This is an optimization exercise on Yosys and OpenROAD, whose aim is small area, not a production implementation.
RTL that was checked went through simulation tests only; none was proved equivalent to the original.
Not every run is shown, and edits may drop behaviour that the tests do not exercise.
Only the layout flow was run in runs 4 to 10; the RTL was not checked for function there.
Power figures rest on the tool's default switching activity, not on a simulated workload.

Figure 1. The metal 2 layer (run 1).
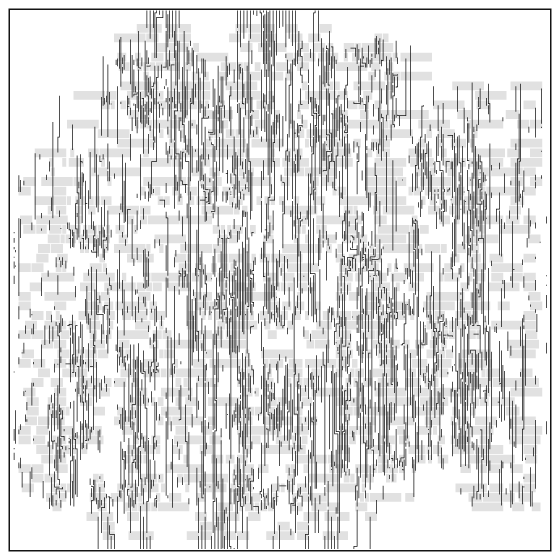
Figure 2. The metal 4 layer (run 1).
Scale bar: 50 um. Supply wires on this layer in grey.
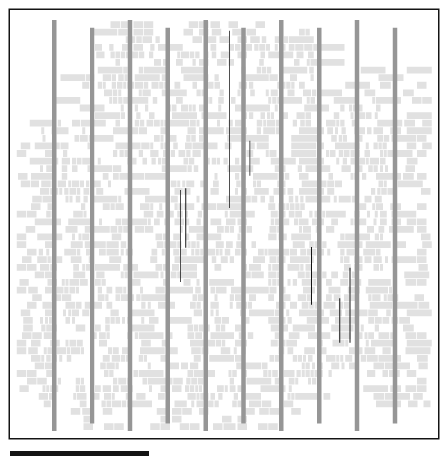
Figure 3. The metal 3 layer (run 1).
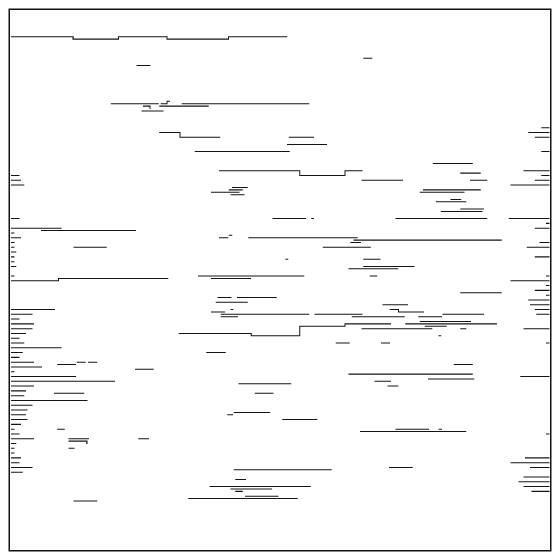
[design/flow/config.mk]
export PLATFORM = sky130hd
export DESIGN_NAME = qspi_fsm
export DESIGN_NICKNAME = qspi_fsm
export VERILOG_FILES = /design/flow/design.v
export SDC_FILE = /design/flow/constraint.sdc
export NUM_CORES = 4
export LEC_CHECK = 0
export CAP_MARGIN = 20
export CORE_MARGIN = 2
export CORE_UTILIZATION = 40
export PLACE_DENSITY = 0.6
export SLEW_MARGIN = 20
[design/flow/constraint.sdc]
create_clock -name core_clock -period 5.0 [get_ports {clk}]
set_input_delay 1.0000 -clock core_clock [delete_from_list [all_inputs] [get_ports {clk}]]
set_output_delay 1.0000 -clock core_clock [all_outputs]
set_load 0.01 [all_outputs]
[design/flow/design.v]
module qspi_fsm #( 
  parameter ADDR_W = 32 )
(
  input               clk,
  input               rst_n,
  input      [2:0]    clk_div,     
  input               cs_auto,     
  input               cs_level,    
  input               quad_en,     
  input               cpol,        
  input               cpha,        
  input               lsb_first,   
  input               start,
  input      [15:0]   cmd_cfg,     
  input      [15:0]   cmd_op,      
  input      [ADDR_W-1:0] cmd_addr,
  input      [7:0]    cmd_dummy,
  input      [31:0]   cmd_len,
  output              done,
  input               tx_ren,           
  input      [7:0]    tx_data_fifo,
  output reg          tx_empty,
  output reg          rx_wen,
  output reg [7:0]    rx_data_fifo,
  input               rx_full,
  output              sclk,
  output reg          cs_n,
  output reg [3:0]    io_o,        
  output reg [3:0]    io_oe,       
  input      [3:0]    io_i         
);
  wire [7:0] opcode    = cmd_op[7:0];
  wire [7:0] mode_bits = cmd_op[15:8];
  wire is_cmd_wrdi = (opcode == 8'h04);  
  wire is_cmd_rdsr = (opcode == 8'h05);  
  wire is_cmd_rdid = (opcode == 8'h9F);  
  wire [1:0] cmd_lanes_raw  = cmd_cfg[1:0];
  wire [1:0] addr_lanes_raw = cmd_cfg[3:2];
  wire [1:0] data_lanes_raw = cmd_cfg[5:4];
  wire [1:0] eff_cmd_lanes  = (is_cmd_wrdi|is_cmd_rdsr|is_cmd_rdid) ? 2'd0 : cmd_lanes_raw;
  wire [1:0] eff_addr_lanes = (is_cmd_wrdi|is_cmd_rdsr|is_cmd_rdid) ? 2'd0
                           : (quad_en ? 2'd2 : addr_lanes_raw);
  wire [1:0] eff_data_lanes = (is_cmd_wrdi|is_cmd_rdsr|is_cmd_rdid) ? 2'd0
                           : (quad_en ? 2'd2 : data_lanes_raw);
  function [2:0] lane_w; input [1:0] code; begin
    case (code)
      2'd0: lane_w = 3'd1;
      2'd1: lane_w = 3'd2;
      default: lane_w = 3'd4;
    endcase
  end endfunction
  wire [2:0] w_cmd  = lane_w(eff_cmd_lanes);
  wire [2:0] w_addr = lane_w(eff_addr_lanes);
  wire [2:0] w_data = lane_w(eff_data_lanes);
  wire [2:0] w_mode = w_addr;  
  wire [1:0] addr_bytes_sel = cmd_cfg[7:6];
  reg  [2:0] addr_bytes_raw;
  always @(*) begin
    case (addr_bytes_sel)
      2'd1: addr_bytes_raw = 3'd3;
      2'd2: addr_bytes_raw = 3'd4;
      default: addr_bytes_raw = 3'd0;
    endcase
  end
  wire [2:0] addr_bytes = (is_cmd_wrdi|is_cmd_rdsr|is_cmd_rdid) ? 3'd0 : addr_bytes_raw;
  wire       mode_en_raw   = cmd_cfg[8];
  wire [3:0] dummy_cfg     = cmd_cfg[12:9];
  wire       dir_read_raw  = cmd_cfg[13];
  wire       mode_en   = (is_cmd_wrdi|is_cmd_rdsr|is_cmd_rdid) ? 1'b0 : mode_en_raw;
  wire [7:0] total_dummy_raw = {4'b0, dummy_cfg} + cmd_dummy;
  wire [7:0] total_dummy = (is_cmd_wrdi|is_cmd_rdsr|is_cmd_rdid) ? 8'd0 : total_dummy_raw;
  wire       dir_read = is_cmd_rdid ? 1'b1 :
                        is_cmd_rdsr ? 1'b1 :
                        dir_read_raw;
  wire [31:0] cmd_len_eff =
      is_cmd_wrdi ? 32'd0 :
      is_cmd_rdid ? ((cmd_len==32'd0) ? 32'd3 : cmd_len) :
      is_cmd_rdsr ? ((cmd_len==32'd0) ? 32'd1 : cmd_len) :
                    cmd_len;
  reg [7:0] div_cnt;
  reg       sclk_int, sclk_en;
  wire [7:0] div_mask = (clk_div==3'd0) ? 8'd1 : (8'd1 << clk_div);
  always @(posedge clk or negedge rst_n) begin
    if (!rst_n) begin
      div_cnt  <= 8'd0;
      sclk_int <= 1'b0;
    end else if (sclk_en) begin
      div_cnt <= div_cnt + 8'd1;
      if (div_cnt == (div_mask - 1)) begin
        div_cnt  <= 8'd0;
        sclk_int <= ~sclk_int;
      end
    end else begin
      div_cnt  <= 8'd0;
      sclk_int <= 1'b0;
    end
  end
  assign sclk = sclk_en ? (cpol ^ sclk_int) : cpol;
  reg sclk_int_d;
  always @(posedge clk or negedge rst_n) begin
    if (!rst_n) sclk_int_d <= 1'b0;
    else        sclk_int_d <= sclk_int;
  end
  wire sclk_rise =  sclk_int & ~sclk_int_d;
  wire sclk_fall = ~sclk_int &  sclk_int_d;
  wire strobe_shift  = cpha ? sclk_rise : sclk_fall;
  wire strobe_sample = cpha ? sclk_fall : sclk_rise;
  localparam ST_IDLE   = 4'd0,
             ST_CS_ON  = 4'd1,
             ST_OPCODE = 4'd2,
             ST_ADDR   = 4'd3,
             ST_MODE   = 4'd4,
             ST_DUMMY  = 4'd5,
             ST_DATA_W = 4'd6,
             ST_DATA_R = 4'd7,
             ST_CS_OFF = 4'd8,
             ST_DONE   = 4'd9;
  reg [3:0] state, nstate;
  reg [7:0] out_byte, in_byte;
  reg [2:0] group_ptr;            
  reg [31:0] bytes_left;
  reg [2:0] addr_idx;
  reg [7:0] dummy_left;
  reg       done_r; assign done = done_r;
  reg       lsb_first_q;
  reg       have_tx;
  reg [7:0] tx_lat;
  reg start_d; always @(posedge clk or negedge rst_n) if (!rst_n) start_d<=1'b0; else start_d<=start;
  wire start_pulse = start & ~start_d;
  function group_done; input [2:0] w; reg [2:0] thr; begin
    if (w==3'd1) thr = 3'd7;      
    else if (w==3'd2) thr = 3'd6;  
    else thr = 3'd4;              
    group_done = (group_ptr >= thr);
  end endfunction
  always @(posedge clk or negedge rst_n) begin
    if (!rst_n) state <= ST_IDLE;
    else        state <= nstate;
  end
  always @(*) begin
    nstate = state;
    case (state)
      ST_IDLE   : nstate = start_pulse ? ST_CS_ON : ST_IDLE;
      ST_CS_ON  : nstate = ST_OPCODE;
      ST_OPCODE : if (strobe_shift && group_done(w_cmd)) begin
                    if (addr_bytes!=0)                    nstate = ST_ADDR;
                    else if (mode_en)                     nstate = ST_MODE;
                    else if (total_dummy!=0)              nstate = ST_DUMMY;
                    else if (cmd_len_eff!=0 && !dir_read) nstate = ST_DATA_W;
                    else if (cmd_len_eff!=0 &&  dir_read) nstate = ST_DATA_R;
                    else                                  nstate = ST_CS_OFF;
                  end
      ST_ADDR   : if (strobe_shift && group_done(w_addr)) begin
                    if (addr_idx == (addr_bytes-1)) begin
                      if (mode_en)                         nstate = ST_MODE;
                      else if (total_dummy!=0)             nstate = ST_DUMMY;
                      else if (cmd_len_eff!=0 && !dir_read)nstate = ST_DATA_W;
                      else if (cmd_len_eff!=0 &&  dir_read)nstate = ST_DATA_R;
                      else                                 nstate = ST_CS_OFF;
                    end
                  end
      ST_MODE   : if (strobe_shift && group_done(w_mode)) begin
                    if (total_dummy!=0)                    nstate = ST_DUMMY;
                    else if (cmd_len_eff!=0 && !dir_read)  nstate = ST_DATA_W;
                    else if (cmd_len_eff!=0 &&  dir_read)  nstate = ST_DATA_R;
                    else                                   nstate = ST_CS_OFF;
                  end
      ST_DUMMY  : if (strobe_sample && (dummy_left==8'd0))
                    nstate = (cmd_len_eff!=0) ? (dir_read ? ST_DATA_R : ST_DATA_W) : ST_CS_OFF;
      ST_DATA_W : if (strobe_shift && group_done(w_data)) begin
                    if (bytes_left==32'd1) nstate = ST_CS_OFF;
                  end
      ST_DATA_R : if (strobe_shift && group_done(w_data)) begin
                    if (bytes_left==32'd1) nstate = ST_CS_OFF;
                  end
      ST_CS_OFF : nstate = ST_DONE;
      ST_DONE   : nstate = ST_IDLE;
      default   : nstate = ST_IDLE;
    endcase
  end
  always @(posedge clk or negedge rst_n) begin
    if (!rst_n) begin
      sclk_en<=1'b0; cs_n<=1'b1; io_oe<=4'b0000; io_o<=4'b0000;
      out_byte<=8'h00; in_byte<=8'h00; group_ptr<=3'd0; bytes_left<=32'd0;
      addr_idx<=3'd0; dummy_left<=8'd0; have_tx<=1'b0; tx_lat<=8'h00;
      tx_empty<=1'b1; rx_wen<=1'b0; rx_data_fifo<=8'h00; done_r<=1'b0;
      lsb_first_q<=1'b0;
    end else begin
      rx_wen<=1'b0; done_r<=1'b0;
      case (state)
        ST_IDLE:   begin sclk_en<=1'b0; cs_n <= (cs_auto ? 1'b1 : cs_level); end
        ST_CS_ON,
        ST_OPCODE, ST_ADDR, ST_MODE, ST_DUMMY, ST_DATA_W, ST_DATA_R:
                   begin sclk_en<=1'b1; cs_n<=1'b0; end
        ST_CS_OFF: begin sclk_en<=1'b1; cs_n <= (cs_auto ? 1'b1 : cs_level); end
        ST_DONE:   begin sclk_en<=1'b0; cs_n <= (cs_auto ? 1'b1 : cs_level); done_r<=1'b1; end
      endcase
      if (state==ST_IDLE && start_pulse) begin
        lsb_first_q <= lsb_first;                
        group_ptr   <= 3'd0;
        out_byte    <= opcode;
        bytes_left  <= cmd_len_eff;
        addr_idx    <= 3'd0;
        dummy_left  <= total_dummy;
        tx_empty    <= (cmd_len_eff==0) || dir_read;
        have_tx     <= 1'b0;
      end
      if (state==ST_CS_ON && nstate==ST_OPCODE) begin
        out_byte  <= opcode; group_ptr <= 3'd0;
      end
      else if (state==ST_OPCODE && strobe_shift && group_done(w_cmd)) begin
        group_ptr <= 3'd0;
        if (addr_bytes!=0)        out_byte <= pick_addr_byte(cmd_addr, addr_bytes, 3'd0);
        else if (mode_en)         out_byte <= mode_bits;    
      end
      else if (state==ST_ADDR && strobe_shift && group_done(w_addr)) begin
        group_ptr <= 3'd0;
        if (addr_idx < addr_bytes-1) out_byte <= pick_addr_byte(cmd_addr, addr_bytes, addr_idx+1);
        else if (mode_en)            out_byte <= mode_bits;  
      end
      else if (state==ST_MODE && strobe_shift && group_done(w_mode)) begin
        group_ptr <= 3'd0;
      end
      else if (state==ST_DATA_W && strobe_shift && group_done(w_data)) begin
        group_ptr <= 3'd0;
      end
      else if (state==ST_DATA_R && strobe_shift && group_done(w_data)) begin
        group_ptr <= 3'd0;
      end
      if (state==ST_ADDR && strobe_shift && group_done(w_addr))
        addr_idx <= addr_idx + 3'd1;
      if ((state==ST_OPCODE && nstate==ST_DUMMY) ||
          (state==ST_ADDR   && nstate==ST_DUMMY) ||
          (state==ST_MODE   && nstate==ST_DUMMY)) begin
        dummy_left <= total_dummy;
      end else if (state==ST_DUMMY && strobe_sample && dummy_left!=8'd0) begin
        dummy_left <= dummy_left - 8'd1;
      end
      if (tx_ren) begin tx_lat <= tx_data_fifo; have_tx <= 1'b0; have_tx <= 1'b1; end
      if (state==ST_DATA_W && strobe_shift && group_done(w_data)) begin
        if (bytes_left!=0) bytes_left <= bytes_left - 32'd1;
        tx_empty <= (bytes_left<=32'd1);
        have_tx  <= 1'b0;
      end
      if (state==ST_DATA_R && strobe_shift && group_done(w_data))
        if (bytes_left!=0) bytes_left <= bytes_left - 32'd1;
      io_oe <= 4'b0000; io_o <= 4'b0000;
      if (state==ST_OPCODE)      {io_oe, io_o} <= drive_group(w_cmd , out_byte, group_ptr, lsb_first_q);
      else if (state==ST_ADDR)   {io_oe, io_o} <= drive_group(w_addr, out_byte, group_ptr, lsb_first_q);
      else if (state==ST_MODE)   {io_oe, io_o} <= drive_group(w_mode, out_byte, group_ptr, lsb_first_q);
      else if (state==ST_DATA_W) {io_oe, io_o} <= drive_group(w_data, (have_tx ? tx_lat : 8'h00), group_ptr, lsb_first_q);
      if (strobe_shift) begin
        if (state==ST_OPCODE)      group_ptr <= group_ptr + w_cmd;
        else if (state==ST_ADDR)   group_ptr <= group_ptr + w_addr;
        else if (state==ST_MODE)   group_ptr <= group_ptr + w_mode;
        else if (state==ST_DATA_W || state==ST_DATA_R)
                                   group_ptr <= group_ptr + w_data;
      end
      if (state==ST_DATA_R && strobe_sample)
        in_byte <= sample_group(w_data, in_byte, lsb_first_q, io_i);  
      if (state==ST_DATA_R && strobe_shift && group_done(w_data)) begin
        if (!rx_full) begin rx_data_fifo <= in_byte; rx_wen <= 1'b1; end
        in_byte <= 8'h00;
      end
    end
  end
  function [7:0] pick_addr_byte;
    input [31:0] a; input [2:0] nbytes; input [2:0] idx;
    begin
      if (nbytes==3) begin
        case (idx)
          3'd0: pick_addr_byte = a[23:16];
          3'd1: pick_addr_byte = a[15:8];
          default: pick_addr_byte = a[7:0];
        endcase
      end else begin
        case (idx)
          3'd0: pick_addr_byte = a[31:24];
          3'd1: pick_addr_byte = a[23:16];
          3'd2: pick_addr_byte = a[15:8];
          default: pick_addr_byte = a[7:0];
        endcase
      end
    end
  endfunction
  function [7:0] drive_group;
    input  [2:0] w;               
    input  [7:0] byte_val;
    input  [2:0] ptr;             
    input        lsb_first_t;
    reg [3:0] oe_r, o_r;
    reg b0,b1,b2,b3;
    integer idx;
    begin
      oe_r = 4'b0000; o_r = 4'b0000;
      case (w)
        3'd1: begin
          oe_r = 4'b0001;
          idx  = lsb_first_t ? ptr : (7 - ptr);
          b0   = byte_val[idx];
          o_r  = {3'b000, b0};                  
        end
        3'd2: begin
          oe_r = 4'b0011;
          if (lsb_first_t) begin
            b1 = byte_val[ptr+1]; b0 = byte_val[ptr];
          end else begin
            b1 = byte_val[7 - ptr    ];
            b0 = byte_val[7 - (ptr+1)];
          end
          o_r = {2'b00, b1, b0};                
        end
        default: begin  
          oe_r = 4'b1111;
          if (lsb_first_t) begin
            b3 = byte_val[ptr+3];
            b2 = byte_val[ptr+2];
            b1 = byte_val[ptr+1];
            b0 = byte_val[ptr  ];
          end else begin
            b3 = byte_val[7 - ptr    ];
            b2 = byte_val[7 - (ptr+1)];
            b1 = byte_val[7 - (ptr+2)];
            b0 = byte_val[7 - (ptr+3)];
          end
          o_r = {b3,b2,b1,b0};                  
        end
      endcase
      drive_group = {oe_r, o_r};
    end
  endfunction
  function [7:0] sample_group;
    input  [2:0] w;
    input  [7:0] byte_accum;
    input        lsb_first_t;
    input  [3:0] lanes_in;  
    reg b0,b1,b2,b3;
    begin
      b0 = lanes_in[0]; b1 = lanes_in[1]; b2 = lanes_in[2]; b3 = lanes_in[3];
      case (w)
        3'd1: begin
          if (!lsb_first_t)  sample_group = {byte_accum[6:0], b1};
          else               sample_group = {b1, byte_accum[7:1]};
        end
        3'd2: begin
          if (!lsb_first_t)  sample_group = {byte_accum[5:0], b1, b0};
          else               sample_group = {b1, b0, byte_accum[7:2]};
        end
        default: begin  
          if (!lsb_first_t)  sample_group = {byte_accum[3:0], b3, b2, b1, b0};
          else               sample_group = {b3, b2, b1, b0, byte_accum[7:4]};
        end
      endcase
    end
  endfunction
endmodule
[design/flow/run.sh]
#!/bin/bash
# synth_recipe.tcl (not shown) runs the flow's synth.tcl, then flattens the netlist and writes it again
# the make line also repeats each setting of config.mk as NAME=value (left out here)
make -C /OpenROAD-flow-scripts/flow DESIGN_CONFIG=/design/flow/config.mk WORK_HOME=/design/flow/orfs CLKGATE_MAP_FILE= SYNTH_SCRIPT=/design/flow/synth_recipe.tcl finish
==> flow_summary_export.csv, run 1 <==
group,metric,value,unit
status,outcome,"finished clean",
yosys,syn_inst,1095,
run,maxCapViolCount,0,
cells_and_area,design.seq.count,107,
placed_design,place_inst,1501,
grt,grt_max_degree,51,
yosys,synth_xor_area_frac,0.0216,
cells_and_area,drive_gt1_frac,0.0954,
cells_and_area,nets,1398,
placed_design,io_buffer_count,148,
cells_and_area,buffers,186,
cells_and_area,clkCellAreaFrac,0.0280,
floorplan,initial_core_util,0.408,
yosys,ys_types,77,
yosys,synth_simple_gate_area_frac,0.225,
sta,report.final.slew_viol_count,0,
placed_design,place_area,0.0108,mm2
sta,worst_clock_skew,0.00960,ns
floorplan,fp.dieArea,0.0235,mm2
grt,grt_pass1_wl,44.6,mm
setup_path,arrival,4.92,ns
routing,routed_wirelength,27.1,mm
clock_tree,postCtsSetupBuffers,0,
setup_path,slowest_stage,"clkdlybuf4s50_1",
clock_tree,max-clock-path-buffers,2,
yosys,synth_area_leaders,"dfrtp_1, a21oi_1, nand2_1",
yosys,ys_warn_count,1,
sta,finalSetupViolCount,0,
-- Figure 1 (at the start) --
nets with wire on the layer	1137
main direction	vertical
longest straight run	65.0 um
share of all routed wire	46%

-- Figure 2 (at the start) --
longest straight run	63.2 um
main direction	vertical
wire length on this layer	192 um
nets with wire on the layer	6

-- Figure 3 (at the start) --
wire length on this layer	1650 um
longest straight run	41.9 um
main direction	horizontal

-- run 1: report_power, final --
part | internal, mW | switching (mW) | leakage (nW)
registers | 1.17 | 0.414 | 1.32
clock network | 0.401 | 0.368 | 0.152
logic | 1.32 | 1.47 | 2.87
-- run 1: per-layer routing --
metal	wire length, um	GRT usage	vias to the layer above
met4	191	0.0376	0
li1	-	-	4433
met2	12500	0.371	298
met3	1650	0.0377	15
met1	12800	0.326	4300
met5	0	0	-
-- run 1: worst max-delay path by stage --
stage	start	to	slack, ns	cells after the start
global placement	cmd_op[4]	bytes_left[20]	0.06	21
global route	cmd_op[4]	bytes_left[22]	0.02	20
floorplan	cmd_op[7]	dummy_left[5]	0.49	16
CTS	cmd_op[4]	dummy_left[0]	0.35	17
detailed placement	cmd_op[4]	dummy_left[0]	-0.02	17
finish	cmd_op[4]	bytes_left[14]	0.31	20
-- run 1: through the flow --
stage / hold WS (ns) / util
CTS: 0.493 / 0.509
global route: 0.506 / 0.509
floorplan: 0.451 / -
finish: 0.492 / 0.509
detailed placement: 0.480 / 0.495
global placement: 0.478 / 0.495
## Run 2: files that changed since run 1, shown whole
removed: design/flow/run.sh
==> design/flow/design.v <==
module qspi_fsm #(
  parameter ADDR_W = 32 )
(
  input               clk,
  input               rst_n,
  input      [2:0]    clk_div,
  input               cs_auto,
  input               cs_level,
  input               quad_en,
  input               cpol,
  input               cpha,
  input               lsb_first,
  input               start,
  input      [15:0]   cmd_cfg,
  input      [15:0]   cmd_op,
  input      [ADDR_W-1:0] cmd_addr,
  input      [7:0]    cmd_dummy,
  input      [31:0]   cmd_len,
  output              done,
  input               tx_ren,
  input      [7:0]    tx_data_fifo,
  output reg          tx_empty,
  output reg          rx_wen,
  output     [7:0]    rx_data_fifo,
  input               rx_full,
  output              sclk,
  output reg          cs_n,
  output reg [3:0]    io_o,
  output reg [3:0]    io_oe,
  input      [3:0]    io_i
);
  wire [7:0] opcode  = cmd_op[7:0];
  wire is_wrdi = (opcode == 8'h04);
  wire is_rdsr = (opcode == 8'h05);
  wire is_rdid = (opcode == 8'h9F);
  wire special = is_wrdi | is_rdsr | is_rdid;
  wire [1:0] cl = special ? 2'd0 : cmd_cfg[1:0];
  wire [1:0] al = special ? 2'd0 : (quad_en ? 2'd2 : cmd_cfg[3:2]);
  wire [1:0] dl = special ? 2'd0 : (quad_en ? 2'd2 : cmd_cfg[5:4]);
  wire       has_addr  = ~special & (cmd_cfg[7] ^ cmd_cfg[6]);
  wire       nb4       = cmd_cfg[7];
  wire       mode_en   = ~special & cmd_cfg[8];
  wire [7:0] td        = {4'd0, cmd_cfg[12:9]} + cmd_dummy;
  wire       has_dummy = ~special & (td != 8'd0);
  wire       rd        = is_rdid | is_rdsr | cmd_cfg[13];
  wire       len_zero  = (cmd_len == 32'd0);
  wire       has_data  = ~is_wrdi & (~len_zero | is_rdid | is_rdsr);
  wire [31:0] len_eff  = {cmd_len[31:2],
                          cmd_len[1] | (len_zero & is_rdid),
                          cmd_len[0] | (len_zero & (is_rdid | is_rdsr))};
  localparam S_IDLE  = 4'b0000,
             S_IDLED = 4'b0001,    
             S_CSOFF = 4'b0100,
             S_DONE  = 4'b0101,
             S_CSON  = 4'b0110,
             S_DUMMY = 4'b0111,
             S_OP    = 4'b1000,
             S_DATA  = 4'b1001,
             S_ADDR  = 4'b1010,
             S_MODE  = 4'b1011;
  reg  [3:0] state, nstate;
  wire idle      = (state[3:1] == 3'b000);
  wire byte_ph   = state[3];
  wire in_dummy  = (state == S_DUMMY);
  wire in_data   = (state == S_DATA);
  wire sclk_en   = byte_ph | in_dummy | (state == S_CSOFF) | (state == S_DONE);
  assign done = (state == S_IDLED);
  reg [6:0] div_cnt;
  reg       sclk_int, sclk_int_d;
  wire [6:0] div_care = ~(7'h7f << clk_div);
  wire       tick = &(div_cnt | ~div_care);
  always @(posedge clk) begin
    div_cnt    <= sclk_en ? div_cnt + 7'd1 : 7'd0;
    sclk_int   <= sclk_en & (sclk_int ^ tick);
    sclk_int_d <= sclk_int;
  end
  assign sclk = cpol ^ (sclk_en & sclk_int);
  wire sedge  = sclk_int ^ sclk_int_d;
  wire shift  = sedge & (sclk_int ~^ cpha);
  wire sample = sedge & (sclk_int ^ cpha);
  reg  [1:0] pl;
  always @(*) begin
    case (state)
      S_OP:          pl = cl;
      S_ADDR, S_MODE: pl = al;
      default:       pl = dl;
    endcase
  end
  wire w2 = (pl == 2'd1);
  wire w4 = pl[1];
  reg  [2:0] ptr;
  wire gd       = ptr[2] & (w4 | (ptr[1] & (w2 | ptr[0])));
  wire byte_end = byte_ph & shift & gd;
  always @(posedge clk)
    ptr <= byte_ph ? ptr + ({w4, w2, ~(w2 | w4)} & {3{shift}}) : 3'd0;
  reg  [31:0] cnt;
  wire addr_last  = (cnt[1:0] == 2'd0);
  wire dummy_last = (cnt[7:0] == 8'd0);
  wire data_last  = (cnt == 32'd1);
  wire [3:0] after_dummy = has_data  ? S_DATA  : S_CSOFF;
  wire [3:0] after_mode  = has_dummy ? S_DUMMY : after_dummy;
  wire [3:0] after_addr  = mode_en   ? S_MODE  : after_mode;
  wire [3:0] after_op    = has_addr  ? S_ADDR  : after_addr;
  reg start_d;
  wire start_pulse = start & ~start_d;
  always @(*) begin
    nstate = state;
    case (state)
      S_IDLE, S_IDLED: nstate = start_pulse ? S_CSON : S_IDLE;
      S_CSON:  nstate = S_OP;
      S_OP:    if (byte_end) nstate = after_op;
      S_ADDR:  if (byte_end & addr_last) nstate = after_addr;
      S_MODE:  if (byte_end) nstate = after_mode;
      S_DUMMY: if (sample & dummy_last) nstate = after_dummy;
      S_DATA:  if (byte_end & data_last) nstate = S_CSOFF;
      S_CSOFF: nstate = S_DONE;
      S_DONE:  nstate = S_IDLED;
      default: nstate = S_IDLE;
    endcase
  end
  always @(posedge clk or negedge rst_n) begin
    if (!rst_n) begin
      state   <= S_IDLE;
      start_d <= 1'b0;
    end else begin
      state   <= nstate;
      start_d <= start;
    end
  end
  wire enter  = (nstate != state);
  wire ld_addr  = enter & (nstate == S_ADDR);
  wire ld_dummy = enter & (nstate == S_DUMMY);
  wire ld_data  = enter & (nstate == S_DATA);
  wire dec      = byte_end | (in_dummy & sample);
  wire [31:0] cnt_dec = cnt - {31'd0, dec};
  always @(posedge clk) begin
    cnt[31:8] <= ld_data ? len_eff[31:8] : cnt_dec[31:8];
    cnt[7:2]  <= ld_data ? len_eff[7:2] : ld_dummy ? td[7:2] : cnt_dec[7:2];
    cnt[1:0]  <= ld_data ? len_eff[1:0] : ld_dummy ? td[1:0] :
                 ld_addr ? {1'b1, nb4} : cnt_dec[1:0];
  end
  reg [7:0] rb;
  assign rx_data_fifo = rb;
  reg [7:0] rb_smp;
  always @(*) begin
    if (dl == 2'd0)
      rb_smp = lsb_first ? {io_i[1], rb[7:1]} : {rb[6:0], io_i[1]};
    else if (dl == 2'd1)
      rb_smp = lsb_first ? {io_i[1:0], rb[7:2]} : {rb[5:0], io_i[1:0]};
    else
      rb_smp = lsb_first ? {io_i, rb[7:4]} : {rb[3:0], io_i};
  end
  always @(posedge clk) begin
    if (rd) begin
      if (in_data) begin
        if (sample) rb <= rb_smp;
      end else
        rb <= 8'h00;
    end else begin
      if (tx_ren & ~(in_data & byte_end)) rb <= tx_data_fifo;
      else if (idle | (in_data & byte_end)) rb <= 8'h00;
    end
  end
  reg [7:0] bv;
  always @(*) begin
    case (state)
      S_OP:   bv = cmd_op[7:0];
      S_MODE: bv = cmd_op[15:8];
      S_ADDR: case (cnt[1:0])
                2'd0: bv = cmd_addr[7:0];
                2'd1: bv = cmd_addr[15:8];
                2'd2: bv = cmd_addr[23:16];
                default: bv = cmd_addr[31:24];
              endcase
      default: bv = rb;
    endcase
  end
  wire [2:0] inv = {3{~lsb_first}};
  wire [1:0] wm1 = {w4, w4 | w2};           
  wire [2:0] i0 = (ptr | {1'b0, lsb_first ? 2'd0 : wm1}) ^ inv;
  wire [2:0] i1 = (ptr | {1'b0, lsb_first ? 2'd1 : (w4 ? 2'd2 : 2'd0)}) ^ inv;
  wire [2:0] i2 = (ptr | {1'b0, lsb_first ? 2'd2 : 2'd1}) ^ inv;
  wire [2:0] i3 = (ptr | {1'b0, lsb_first ? 2'd3 : 2'd0}) ^ inv;
  wire drive = byte_ph & ~(in_data & rd);
  always @(posedge clk) io_o <= {bv[i3], bv[i2], bv[i1], bv[i0]};
  always @(posedge clk or negedge rst_n) begin
    if (!rst_n) begin
      io_oe    <= 4'b0000;
      cs_n     <= 1'b1;
      rx_wen   <= 1'b0;
      tx_empty <= 1'b1;
    end else begin
      io_oe    <= {w4, w4, w4 | w2, 1'b1} & {4{drive}};
      cs_n     <= (~byte_ph & ~(state[2] & state[1])) & (cs_auto | cs_level);
      rx_wen   <= in_data & rd & byte_end & ~rx_full;
      if (idle & start_pulse)
        tx_empty <= ~has_data | rd;
      else if (in_data & ~rd & byte_end & data_last)
        tx_empty <= 1'b1;
    end
  end
endmodule
==> design/flow/flow/run.sh <==
#!/bin/bash
# Standard ORFS layout, with the I/O port buffers made of the smallest buffer cell.
set -euo pipefail
bash standard.sh synth > synth.log 2>&1
bash standard.sh "BUFFER_PORTS_ARGS=-buffer_cell sky130_fd_sc_hd__buf_1" finish > layout.log 2>&1
==> design/flow/standard.sh <==
#!/bin/bash
# synth_recipe.tcl (not shown) runs the flow's synth.tcl, then flattens the netlist and writes it again
# the make line also repeats each setting of config.mk as NAME=value (left out here)
make -C /OpenROAD-flow-scripts/flow DESIGN_CONFIG=/design/flow/config.mk WORK_HOME=/design/flow/orfs CLKGATE_MAP_FILE= SYNTH_SCRIPT=/design/flow/synth_recipe.tcl "${@:-finish}"
==> design/flow/config.mk <==
export PLATFORM = sky130hd
export DESIGN_NAME = qspi_fsm
export DESIGN_NICKNAME = qspi_fsm
export VERILOG_FILES = /design/flow/design.v
export SDC_FILE = /design/flow/constraint.sdc
export NUM_CORES = 4
export LEC_CHECK = 0
export CAP_MARGIN = 20
export CORE_MARGIN = 2
export CORE_UTILIZATION = 40
export CTS_BUF_LIST = sky130_fd_sc_hd__clkbuf_4
export PLACE_DENSITY = 0.6
export SLEW_MARGIN = 20
Figure 4. The metal 4 layer (run 2).
Scale bar: 20 um. Supply wires on this layer in grey.
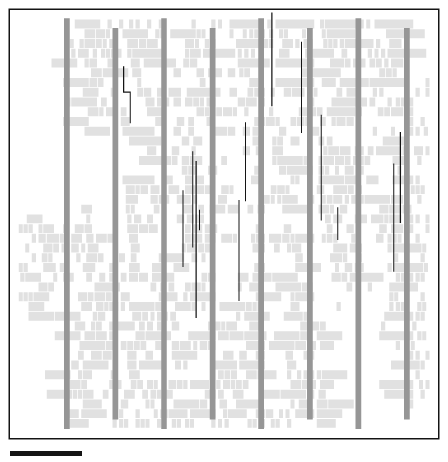
nets with wire on the layer	10
main direction	vertical
longest straight run	43.5 um

==> flow_summary_export.csv, run 2 <==
group,metric,value,unit
status,outcome,"finished clean",
sta,worst_clock_skew,0.0264,ns
sta,finalSetupViolCount,0,
yosys,synth_xor_area_frac,0.0738,
clock_tree,cts_tree,"yes",
floorplan,nWellTaps,176,
setup_path,slowest_stage,"and2_4",
cells_and_area,final_util,0.470,
setup_path,path_depth,13,
cells_and_area,seq_share,0.239,
grt,grt_use_met3,0.0399,
routing,routed_wirelength,16.2,mm
yosys,ys_types,78,
floorplan,initial_core_util,0.406,
yosys,synth_simple_gate_area_frac,0.251,
yosys,ys_warn_count,1,
setup_path,arrival,4.44,ns
placed_design,place_inst,941,
setup_path,cp_data_required_time,5.34,ns
cells_and_area,drive_gt1_frac,0.0999,
clock_tree,max-clock-path-buffers,2,
placed_design,place_area,0.00608,mm2
grt,grt_max_degree,33,
placed_design,io_buffer_count,148,
grt,grt_antenna_before_repair,0,
yosys,syn_inst,630,
grt,met1_usage,0.293,
sta,report.final.slew_viol_count,0,
setup_path,worst-path-max-fanout,32,
cells_and_area,nets,916,
grt,grt-busiest-layer,"met2",
grt,grt_pass1_wl,25.9,mm
run,maxCapViolCount,0,
grt,grt_util_met2,0.380,
cells_and_area,design.seq.count,67,
yosys,synth_area_leaders,"dfxtp_1, mux4_2, nand2_1",
routing,ant_nets,0,
placed_design,place_congestion,0.937,
floorplan,fp.dieArea,0.0143,mm2
cells_and_area,clkCellAreaFrac,0.0168,
cells_and_area,top_register,"cnt",
yosys,netlist_area,0.00534,mm2
sta,hold-worst-slack,0.433,ns
Figure 5. The metal 1 layer (run 2).
Supply wires on this layer in grey.
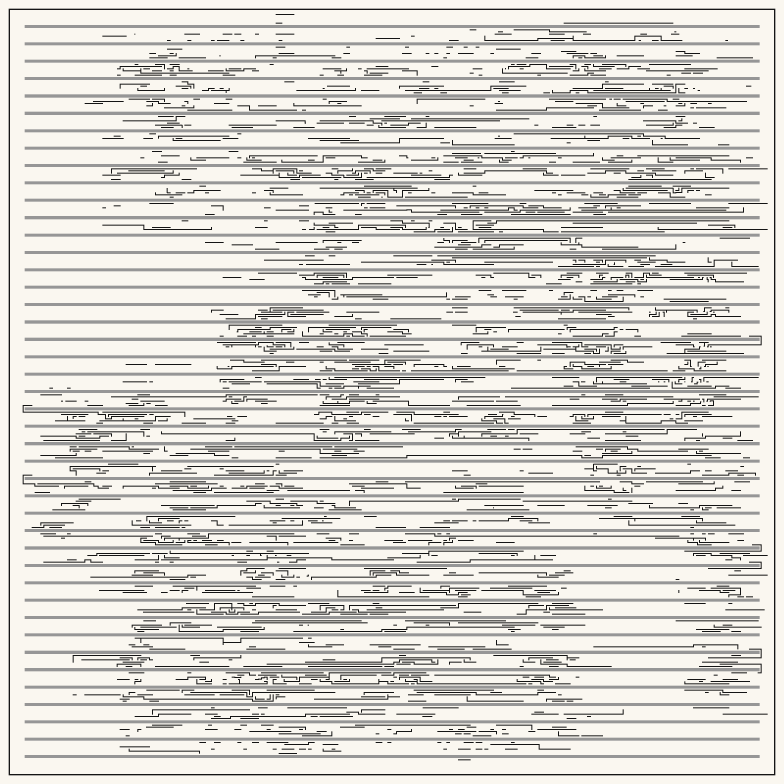
nets with wire on the layer	802
share of all routed wire	44%
wire length on this layer	7190 um
main direction	horizontal
longest straight run	38.2 um

## run 2: cell count changes after synthesis, moves of 17 or more
cell	previous run	this run
a21oi_1	117	35
a311oi_1	24	0
clkbuf_1	51	18
dfrtp_1	105	9
dfxtp_1	0	48
ha_1	32	8
inv_1	35	18
mux2_2	29	6
nand2_1	116	70
nand2b_1	29	8
nor2_1	88	56
o21ai_0	65	31
## run 2: report_power, final
part | leakage [nW] | total (mW) | internal (mW) | switching [mW]
Sequential | 0.631 | 0.984 | 0.755 | 0.229
Combinational | 1.65 | 1.33 | 0.624 | 0.710
Clock | 0.0631 | 0.313 | 0.107 | 0.206
## run 2: path summary, 6_finish.rpt
path,slack (ns),from,end
worst max register to register,1.00,state[0],cnt[12]
worst max-delay path,0.90,cmd_cfg[10],cnt[8]
worst min register to register,0.43,sclk_int,sclk_int_d
max in group asynchronous,4.08,rst_n,state[2]
min in group asynchronous,0.50,rst_n,io_oe[0]
worst min-delay path,0.43,sclk_int,sclk_int_d
## run 2: metal layers
layer,share of wire,vias to the layer above
li1,-,2658
met1,0.44,2600
met2,0.47,198
met3,0.061,27
met4,0.019,0
met5,0,-
--- run 3 (diff from run 2) ---
==> design/flow/run.sh (new file) <==
#!/bin/bash
# synth_recipe.tcl (not shown) runs the flow's synth.tcl, then flattens the netlist and writes it again
# the make line also repeats each setting of config.mk as NAME=value (left out here)
make -C /OpenROAD-flow-scripts/flow DESIGN_CONFIG=/design/flow/config.mk WORK_HOME=/design/flow/orfs CLKGATE_MAP_FILE= SYNTH_SCRIPT=/design/flow/synth_recipe.tcl finish
--- a/design/flow/config.mk
+++ b/design/flow/config.mk
@@ -8,6 +8,5 @@
 export CAP_MARGIN = 20
 export CORE_MARGIN = 2
 export CORE_UTILIZATION = 40
-export CTS_BUF_LIST = sky130_fd_sc_hd__clkbuf_4
 export PLACE_DENSITY = 0.6
 export SLEW_MARGIN = 20
removed: design/flow/flow/run.sh
removed: design/flow/standard.sh
Figure 6. The metal 1 layer (run 3).
Supply wires on this layer in grey.
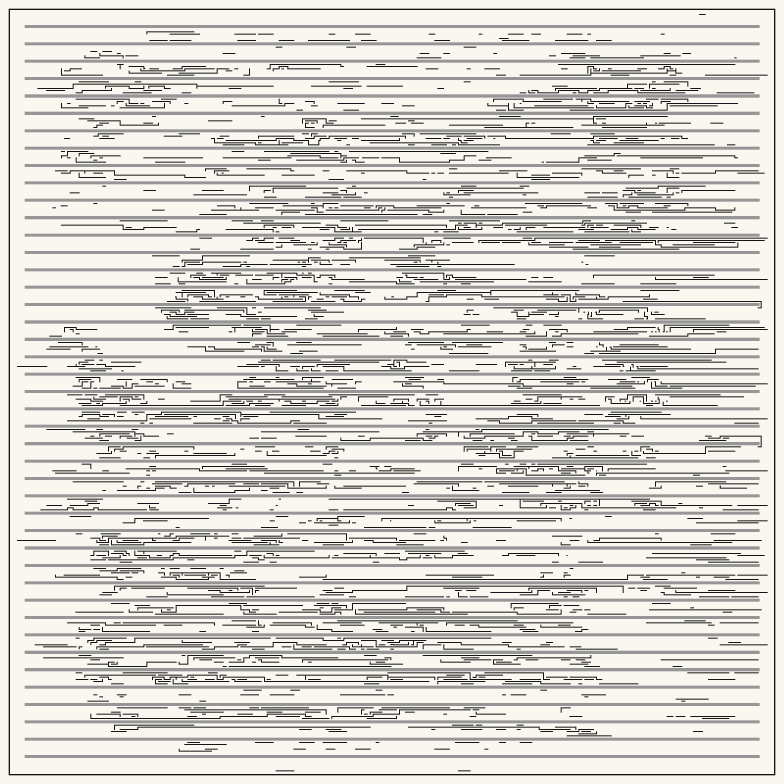
wire length on this layer	7820 um
share of all routed wire	46%
nets with wire on the layer	820

Figure 7. The metal 3 layer (run 3).
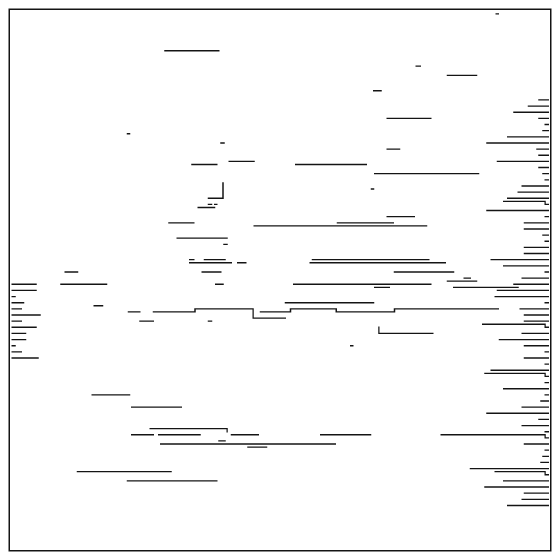
main direction	horizontal
longest straight run	38.6 um
wire length on this layer	1080 um
nets with wire on the layer	125
share of all routed wire	6.4%

==> flow_summary_export.csv, run 3 <==
group,metric,value,unit
setup_path,crit_start,"cmd_cfg[9]",
pwr,power_frac_seq,0.332,
placed_design,io_buffer_count,148,
status,outcome,"finished clean",
worst_hold_path,holdPathEnd,"sclk_int_d",
grt,grt_antenna_before_repair,0,
grt,grt_pass1_wl,27.1,mm
yosys,synth_simple_gate_area_frac,0.251,
pwr,clkPwrFrac,0.198,
setup_path,worst-path-max-fanout,16,
cells_and_area,drive_gt1_frac,0.102,
setup_path,reg2reg_to,"cnt[8]",
routing,ant_nets,0,
placed_design,place_inst,940,
clock_tree,postCtsSetupBuffers,0,
worst_hold_path,worstHoldStart,"sclk_int",
cells_and_area,nets,916,
sta,hold-worst-slack,0.437,ns
floorplan,fp.dieArea,0.0143,mm2
pwr,power_leader,"combinational cells",
floorplan,initial_core_util,0.406,
cells_and_area,top_register,"cnt",
setup_path,endpoint,"cnt[8]",
clock_tree,max-clock-path-buffers,2,
sta,worst_clock_skew,0.00922,ns
setup_path,rrSetupSlack,1.02,ns
setup_path,cp_data_required_time,5.22,ns
routing,routed_wirelength,16.9,mm
pwr,p_sw_frac,0.388,
placed_design,place_area,0.00699,mm2
sta,finalSetupViolCount,0,
cells_and_area,final_util,0.555,
grt,grt_max_degree,33,
pwr,pg_clk,0.606,mW
run,maxCapViolCount,0,
pwr,comb_power,1.44,mW
yosys,ys_types,78,
==> run 3: worst max-delay path, cell delays in order <==
cell and delay (ns):
clkdlybuf4s50_1 0.40, ha_1 0.25, fa_1 0.43, xor2_1 0.19, nor3_1 0.19, o221ai_1 0.21, nor3_1 0.42, o2111ai_1 0.19
a21oi_1 0.35, a21o_1 0.19, o31a_1 0.23, and2_4 0.38, mux2_2 0.37
==> run 3: per-layer routing <==
layer,share of wire,vias to the layer above,GRT usage
met5,0,-,0
met4,0.017,0,0.0750
met3,0.064,20,0.0390
met2,0.46,192,0.385
met1,0.46,2566,0.321
li1,-,2663,-
==> run 3: final cells by class <==
cell class | count | area [um2] | share of cell area
Clock inverter | 2 | 10.0 | 0.00137
Timing Repair Buffer | 161 | 1580 | 0.217
Inverter | 19 | 71.3 | 0.00978
Tap cell | 176 | 220 | 0.0302
Multi-Input combinational cell | 518 | 3660 | 0.502
Sequential cell | 67 | 1480 | 0.203
Clock buffer | 14 | 274 | 0.0376
==> run 3: timing repair <==
action / 4_1_cts / 5_1_grt
endpoints found under the setup margin: 0 / 17
gates resized for setup: 0 / 1
hold buffers: 0 / 0
--- run 4 (diff from run 3) ---
--- a/design/flow/design.v
+++ b/design/flow/design.v
@@ -175,14 +175,16 @@
       default: bv = rb;
     endcase
   end
-  wire [2:0] inv = {3{~lsb_first}};
-  wire [1:0] wm1 = {w4, w4 | w2};           
-  wire [2:0] i0 = (ptr | {1'b0, lsb_first ? 2'd0 : wm1}) ^ inv;
-  wire [2:0] i1 = (ptr | {1'b0, lsb_first ? 2'd1 : (w4 ? 2'd2 : 2'd0)}) ^ inv;
-  wire [2:0] i2 = (ptr | {1'b0, lsb_first ? 2'd2 : 2'd1}) ^ inv;
-  wire [2:0] i3 = (ptr | {1'b0, lsb_first ? 2'd3 : 2'd0}) ^ inv;
+  wire [2:0] idx = ptr ^ {3{~lsb_first}};
+  wire [2:0] s0  = {idx[2], idx[1] & ~w4, idx[0] & ~(w4 | w2)};
+  wire [1:0] s1  = {idx[2], idx[1] & ~w4};
+  wire [3:0] lane;
+  assign lane[0] = bv[s0];
+  assign lane[1] = bv[{s1, 1'b1}];
+  assign lane[2] = bv[{idx[2], 2'b10}];
+  assign lane[3] = bv[{idx[2], 2'b11}];
   wire drive = byte_ph & ~(in_data & rd);
-  always @(posedge clk) io_o <= {bv[i3], bv[i2], bv[i1], bv[i0]};
+  always @(posedge clk) io_o <= lane;
   always @(posedge clk or negedge rst_n) begin
     if (!rst_n) begin
       io_oe    <= 4'b0000;
==> design/flow/flow/run.sh (new file) <==
#!/bin/bash
# Standard ORFS synthesis, then an area-oriented re-mapping of its combinational
# logic (flip-flops untouched), then the standard ORFS layout with the I/O port
# buffers made of the smallest buffer cell.
set -euo pipefail
here=$(pwd)
res=$here/orfs/results/$FLOW_PLATFORM/qspi_fsm/base
bash standard.sh synth > synth.log 2>&1
cp $res/1_2_yosys.v $here/standard_synth.v
REABC_IN=$here/standard_synth.v REABC_OUT=$res/1_2_yosys.v REABC_SCRIPT=$here/flow/area.abc \
  yosys -c $here/flow/reabc.tcl > reabc.log 2>&1
rm -f $res/1_synth.odb $res/1_synth.sdc
bash standard.sh "BUFFER_PORTS_ARGS=-buffer_cell sky130_fd_sc_hd__buf_1" finish > layout.log 2>&1
==> design/flow/flow/area.abc (new file) <==
strash
&get -n
&st
&syn2
&dch -f
&nf -a
&put
==> design/flow/flow/reabc.tcl (new file) <==
# Re-map the combinational logic of the standard synthesis netlist for area.
# The flip-flops are kept as they are (same instances, names and cells).
yosys -import
set lib $::env(FLOW_HOME)/platforms/sky130hd/lib/sky130_fd_sc_hd__tt_025C_1v80.lib
read_liberty -ignore_miss_func $lib
read_verilog $::env(REABC_IN)
hierarchy -top $::env(FLOW_TOP)
setattr -mod -set keep_hierarchy 1 sky130_fd_sc_hd__df* sky130_fd_sc_hd__edf*
flatten
opt_clean -purge
abc -liberty $lib -dont_use sky130_fd_sc_hd__probe_p_8 -dont_use sky130_fd_sc_hd__probec_p_8 -dont_use sky130_fd_sc_hd__lpflow_bleeder_1 -dont_use sky130_fd_sc_hd__lpflow_clkbufkapwr_1 -dont_use sky130_fd_sc_hd__lpflow_clkbufkapwr_16 -dont_use sky130_fd_sc_hd__lpflow_clkbufkapwr_2 -dont_use sky130_fd_sc_hd__lpflow_clkbufkapwr_4 -dont_use sky130_fd_sc_hd__lpflow_clkbufkapwr_8 -dont_use sky130_fd_sc_hd__lpflow_clkinvkapwr_1 -dont_use sky130_fd_sc_hd__lpflow_clkinvkapwr_16 -dont_use sky130_fd_sc_hd__lpflow_clkinvkapwr_2 -dont_use sky130_fd_sc_hd__lpflow_clkinvkapwr_4 -dont_use sky130_fd_sc_hd__lpflow_clkinvkapwr_8 -dont_use sky130_fd_sc_hd__lpflow_decapkapwr_12 -dont_use sky130_fd_sc_hd__lpflow_decapkapwr_3 -dont_use sky130_fd_sc_hd__lpflow_decapkapwr_4 -dont_use sky130_fd_sc_hd__lpflow_decapkapwr_6 -dont_use sky130_fd_sc_hd__lpflow_decapkapwr_8 -dont_use sky130_fd_sc_hd__lpflow_inputiso0n_1 -dont_use sky130_fd_sc_hd__lpflow_inputiso0p_1 -dont_use sky130_fd_sc_hd__lpflow_inputiso1n_1 -dont_use sky130_fd_sc_hd__lpflow_inputiso1p_1 -dont_use sky130_fd_sc_hd__lpflow_inputisolatch_1 -dont_use sky130_fd_sc_hd__lpflow_isobufsrc_1 -dont_use sky130_fd_sc_hd__lpflow_isobufsrc_16 -dont_use sky130_fd_sc_hd__lpflow_isobufsrc_2 -dont_use sky130_fd_sc_hd__lpflow_isobufsrc_4 -dont_use sky130_fd_sc_hd__lpflow_isobufsrc_8 -dont_use sky130_fd_sc_hd__lpflow_isobufsrckapwr_16 -dont_use sky130_fd_sc_hd__lpflow_lsbuf_lh_hl_isowell_tap_1 -dont_use sky130_fd_sc_hd__lpflow_lsbuf_lh_hl_isowell_tap_2 -dont_use sky130_fd_sc_hd__lpflow_lsbuf_lh_hl_isowell_tap_4 -dont_use sky130_fd_sc_hd__lpflow_lsbuf_lh_isowell_4 -dont_use sky130_fd_sc_hd__lpflow_lsbuf_lh_isowell_tap_1 -dont_use sky130_fd_sc_hd__lpflow_lsbuf_lh_isowell_tap_2 -dont_use sky130_fd_sc_hd__lpflow_lsbuf_lh_isowell_tap_4  -script $::env(REABC_SCRIPT) -D 5000
opt_clean -purge
hilomap -singleton -hicell sky130_fd_sc_hd__conb_1 HI -locell sky130_fd_sc_hd__conb_1 LO
insbuf -buf sky130_fd_sc_hd__buf_4 A X
splitnets
opt_clean -purge
select $::env(FLOW_TOP)
stat -liberty $lib
write_verilog -noattr -noexpr -nohex -nodec -selected $::env(REABC_OUT)
==> design/flow/standard.sh (new file) <==
#!/bin/bash
# synth_recipe.tcl (not shown) runs the flow's synth.tcl, then flattens the netlist and writes it again
# the make line also repeats each setting of config.mk as NAME=value (left out here)
make -C /OpenROAD-flow-scripts/flow DESIGN_CONFIG=/design/flow/config.mk WORK_HOME=/design/flow/orfs CLKGATE_MAP_FILE= SYNTH_SCRIPT=/design/flow/synth_recipe.tcl "${@:-finish}"
--- a/design/flow/config.mk
+++ b/design/flow/config.mk
@@ -8,5 +8,6 @@
 export CAP_MARGIN = 20
 export CORE_MARGIN = 2
 export CORE_UTILIZATION = 40
+export CTS_BUF_LIST = sky130_fd_sc_hd__clkbuf_4 sky130_fd_sc_hd__clkbuf_8
 export PLACE_DENSITY = 0.6
 export SLEW_MARGIN = 20
removed: design/flow/run.sh
Figure 8. The metal 2 layer (run 4).
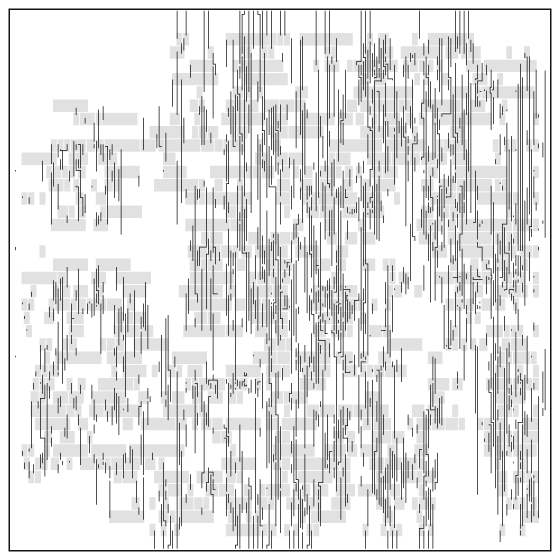
wire length on this layer	6330 um
share of all routed wire	46%
nets with wire on the layer	727
main direction	vertical

Figure 9. The metal 4 layer (run 4).
Scale bar: 20 um. Supply wires on this layer in grey.
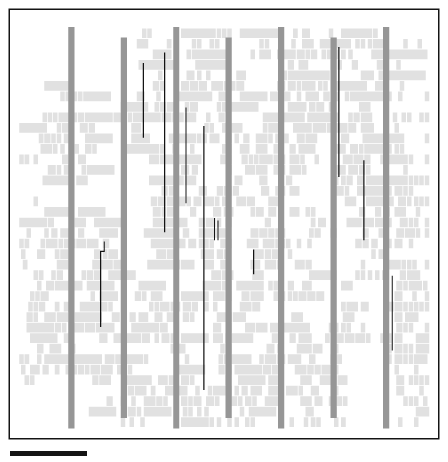
nets with wire on the layer	9
wire length on this layer	270 um

==> flow_summary_export.csv, run 4 <==
group,metric,value,unit
cells_and_area,multi_input_area_share,0.544,
status,outcome,"finished clean",
setup_path,path_depth,11,
setup_path,rrSetupSlack,0.49,ns
cells_and_area,buffers,164,
worst_hold_path,holdPathEnd,"sclk_int_d",
placed_design,place_congestion,0.895,
routing,drtIter0Drc,296,
cells_and_area,largest_class,"multi-input gates",
grt,grt-busiest-layer,"met2",
grt,grt_pass1_wl,22.9,mm
setup_path,worst-path-max-fanout,25,
sta,min_period,4.51,ns
cells_and_area,nonClkBufAreaFrac,0.122,
grt,grt_antenna_before_repair,0,
cells_and_area,areaGrowthSynthToFinish,21.4,%
routing,ant_nets,0,
grt,grt_max_degree,40,
cells_and_area,nets,860,
sta,fin_ws,0.489,ns
routing,route.met3.wl,1.12,mm
worst_hold_path,worstHoldStart,"sclk_int",
yosys,ys_warn_count,1,
cells_and_area,top_register,"cnt",
sta,report.final.slew_viol_count,0,
cells_and_area,design.seq.count,67,
floorplan,nWellTaps,140,
cells_and_area,multi_input_gates,484,
clock_tree,cts_tree,"yes",
routing,routed_wirelength,13.8,mm
sta,worst_clock_skew,0.00870,ns
clock_tree,max-clock-path-buffers,2,
cells_and_area,clock_buffers,12,
yosys,netlist_area,0.00456,mm2
setup_path,arrival,4.74,ns
run,maxCapViolCount,0,
grt,grt_use_met3,0.0503,
routing,wl_met2,6.33,mm
clock_tree,cts_hold_buf,0,
setup_path,endpoint,"cnt[1]",
cells_and_area,nNonClkInverters,4,
cells_and_area,multi_input_area,0.00301,mm2
floorplan,num_rows,38,
setup_path,reg2reg_to,"cnt[1]",
setup_path,slowest_delay,0.80,ns
setup_path,r2r_start,"state[1]",
grt,met1_usage,0.288,
setup_path,path_buf_inv,2,
routing,wl_met1,6.10,mm
setup_path,cp_top_family,"compound AO/OA/AOI/OAI gates",
floorplan,fp.dieArea,0.0123,mm2
cells_and_area,clkCellAreaFrac,0.0321,
sta,hold_viol,0,
clock_tree,postCtsSetupBuffers,0,
cells_and_area,seq_share,0.267,
cells_and_area,register_area,0.00148,mm2
grt,grt_util_met2,0.376,
clock_tree,worst_skew_pair.late_latency,0.35,ns
clock_tree,ctsResizeCount,0,
-- run 4: cell types whose count changed in the layout (fill, tap and decap cells not counted), sizes merged, moves of 11 or more --
cell           before  now
mux2               21    3
o21ai              31   46
nor2               56   71
o22ai               3   19
inv                18    1
mux4               15    4
a31oi               5   17
nand2              70   59
nand3              27    8
clkdlybuf4s50     148    0
buf                13  164
-- run 4: report_power, final --
| group | internal, mW | switching, mW | total (mW) | leakage, nW |
|---|---|---|---|---|
| registers | 0.792 | 0.237 | 1.03 | 0.620 |
| clock network | 0.204 | 0.209 | 0.413 | 0.0975 |
| logic | 0.579 | 0.750 | 1.33 | 1.22 |
| total | 1.58 | 1.20 | 2.77 | 1.94 |
-- run 4: metrics by stage --
stage / cell area, um2 / utilization / std cells / power, mW / hold WS [ns]
floorplan: 4570 / - / 565 / 1.94 / 0.406
global placement: 5350 / 0.487 / 859 / 2.32 / 0.423
detailed placement: 5350 / 0.487 / 859 / 2.35 / 0.429
CTS: 5530 / 0.503 / 875 / 2.78 / 0.446
global route: 5530 / 0.504 / 875 / 3.01 / 0.470
finish: 5530 / 0.504 / 875 / 2.77 / 0.449
Figure 10. The metal 3 layer (run 4).
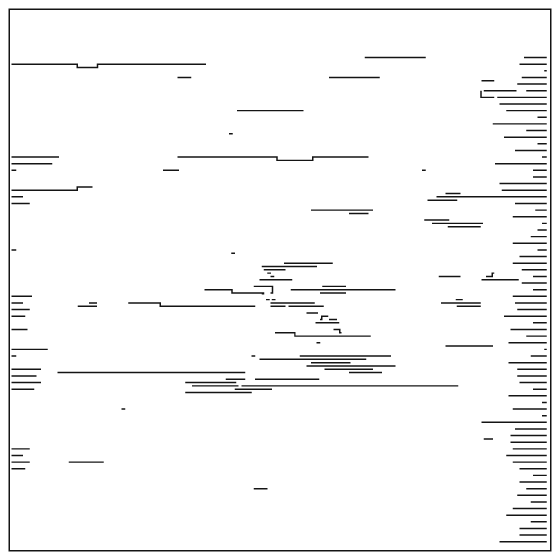

--- run 5 (diff from run 4) ---
--- a/design/flow/design.v
+++ b/design/flow/design.v
@@ -141,19 +141,19 @@
   end
   reg [7:0] rb;
   assign rx_data_fifo = rb;
-  reg [7:0] rb_smp;
-  always @(*) begin
-    if (dl == 2'd0)
-      rb_smp = lsb_first ? {io_i[1], rb[7:1]} : {rb[6:0], io_i[1]};
-    else if (dl == 2'd1)
-      rb_smp = lsb_first ? {io_i[1:0], rb[7:2]} : {rb[5:0], io_i[1:0]};
-    else
-      rb_smp = lsb_first ? {io_i, rb[7:4]} : {rb[3:0], io_i};
-  end
+  wire [2:0] idx = ptr ^ {3{~lsb_first}};
+  wire w1 = ~(w4 | w2);
+  wire [7:0] hit;
+  wire [7:0] din;
+  genvar k;
+  generate for (k = 0; k < 8; k = k + 1) begin : g_rx
+    assign hit[k] = (idx[2] == k[2]) & (w4 | ((idx[1] == k[1]) & (w2 | (idx[0] == k[0]))));
+    assign din[k] = w1 ? io_i[1] : w2 ? io_i[k % 2] : io_i[k % 4];
+  end endgenerate
   always @(posedge clk) begin
     if (rd) begin
       if (in_data) begin
-        if (sample) rb <= rb_smp;
+        if (sample) rb <= (din & hit) | (rb & ~hit);
       end else
         rb <= 8'h00;
     end else begin
@@ -175,7 +175,6 @@
       default: bv = rb;
     endcase
   end
-  wire [2:0] idx = ptr ^ {3{~lsb_first}};
   wire [2:0] s0  = {idx[2], idx[1] & ~w4, idx[0] & ~(w4 | w2)};
   wire [1:0] s1  = {idx[2], idx[1] & ~w4};
   wire [3:0] lane;
==> design/flow/flow/area.abc (replaced) <==
strash
&get -n
&st
&deepsyn -T 60
&dch -f
&nf -a -R 1000
&put
mfs3 -a
strash
&get -n
&st
&dc2
&syn2
&dch -f
&nf -a -R 1000
&put
mfs3 -a
Figure 11. The metal 3 layer (run 5).
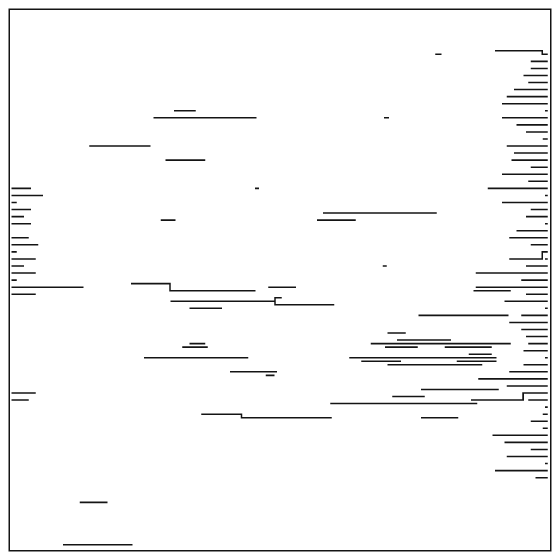
wire length on this layer	816 um
nets with wire on the layer	103
share of all routed wire	6.4%

Figure 12. Ports around the boundary (run 5).
Scale bar: 20 um. Pins as bars across the die edge, other pins in grey.
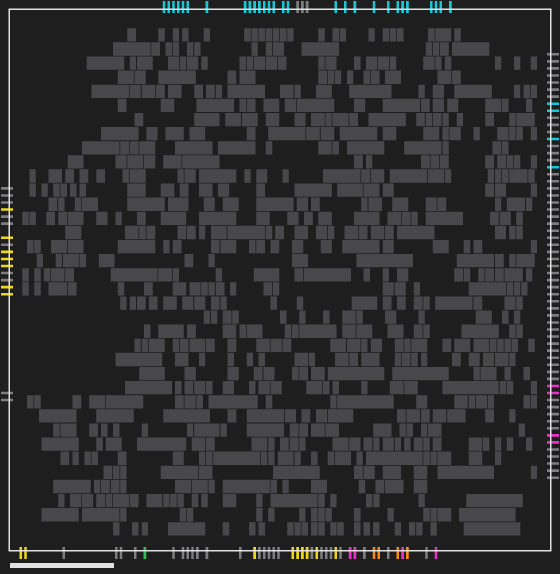
port	colour	pins	direction	edge
`rst_n`	green	1	input	south
`io_i`	orange	4	input	south
`cmd_cfg`	yellow	16	input	9 south, 7 west
`cmd_len`	cyan	32	input	28 north, 4 east
`tx_data_fifo`	magenta	8	input	4 east, 4 south
all pins by edge	61 east, 42 south, 31 north, 17 west

==> flow_summary_export.csv, run 5 <==
group,metric,value,unit
status,outcome,"finished clean",
routing,ant_nets,0,
routing,top_layer,"met4",
setup_path,rrSetupSlack,0.62,ns
clock_tree,cts_hold_buf,0,
clock_tree,worst_skew_pair.late_latency,0.36,ns
cells_and_area,multi_input_area,0.00240,mm2
setup_path,r2r_start,"state[2]",
setup_path,endpoint,"cnt[31]",
clock_tree,ctsResizeCount,0,
setup_path,arrival,4.70,ns
placed_design,place_congestion,0.906,
setup_path,reg2reg_to,"cnt[31]",
routing,route.met3.wl,816,um
cells_and_area,areaGrowthSynthToFinish,25.5,%
yosys,syn_inst,510,
setup_path,cp_data_required_time,5.29,ns
cells_and_area,top_register,"cnt",
grt,grt_util_met2,0.388,
grt,grt-busiest-layer,"met2",
clock_tree,cts_tree,"yes",
sta,worst_clock_skew,0.0137,ns
setup_path,worst-path-max-fanout,8,
floorplan,fp.dieArea,0.0108,mm2
floorplan,num_rows,36,
worst_hold_path,worstHoldStart,"sclk_int",
cells_and_area,final_cells,814,
routing,drtIter0Drc,265,
pwr,p_total,2.90,mW
routing,wl_met2,6.03,mm
cells_and_area,nets,806,
yosys,netlist_area,0.00401,mm2
clock_tree,max-clock-path-buffers,2,
grt,grt_max_degree,52,
cells_and_area,fin_area,0.00503,mm2
grt,met1_usage,0.303,
grt,grt_pass1_wl,20.4,mm
grt,grt_antenna_before_repair,0,
sta,fin_ws,0.590,ns
sta,report.final.slew_viol_count,0,
[run 5: changes by cell type in the layout (fill, tap and decap cells not counted), sizes merged, moves of 7 or more]
cell,before,now
a21oi,32,55
a31oi,17,8
clkinv,7,18
mux2i,17,8
nand2,59,48
nor2,71,83
o21ai,46,27
or2,10,3
[run 5: final cells by class]
class,instances,share of cell area
Sequential cell,67,0.294
Multi-Input combinational cell,417,0.477
Clock buffer,10,0.0274
Clock inverter,6,0.0177
Tap cell,133,0.0331
Inverter,16,0.0122
Timing Repair Buffer,165,0.138
[run 5: critical path: stages]
cell	delay, ns
buf_1	0.08
nor3b_1	0.16
nand3_1	0.08
and4b_1	0.23
a21o_1	0.20
or3_1	0.37
a21oi_1	0.18
and2_1	0.17
a22o_1	0.23
nand3_1	0.11
or3_1	0.34
or3_1	0.34
nor3_1	0.21
nand2b_1	0.11
or2_0	0.36
nand2b_1	0.23
xor2_1	0.16
a21oi_1	0.13
[run 5: where the power goes]
group,leakage (nW),switching (mW),internal [mW],total [mW]
combinational,1.10,0.796,0.559,1.35
clock,0.108,0.224,0.294,0.518
sequential,0.614,0.208,0.821,1.03
total,1.83,1.23,1.67,2.90
--- run 6 (diff from run 5) ---
==> design/flow/flow/area.abc (replaced) <==
strash
&get -n
&st
&dc2
&syn2
&dch -f
&nf -a -R 1000
&put
mfs3 -a
strash
&get -n
&st
&dc2
&syn2
&dch -f
&nf -a -R 1000
&put
mfs3 -a
--- a/design/flow/config.mk
+++ b/design/flow/config.mk
@@ -7,7 +7,8 @@
 export LEC_CHECK = 0
 export CAP_MARGIN = 20
 export CORE_MARGIN = 2
-export CORE_UTILIZATION = 40
+export CORE_UTILIZATION = 60
 export CTS_BUF_LIST = sky130_fd_sc_hd__clkbuf_4 sky130_fd_sc_hd__clkbuf_8
-export PLACE_DENSITY = 0.6
+export CTS_CLUSTER_SIZE = 20
+export PLACE_DENSITY = 0.7
 export SLEW_MARGIN = 20
Figure 13. The metal 4 layer (run 6).
Scale bar: 20 um. Supply wires on this layer in grey.
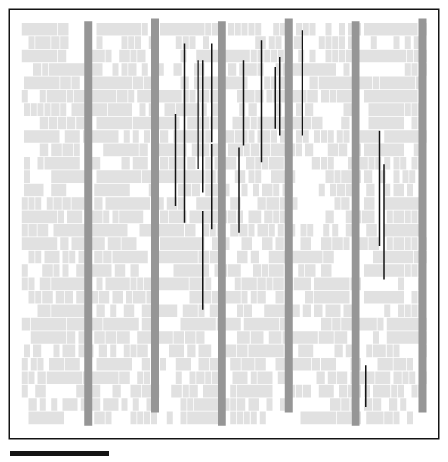
wire length on this layer	321 um
nets with wire on the layer	15
main direction	vertical
longest straight run	36.0 um

Figure 14. The metal 3 layer (run 6).
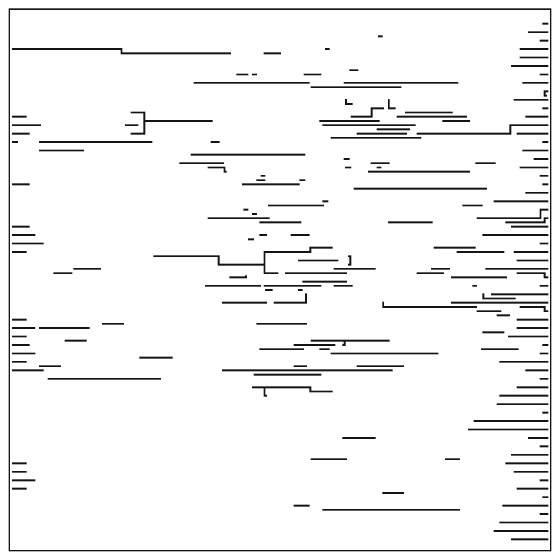
nets with wire on the layer	155
main direction	horizontal

==> flow_summary_export.csv, run 6 <==
group,metric,value,unit
pwr,internal_power,1.58,mW
setup_path,endpoint,"cnt[3]",
sta,hold_viol,0,
cells_and_area,final_cells,769,
routing,top_layer,"met4",
grt,grt_max_degree,38,
cells_and_area,drive_gt1_frac,0.0610,
sta,hold-worst-slack,0.449,ns
pwr,power_frac_seq,0.371,
run,maxCapViolCount,0,
cells_and_area,register_area,0.00148,mm2
placed_design,io_buffer_count,148,
yosys,ys_warn_count,1,
status,outcome,"finished clean",
clock_tree,cts_hold_buf,0,
sta,finalSetupViolCount,0,
grt,met1_usage,0.407,
pwr,combPwrFrac,0.458,
floorplan,initial_core_util,0.613,
routing,wl_met1,4.99,mm
setup_path,slowest_delay,0.42,ns
setup_path,cp_data_required_time,5.27,ns
pwr,clkPwrFrac,0.171,
setup_path,rrSetupSlack,0.46,ns
sta,report.final.slew_viol_count,0,
pwr,p_sw_frac,0.417,
cells_and_area,fin_area,0.00502,mm2
grt,grt_util_met2,0.570,
setup_path,path_depth,22,
sta,min_period,4.67,ns
floorplan,fp.dieArea,0.00755,mm2
cells_and_area,multi_input_area,0.00251,mm2
setup_path,reg2reg_to,"cnt[3]",
worst_hold_path,worstHoldStart,"sclk_int",
pwr,seq_power,1.01,mW
==> run 6: final cells by class <==
| type | instances | area share |
|---|---|---|
| clock buffer | 12 | 0.0304 |
| clock inverter | 4 | 0.00972 |
| inverter | 17 | 0.0127 |
| multi-input combinational | 428 | 0.500 |
| sequential | 67 | 0.295 |
| tap | 80 | 0.0199 |
| timing repair buffer | 161 | 0.133 |
==> run 6: worst register-to-register path, stage by stage, from the launching register on <==
cell      delay [ns]
dfrtp_1         0.51
nand2b_1        0.37
clkinv_1        0.18
nand2_1         0.17
nor2_1          0.05
nor2_1          0.08
o32ai_1         0.12
or2_0           0.34
clkinv_1        0.15
o221ai_1        0.15
clkinv_1        0.18
nand3_1         0.14
a21oi_1         0.44
nand3_1         0.18
a211oi_2        0.30
o311a_1         0.22
and2_0          0.23
nand2_2         0.17
buf_4           0.21
nand3_1         0.07
o21ai_0         0.08
o21ai_0         0.14
==> run 6: stage by stage <==
stage               setup TNS (ns)  power, mW  setup slack, ns
finish                           0       2.71            0.326
global route                     0       2.92           0.0488
CTS                              0       2.69            0.208
detailed placement         -0.0592       2.22          -0.0441
global placement                 0       2.17           0.0822
floorplan                        0       1.83           0.0939
Figure 15. The metal 1 layer (run 6).
Supply wires on this layer in grey.
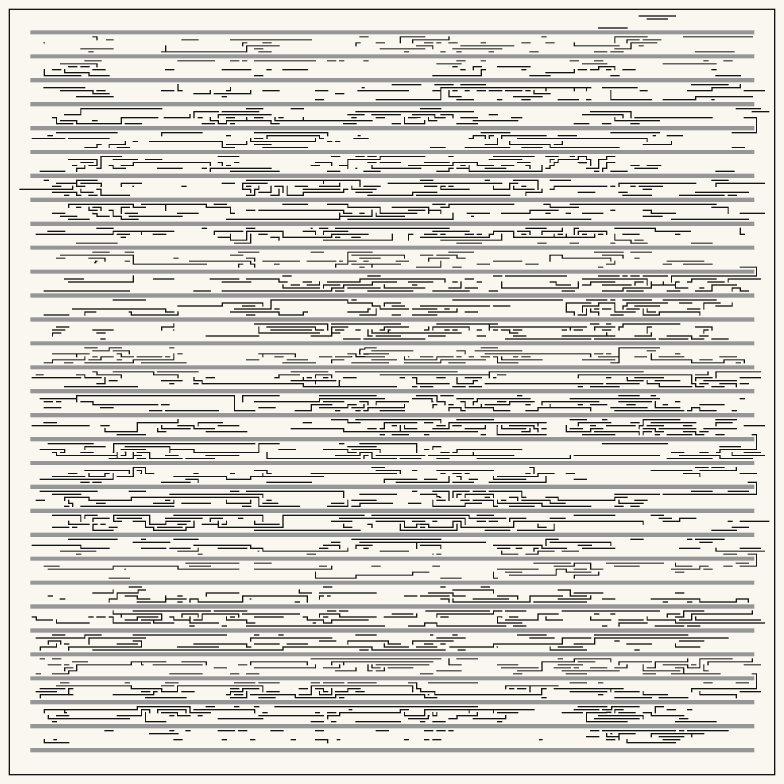

--- run 7 (diff from run 6) ---
==> design/flow/flow/area.abc (replaced) <==
strash
&get -n
&st
&deepsyn -T 60
&dch -f
&nf -a -R 1000
&put
mfs3 -a
strash
&get -n
&st
&dc2
&syn2
&dch -f
&nf -a -R 1000
&put
mfs3 -a
--- a/design/flow/config.mk
+++ b/design/flow/config.mk
@@ -8,7 +8,6 @@
 export CAP_MARGIN = 20
 export CORE_MARGIN = 2
 export CORE_UTILIZATION = 60
-export CTS_BUF_LIST = sky130_fd_sc_hd__clkbuf_4 sky130_fd_sc_hd__clkbuf_8
-export CTS_CLUSTER_SIZE = 20
+export CTS_BUF_LIST = sky130_fd_sc_hd__clkbuf_4
 export PLACE_DENSITY = 0.7
 export SLEW_MARGIN = 20
Figure 16. The metal 1 layer (run 7).
Supply wires on this layer in grey.
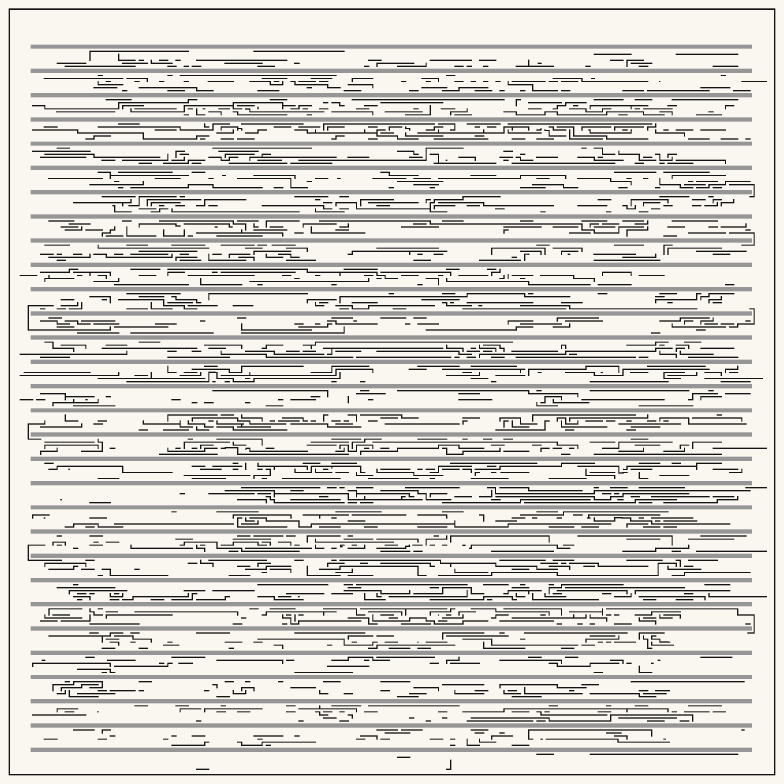
main direction	horizontal
wire length on this layer	4970 um

==> flow_summary_export.csv, run 7 <==
group,metric,value,unit
routing,top_layer,"met4",
setup_path,cp_data_required_time,5.37,ns
sta,hold-worst-slack,0.448,ns
cells_and_area,areaGrowthSynthToFinish,20.0,%
floorplan,num_rows,29,
setup_path,crit_path_cell_trace,"nand2b_1, clkinv_1, nand2_1, o21ai_0, nand2b_1, a21oi_1, o21ai_0, a21oi_1, and2_1, a22o_1, nand3_1, or3_1, or3_1, nor3_1, nand2b_1, or2_0, nand2b_1, xor2_1, a21oi_1",
floorplan,initial_core_util,0.627,
routing,routed_wirelength,11.8,mm
grt,grt_antenna_before_repair,0,
cells_and_area,drive_gt1_frac,0.0446,
sta,report.final.slew_viol_count,0,
placed_design,io_buffer_count,148,
grt,grt_max_degree,52,
grt,met1_usage,0.417,
setup_path,rrSetupSlack,0.50,ns
cells_and_area,nets,798,
sta,worst_clock_skew,0.0162,ns
setup_path,arrival,4.86,ns
setup_path,r2r_start,"state[3]",
setup_path,crit_start,"state[3]",
clock_tree,clock-sinks,67,
yosys,syn_inst,510,
clock_tree,path_clk_slew,0.11,ns
cells_and_area,top_register,"cnt",
setup_path,endpoint,"cnt[31]",
routing,drtIter0Drc,267,
yosys,syn_nets,640,
routing,wl_met2,5.58,mm
sta,min_period,4.50,ns
status,outcome,"finished clean",
routing,wl_met1,4.97,mm
clock_tree,cts_tree,"yes",
clock_tree,cts_hold_buf,0,
worst_hold_path,worstHoldStart,"sclk_int",
floorplan,fp.dieArea,0.00735,mm2
routing,ant_nets,0,
setup_path,reg2reg_depth,19,
clock_tree,max-clock-path-buffers,2,
grt,grt_pass1_wl,18.4,mm
yosys,ys_warn_count,1,
setup_path,reg2reg_to,"cnt[31]",
clock_tree,worst_skew_pair.late_latency,0.44,ns
grt,grt_use_met3,0.0731,
routing,route.met3.wl,1.08,mm
worst_hold_path,holdPathEnd,"sclk_int_d",
sta,tns,0,ns
clock_tree,ctsResizeCount,0,
setup_path,slowest_delay,0.51,ns
setup_path,crit_top_cell,"nand2b_1",
sta,hold_viol,0,
grt,grt_util_met2,0.525,
clock_tree,postCtsSetupBuffers,0,
placed_design,place_congestion,0.999,
yosys,netlist_area,0.00401,mm2
setup_path,slowest_stage,"dfrtp_1",
setup_path,worst-path-max-fanout,10,
Figure 17. The metal 4 layer (run 7).
Scale bar: 20 um. Supply wires on this layer in grey.
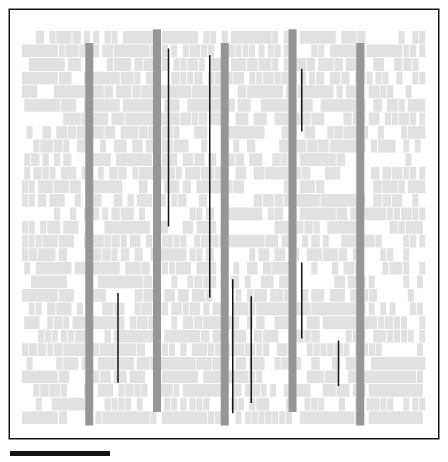
longest straight run	48.3 um
wire length on this layer	185 um
main direction	vertical

run 7: power by group:
group          switching [mW]  internal, mW
sequential              0.231         0.819
clock                   0.201         0.162
combinational           0.764         0.538
total                    1.20          1.52
run 7: worst max-delay path: cells and delay by family (launching register included):
family | cells | cell delay [ns]
AOI/OAI and AO/OA | 6 | 1.18
xor gates and xnor gates | 1 | 0.15
buffers and inverters | 1 | 0.13
DFF | 1 | 0.51
and+or+nand+nor | 11 | 2.48
run 7: stage by stage:
stage	std cells	power, mW	setup WS, ns	instance area, um2	utilization
2_1_floorplan	510	1.98	0.00596	4020	-
3_3_place_gp	734	2.29	0.249	4670	0.732
3_5_place_dp	734	2.33	0.151	4670	0.732
4_1_cts	750	2.70	0.536	4810	0.753
5_1_grt	750	2.91	0.0596	4810	0.753
6_report	750	2.71	0.505	4810	0.753
run 7: layout make-up:
class,count,area (um2)
multi-input combinational,417,2400
fill,526,1580
sequential,67,1480
timing repair buffer,157,636
tap,77,96.3
clock buffer,11,82.6
inverter,16,61.3
clock inverter,5,53.8
--- run 8 (diff from run 7) ---
==> design/flow/flow/area.abc (replaced) <==
strash
&get -n
&st
&dc2
&syn2
&dch -f
&nf -a -R 1000
&put
mfs3 -a
strash
&get -n
&st
&dc2
&syn2
&dch -f
&nf -a -R 1000
&put
mfs3 -a
--- a/design/flow/config.mk
+++ b/design/flow/config.mk
@@ -8,6 +8,8 @@
 export CAP_MARGIN = 20
 export CORE_MARGIN = 2
 export CORE_UTILIZATION = 60
-export CTS_BUF_LIST = sky130_fd_sc_hd__clkbuf_4
+export CTS_BUF_LIST = sky130_fd_sc_hd__clkbuf_8
+export CTS_CLUSTER_DIAMETER = 100
+export CTS_CLUSTER_SIZE = 30
 export PLACE_DENSITY = 0.7
 export SLEW_MARGIN = 20
==> flow_summary_export.csv, run 8 <==
group,metric,value,unit
clock_tree,cts_tree,"yes",
setup_path,arrival,4.94,ns
clock_tree,path_clk_slew,0.08,ns
run,maxCapViolCount,0,
sta,finalSetupViolCount,0,
placed_design,io_buffer_count,148,
grt,grt_antenna_before_repair,0,
pwr,power_frac_seq,0.372,
pwr,clkPwrFrac,0.166,
pwr,comb_power,1.25,mW
worst_hold_path,holdPathEnd,"sclk_int_d",
sta,report.final.slew_viol_count,0,
clock_tree,max-clock-path-buffers,2,
yosys,syn_nets,652,
setup_path,worst-path-max-fanout,11,
floorplan,num_rows,30,
setup_path,cp_data_required_time,5.27,ns
cells_and_area,final_util,0.746,
clock_tree,ctsResizeCount,0,
pwr,internal_power,1.57,mW
cells_and_area,fin_area,0.00501,mm2
grt,grt_max_degree,38,
cells_and_area,top_register,"cnt",
pwr,p_total,2.70,mW
worst_hold_path,min_path_cells,0,
yosys,netlist_area,0.00412,mm2
floorplan,initial_core_util,0.613,
clock_tree,worst_skew_pair.late_latency,0.34,ns
grt,grt_pass1_wl,19.6,mm
routing,drtIter0Drc,354,
yosys,ys_warn_count,1,
floorplan,fp.dieArea,0.00755,mm2
yosys,syn_inst,522,
routing,routed_wirelength,12.4,mm
cells_and_area,nets,814,
clock_tree,clock-sinks,67,
setup_path,reg2reg_depth,21,
setup_path,r2r_start,"state[2]",
cells_and_area,areaGrowthSynthToFinish,21.7,%
worst_hold_path,worstHoldStart,"sclk_int",
status,outcome,"finished clean",
cells_and_area,final_cells,769,
sta,min_period,4.67,ns
pwr,p_sw,1.13,mW
sta,hold-worst-slack,0.433,ns
clock_tree,postCtsSetupBuffers,0,
sta,hold_viol,0,
clock_tree,cts_hold_buf,0,
pwr,combPwrFrac,0.462,
placed_design,place_inst,753,
sta,tns,0,ns
setup_path,rrSetupSlack,0.48,ns
sta,fin_ws,0.332,ns
sta,worst_clock_skew,0.0110,ns
placed_design,place_area,0.00481,mm2
placed_design,dp_slack,-0.0441,ns
placed_design,place_congestion,0.995,
pwr,seq_power,1.00,mW
pwr,p_sw_frac,0.420,
setup_path,reg2reg_to,"cnt[3]",
## run 8: layer usage
metal | global-route usage | wire length [um] | part of all wire | vias up
li1 | - | - | - | 2231
met1 | 0.407 | 5000 | 0.40 | 2091
met2 | 0.568 | 6020 | 0.49 | 268
met3 | 0.0559 | 1070 | 0.086 | 38
met4 | 0.116 | 320 | 0.026 | 0
met5 | 0 | 0 | 0 | -
## run 8: critical path, cell delays in order
cell and delay (ns):
buf_1 0.10, nor2_1 0.06, a21oi_1 0.16, a21oi_1 0.13, maj3_1 0.41, maj3_1 0.42
and2_0 0.21, nand3_1 0.14, o41ai_1 0.11, nand3_1 0.14, nand2_1 0.08, and2_0 0.16
o31ai_1 0.28, nand3_1 0.14, a211oi_2 0.30, o311a_1 0.22, and2_0 0.22, nand2_2 0.17
buf_4 0.21, nand3_1 0.07, o21ai_0 0.08, o21ai_0 0.14
## run 8: final cells by class
class,count,area (um2)
multi-input cells,428,2510
inverters,17,63.8
clock inverters,6,56.3
fillers,579,1710
flip-flops and latches,67,1480
well taps,80,100
clock buffers,10,138
repair buffers,161,666
Figure 18. The metal 2 layer (run 8).
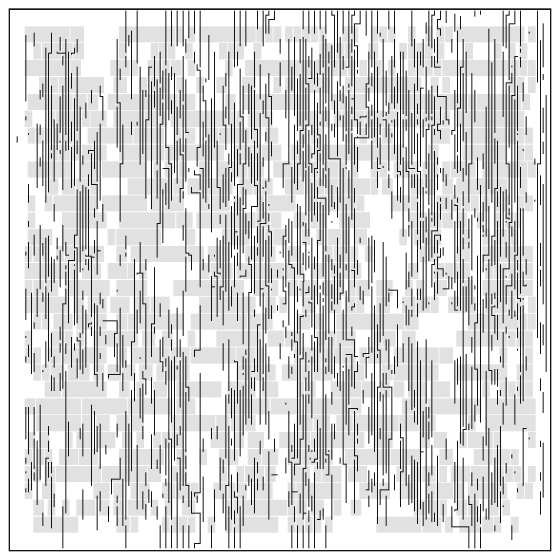
longest straight run	44.4 um
nets with wire on the layer	712
main direction	vertical

Figure 19. The metal 4 layer (run 8).
Scale bar: 20 um. Supply wires on this layer in grey.
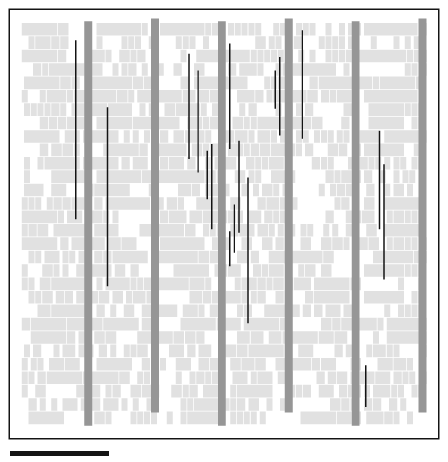
nets with wire on the layer	15
wire length on this layer	321 um
longest straight run	36.0 um
main direction	vertical
share of all routed wire	2.6%

--- run 9 (diff from run 8) ---
--- a/design/flow/design.v
+++ b/design/flow/design.v
@@ -19,7 +19,7 @@
   output              done,
   input               tx_ren,
   input      [7:0]    tx_data_fifo,
-  output reg          tx_empty,
+  output              tx_empty,
   output reg          rx_wen,
   output     [7:0]    rx_data_fifo,
   input               rx_full,
@@ -65,6 +65,8 @@
   wire in_data   = (state == S_DATA);
   wire sclk_en   = byte_ph | in_dummy | (state == S_CSOFF) | (state == S_DONE);
   assign done = (state == S_IDLED);
+  wire pre_csoff = byte_ph | (state == S_CSON) | in_dummy;
+  assign tx_empty = ~(pre_csoff & has_data & ~rd);
   reg [6:0] div_cnt;
   reg       sclk_int, sclk_int_d;
   wire [6:0] div_care = ~(7'h7f << clk_div);
@@ -189,15 +191,10 @@
       io_oe    <= 4'b0000;
       cs_n     <= 1'b1;
       rx_wen   <= 1'b0;
-      tx_empty <= 1'b1;
     end else begin
       io_oe    <= {w4, w4, w4 | w2, 1'b1} & {4{drive}};
       cs_n     <= (~byte_ph & ~(state[2] & state[1])) & (cs_auto | cs_level);
       rx_wen   <= in_data & rd & byte_end & ~rx_full;
-      if (idle & start_pulse)
-        tx_empty <= ~has_data | rd;
-      else if (in_data & ~rd & byte_end & data_last)
-        tx_empty <= 1'b1;
     end
   end
 endmodule
==> design/flow/flow/run.sh (replaced) <==
#!/bin/bash
# Layout flow:
#  1. the standard synthesis (standard.sh synth), unchanged;
#  2. the combinational logic of that netlist is re-mapped for area with a few
#     ABC scripts (flow/area*.abc, each run in its own Yosys, log reabc_N.log);
#     the flip-flops are left as they are, and the smallest netlist is kept;
#  3. the standard ORFS layout of that netlist (standard.sh finish), with the
#     I/O port buffers made of the smallest buffer cell.
set -uo pipefail
here=$(pwd)
res=$here/orfs/results/$FLOW_PLATFORM/qspi_fsm/base
bash standard.sh synth > synth.log 2>&1 || exit 1
cp $res/1_2_yosys.v $here/standard_synth.v

flops() { grep -cE '^ *sky130_fd_sc_hd__(df|edf|sdf|dl)[a-z0-9_]* ' "$1"; }
nflops=$(flops $here/standard_synth.v)
pids=()
for s in $here/flow/area*.abc; do
  n=$(basename $s .abc)
  REABC_IN=$here/standard_synth.v REABC_OUT=$here/reabc_$n.v REABC_SCRIPT=$s \
    yosys -c $here/flow/reabc.tcl > reabc_$n.log 2>&1 &
  pids+=($!)
done
for p in "${pids[@]}"; do wait $p; done

best=""; bestarea=""
for s in $here/flow/area*.abc; do
  n=$(basename $s .abc)
  [[ -s $here/reabc_$n.v ]] || continue
  a=$(grep 'Chip area' reabc_$n.log | tail -1 | awk '{print $NF}')
  [[ -n "$a" ]] || continue
  [[ $(flops $here/reabc_$n.v) == "$nflops" ]] || continue
  if [[ -z "$best" ]] || awk "BEGIN{exit !($a < $bestarea)}"; then best=$n; bestarea=$a; fi
done
echo "standard synthesis: $(grep 'Chip area' orfs/reports/$FLOW_PLATFORM/qspi_fsm/base/synth_stat.txt)" > reabc_choice.log
echo "chosen: ${best:-standard netlist} ${bestarea}" >> reabc_choice.log
if [[ -n "$best" ]]; then
  cp $here/reabc_$best.v $res/1_2_yosys.v
  rm -f $res/1_synth.odb $res/1_synth.sdc
fi
bash standard.sh "BUFFER_PORTS_ARGS=-buffer_cell sky130_fd_sc_hd__buf_1" finish > layout.log 2>&1
==> design/flow/flow/area1.abc (new file) <==
strash
&get -n
&st
&deepsyn -T 100
&dch -f
&nf -a -R 1000
&put
mfs3 -a
==> design/flow/flow/area2.abc (new file) <==
strash
&get -n
&st
&dc2
&syn2
&dch -f
&nf -a -R 1000
&put
mfs3 -a
==> design/flow/flow/area3.abc (new file) <==
strash
&get -n
&st
&dc2
&syn2
&dch -f
&nf -a -R 1000
&put
strash
&get -n
&st
&dc2
&syn2
&dch -f
&nf -a -R 1000
&put
==> design/flow/flow/area4.abc (new file) <==
strash
&get -n
&st
&deepsyn -T 100 -S 7
&dch -f
&nf -a -R 1000
&put
mfs3 -a
--- a/design/flow/config.mk
+++ b/design/flow/config.mk
@@ -8,8 +8,6 @@
 export CAP_MARGIN = 20
 export CORE_MARGIN = 2
 export CORE_UTILIZATION = 60
-export CTS_BUF_LIST = sky130_fd_sc_hd__clkbuf_8
-export CTS_CLUSTER_DIAMETER = 100
-export CTS_CLUSTER_SIZE = 30
+export CTS_BUF_LIST = sky130_fd_sc_hd__clkbuf_4
 export PLACE_DENSITY = 0.7
 export SLEW_MARGIN = 20
removed: design/flow/flow/area.abc
Figure 20. The metal 2 layer (run 9).
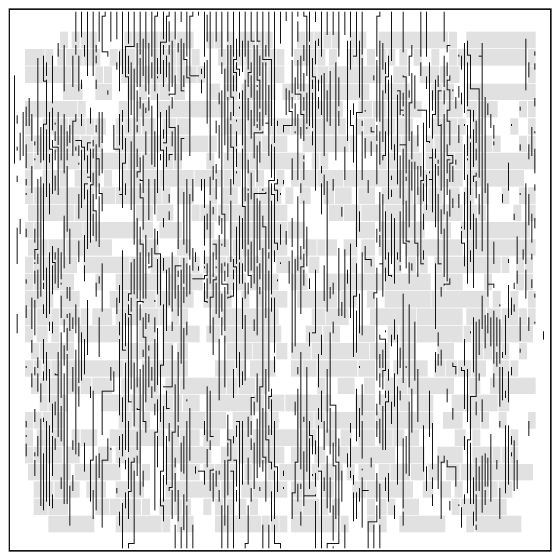
longest straight run	32.6 um
wire length on this layer	5310 um
share of all routed wire	47%

Figure 21. The metal 4 layer (run 9).
Scale bar: 20 um. Supply wires on this layer in grey.
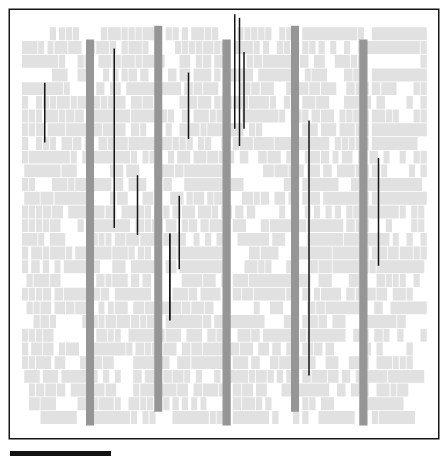
longest straight run	50.3 um
share of all routed wire	2.1%
main direction	vertical

==> flow_summary_export.csv, run 9 <==
group,metric,value,unit
worst_hold_path,min_path_cells,0,
yosys,syn_nets,622,
cells_and_area,areaGrowthSynthToFinish,25.2,%
yosys,syn_inst,492,
grt,met1_usage,0.427,
pwr,comb_power,0.971,mW
clock_tree,worst_skew_pair.late_latency,0.42,ns
cells_and_area,multi_input_area_share,0.496,
clock_tree,cts_hold_buf,0,
setup_path,reg2reg_depth,25,
routing,ant_nets,0,
cells_and_area,drive_gt1_frac,0.0885,
setup_path,rrSetupSlack,0.46,ns
sta,min_period,4.60,ns
pwr,seq_power,0.952,mW
clock_tree,ctsResizeCount,0,
pwr,clkPwrFrac,0.158,
setup_path,crit_start,"cmd_op[7]",
yosys,ys_warn_count,1,
run,maxCapViolCount,0,
cells_and_area,multi_input_area,0.00244,mm2
floorplan,num_rows,29,
routing,wl_met2,5.31,mm
sta,report.final.slew_viol_count,0,
sta,tns,0,ns
cells_and_area,largest_class,"multi-input gates",
grt,grt_use_met3,0.0467,
status,outcome,"finished clean",
cells_and_area,final_util,0.775,
grt,grt-busiest-layer,"met2",
grt,grt_max_degree,38,
cells_and_area,fillers,491,
pwr,pg_clk,0.361,mW
placed_design,place_inst,728,
setup_path,reg2reg_to,"cnt[31]",
floorplan,fp.dieArea,0.00722,mm2
cells_and_area,nonClkBufAreaFrac,0.145,
routing,top_layer,"met4",
setup_path,arrival,4.87,ns
pwr,combPwrFrac,0.425,
routing,drtIter0Drc,242,
cells_and_area,clkCellAreaFrac,0.0274,
cells_and_area,clock_buffers,12,
cells_and_area,buffers,169,
pwr,p_sw,0.950,mW
routing,routed_wirelength,11.3,mm
routing,route.met3.wl,906,um
run 9: worst max-delay path, cell delays in order:
cell      delay [ns]
buf_1           0.10
nor3_1          0.20
o211ai_1        0.11
a21o_1          0.22
o221ai_2        0.11
clkinv_2        0.12
nor2_4          0.10
nand2_2         0.08
o21ai_2         0.20
nor3_2          0.06
nor2_1          0.12
nand2_1         0.11
clkinv_2        0.06
a22o_4          0.14
nand2_4         0.04
or3_4           0.34
nand2b_4        0.17
clkinv_4        0.08
nand3_4         0.07
or3_4           0.41
nor4_4          0.23
nand2b_1        0.13
or3_4           0.37
nor2_4          0.10
xnor2_1         0.12
a21oi_1         0.09
run 9: worst max-delay path by stage:
stage / cells after the start / end / slack, ns
6_report: 26 / cnt[31] / 0.40
5_1_grt: 24 / cnt[30] / 0.10
4_1_cts: 25 / cnt[31] / 0.36
3_5_place_dp: 26 / cnt[31] / -0.03
3_3_place_gp: 26 / cnt[31] / 0.13
2_1_floorplan: 25 / cnt[31] / 0.001
run 9: metrics by stage:
stage / area [um2] / hold slack [ns]
global route: 4920 / 0.445
CTS: 4920 / 0.425
finish: 4920 / 0.431
floorplan: 4050 / 0.383
detailed placement: 4790 / 0.408
global placement: 4790 / 0.398
--- run 10 (diff from run 9) ---
--- a/design/flow/config.mk
+++ b/design/flow/config.mk
@@ -5,9 +5,9 @@
 export SDC_FILE = /design/flow/constraint.sdc
 export NUM_CORES = 4
 export LEC_CHECK = 0
-export CAP_MARGIN = 20
+export CAP_MARGIN = 0
 export CORE_MARGIN = 2
 export CORE_UTILIZATION = 60
 export CTS_BUF_LIST = sky130_fd_sc_hd__clkbuf_4
 export PLACE_DENSITY = 0.7
-export SLEW_MARGIN = 20
+export SLEW_MARGIN = 0
Figure 22. The metal 1 layer (run 10).
Supply wires on this layer in grey.
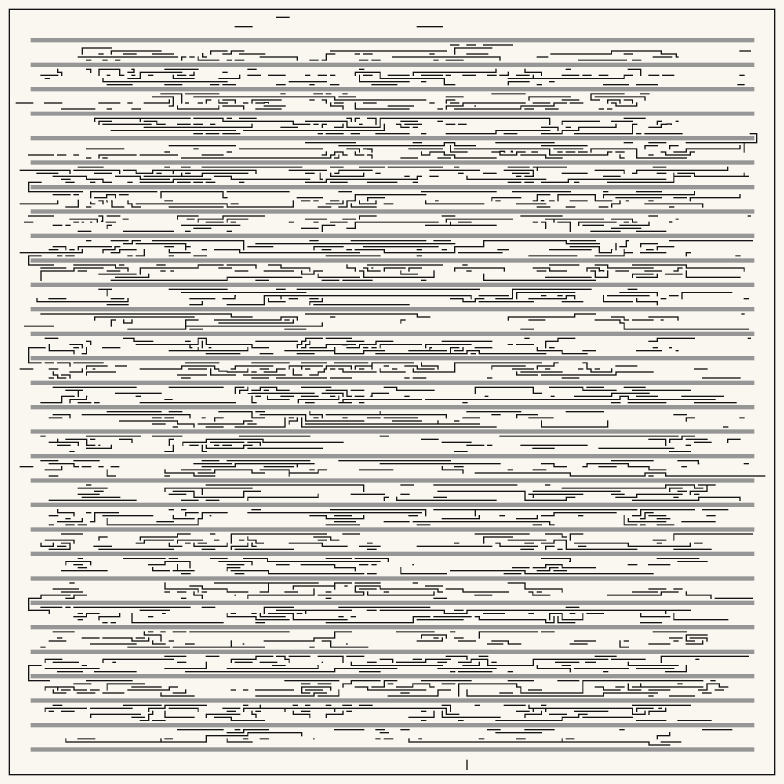
wire length on this layer	4870 um
share of all routed wire	43%
nets with wire on the layer	704

Figure 23. The metal 3 layer (run 10).
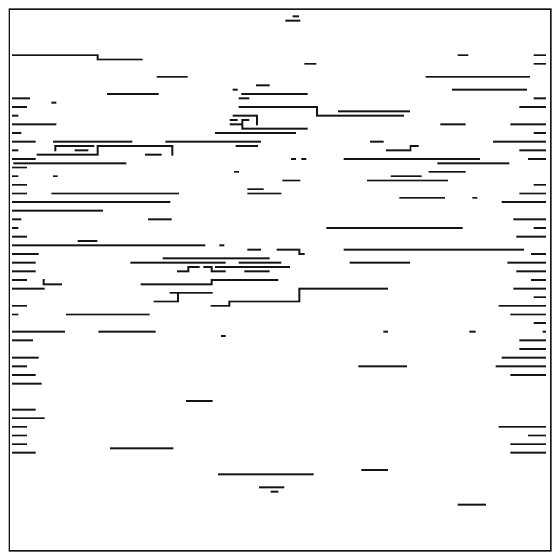
share of all routed wire	8.0%
longest straight run	30.1 um
nets with wire on the layer	128
main direction	horizontal
wire length on this layer	907 um

==> flow_summary_export.csv, run 10 <==
group,metric,value,unit
cells_and_area,clock_buffers,12,
pwr,clkPwrFrac,0.158,
cells_and_area,nNonClkInverters,21,
sta,fin_ws,0.401,ns
cells_and_area,multi_input_area,0.00244,mm2
sta,finalSetupViolCount,0,
cells_and_area,final_util,0.775,
pwr,combPwrFrac,0.425,
sta,tns,0,ns
cells_and_area,largest_class,"multi-input gates",
clock_tree,cts_tree,"yes",
cells_and_area,clkCellAreaFrac,0.0274,
routing,routed_wirelength,11.3,mm
placed_design,place_area,0.00479,mm2
sta,hold_viol,0,
sta,hold-worst-slack,0.431,ns
setup_path,arrival,4.87,ns
sta,min_period,4.60,ns
grt,grt_antenna_before_repair,0,
clock_tree,max-clock-path-buffers,2,
floorplan,fp.dieArea,0.00722,mm2
grt,grt_util_met2,0.523,
cells_and_area,multi_input_area_share,0.496,
grt,grt_use_met3,0.0467,
cells_and_area,seq_share,0.295,
pwr,p_sw_frac,0.416,
cells_and_area,buffers,169,
grt,grt-busiest-layer,"met2",
routing,wl_met1,4.87,mm
routing,route.met3.wl,906,um
yosys,netlist_area,0.00393,mm2
yosys,syn_inst,492,
pwr,p_sw,0.950,mW
pwr,pg_clk,0.361,mW
cells_and_area,top_register,"cnt",
pwr,comb_power,0.971,mW
floorplan,initial_core_util,0.620,
status,outcome,"finished clean",
cells_and_area,register_area,0.00145,mm2
clock_tree,cts_hold_buf,0,
floorplan,num_rows,29,
placed_design,place_congestion,0.962,
floorplan,nWellTaps,77,
setup_path,cp_data_required_time,5.27,ns
pwr,internal_power,1.33,mW
cells_and_area,final_cells,744,
routing,ant_nets,0,
yosys,ys_warn_count,1,
cells_and_area,multi_input_gates,395,
cells_and_area,nets,792,
placed_design,dp_slack,-0.0340,ns
cells_and_area,nonClkBufAreaFrac,0.145,
routing,top_layer,"met4",
cells_and_area,fin_area,0.00492,mm2
pwr,power_frac_seq,0.417,
grt,grt_max_degree,38,
cells_and_area,fillers,491,
pwr,p_total,2.28,mW
cells_and_area,design.seq.count,66,
run,maxCapViolCount,0,
## run 10: critical path, stage by stage
cell	delay [ns]
buf_1	0.10
nor3_1	0.20
o211ai_1	0.11
a21o_1	0.22
o221ai_2	0.11
clkinv_2	0.12
nor2_4	0.10
nand2_2	0.08
o21ai_2	0.20
nor3_2	0.06
nor2_1	0.12
nand2_1	0.11
clkinv_2	0.06
a22o_4	0.14
nand2_4	0.04
or3_4	0.34
nand2b_4	0.17
clkinv_4	0.08
nand3_4	0.07
or3_4	0.41
nor4_4	0.23
nand2b_1	0.13
or3_4	0.37
nor2_4	0.10
xnor2_1	0.12
a21oi_1	0.09
## run 10: final timing paths
kind	slack [ns]	from	end	cells after the start
setup / recovery	0.40	cmd_op[7]	cnt[31]	26
hold / removal	0.43	sclk_int	sclk_int_d	0
setup reg to reg	0.46	state[2]	cnt[31]	25
hold reg to reg	0.43	sclk_int	sclk_int_d	0
max in group asynchronous	4.06	rst_n	io_oe[1]	1
min in group asynchronous	0.54	rst_n	io_oe[0]	1
## run 10: repair_timing
action / in CTS / in global routing
gates resized for setup: 0 / 1
setup endpoints to repair: 0 / 1
endpoints found under the hold margin: 0 / 0

==> screenshots <==
The metal 2 layer.
picture 1
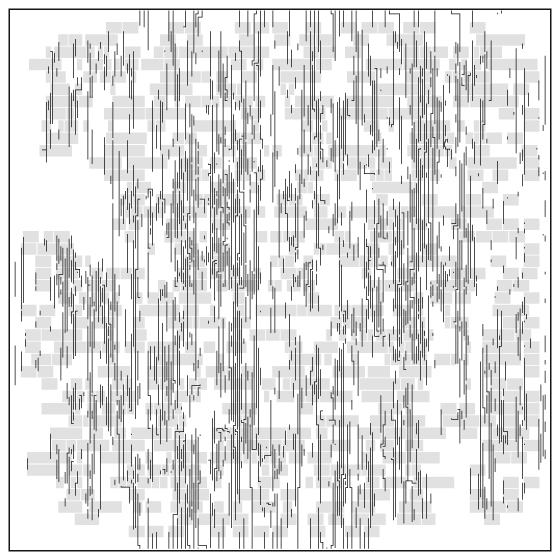
picture 2
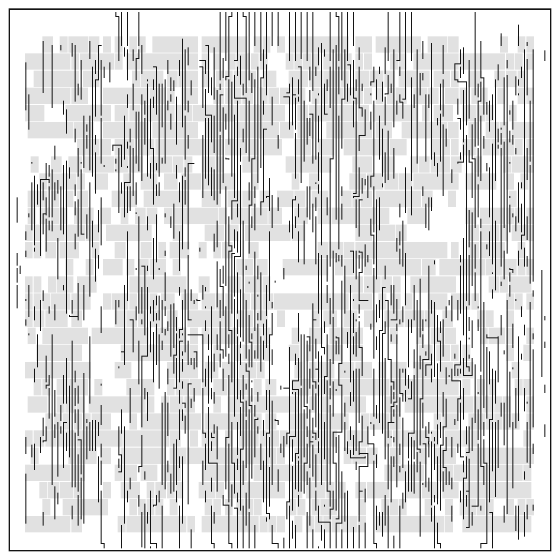
picture 3
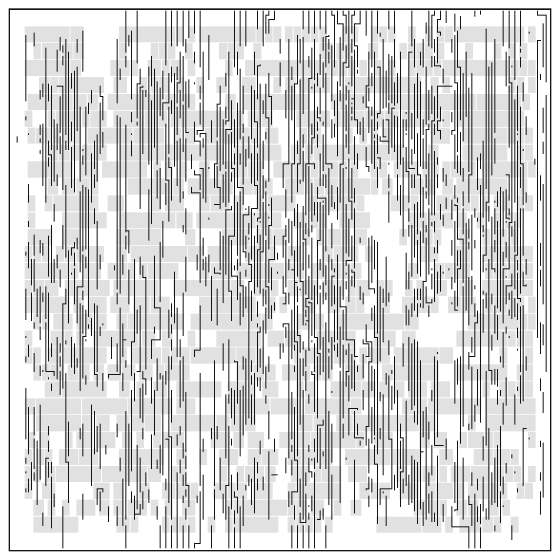
| picture | from |
|---|---|
| picture 2 | run 7 |
| picture 1 | run 3 |
| picture 3 | run 6 |

Key to picture 3:
wire length on this layer	6090 um
longest straight run	47.8 um
main direction	vertical
nets with wire on the layer	710


==> layout pictures side by side <==
The metal 1 layer.
Supply wires on this layer in grey.
panel A
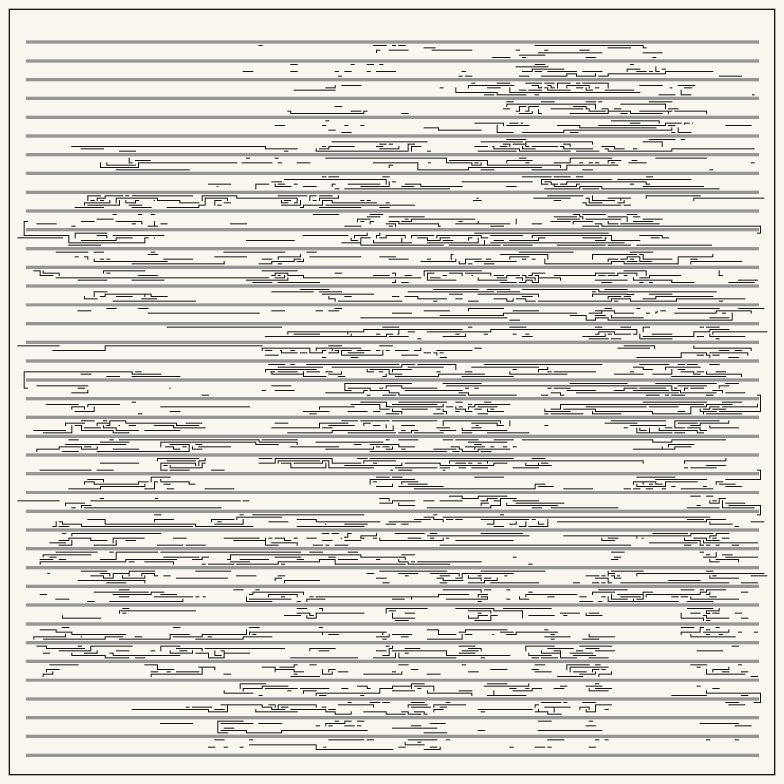
panel B
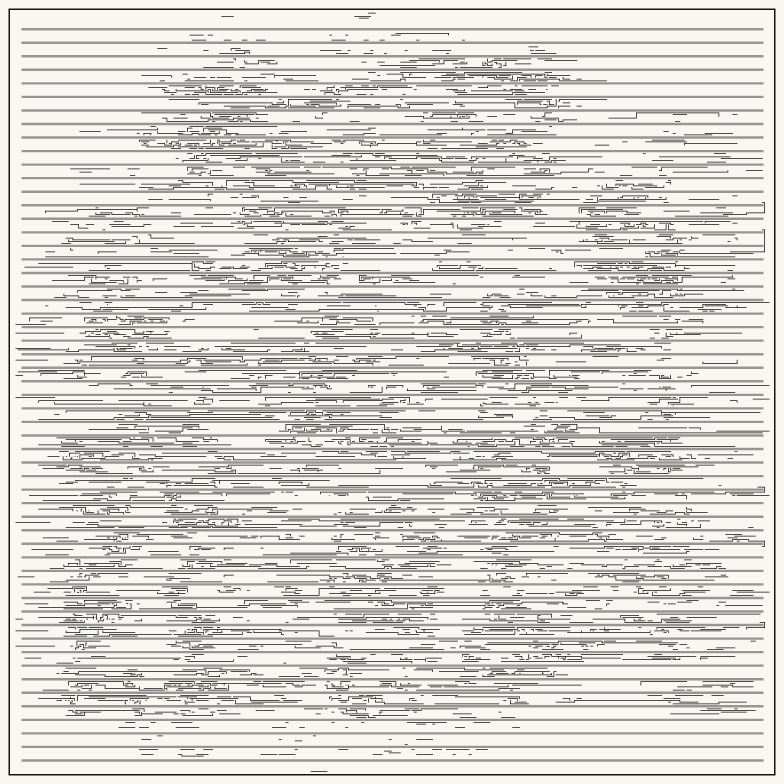
panel C
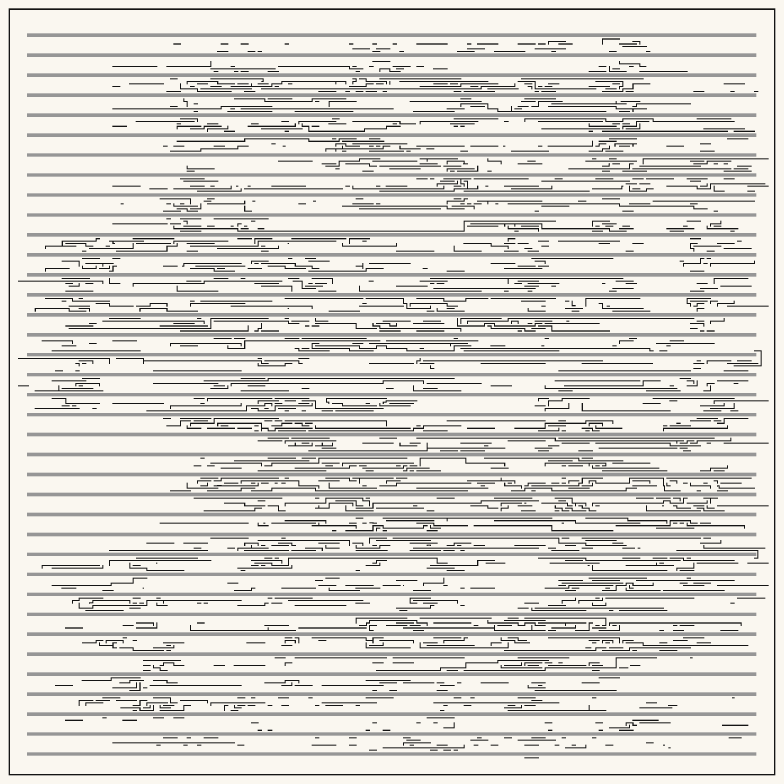
panel D
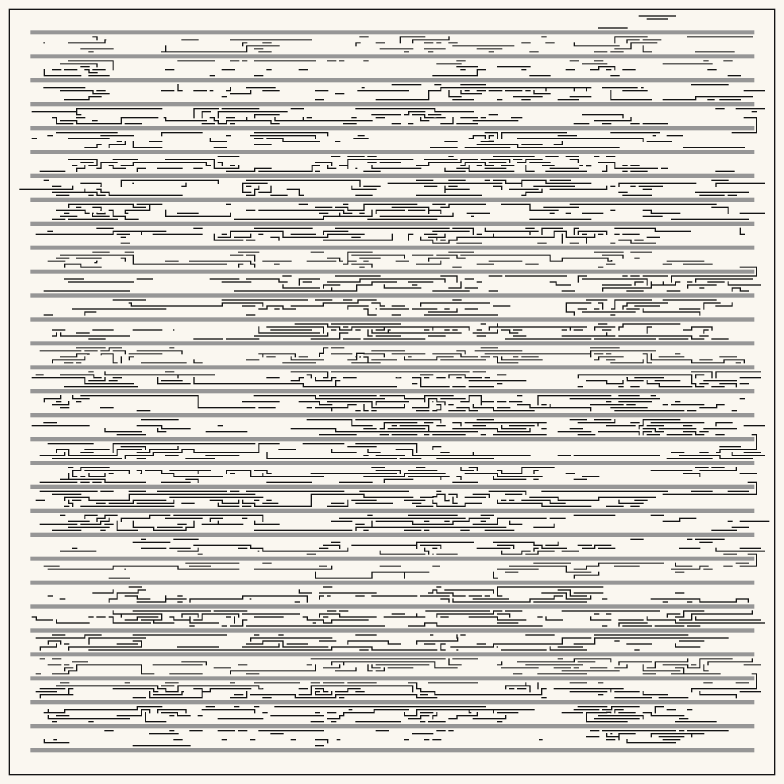
| from | picture |
|---|---|
| run 4 | panel A |
| run 5 | panel C |
| run 1 | panel B |
| run 8 | panel D |

Key to panel C:
longest straight run	30.8 um
nets with wire on the layer	707
main direction	horizontal
wire length on this layer	5740 um

## static timing again, ports no longer ideal
Ports are ideal in the flow. The routed layouts listed here were re-timed in OpenROAD.
Step 1: set_driving_cell puts a clkbuf_16 on clk and a buf_2 on each other input, an assumption about the parent block.
Step 2, shift: input delay + t, output delay - t, t = (earliest + latest rising clock arrival at the registers) / 2. This alone moves slack from input paths to output paths.
a / b / c = ideal ports / drivers / drivers and shift; a / b = the first two.
run | shift t [ns] | setup slack, ns | hold WS [ns] | clock arrival spread, ns | cell pins on the clock port's net
run 1 | 0.404 | 0.307 / 0.319 / -0.086 | 0.492 / 0.492 / 0.492 | 0.011 / 0.011 | 1
run 2 | 0.469 | 0.898 / 0.908 / 0.440 | 0.433 / 0.433 / 0.433 | 0.026 / 0.027 | 1
run 3 | 0.374 | 0.404 / 0.424 / 0.050 | 0.437 / 0.437 / 0.437 | 0.010 / 0.009 | 1
run 4 | 0.382 | 0.489 / 0.489 / 0.335 | 0.449 / 0.449 / 0.449 | 0.008 / 0.009 | 1
run 5 | 0.382 | 0.590 / 0.599 / 0.217 | 0.446 / 0.446 / 0.446 | 0.014 / 0.014 | 1
run 6 | 0.367 | 0.326 / 0.335 / -0.032 | 0.449 / 0.449 / 0.449 | 0.010 / 0.010 | 1
run 7 | 0.458 | 0.505 / 0.505 / 0.062 | 0.448 / 0.448 / 0.448 | 0.016 / 0.016 | 1
run 8 | 0.366 | 0.332 / 0.341 / -0.025 | 0.433 / 0.433 / 0.433 | 0.011 / 0.011 | 1
run 9 | 0.446 | 0.401 / 0.411 / -0.035 | 0.431 / 0.431 / 0.431 | 0.019 / 0.018 | 1
run 10 | 0.446 | 0.401 / 0.411 / -0.035 | 0.431 / 0.431 / 0.431 | 0.019 / 0.018 | 1
With both steps, setup timing fails in 5 of these runs, where it was met with ideal ports. The setup slack of run 2, which loses most, moves by +0.010 ns with the drivers and by -0.458 ns with both steps.
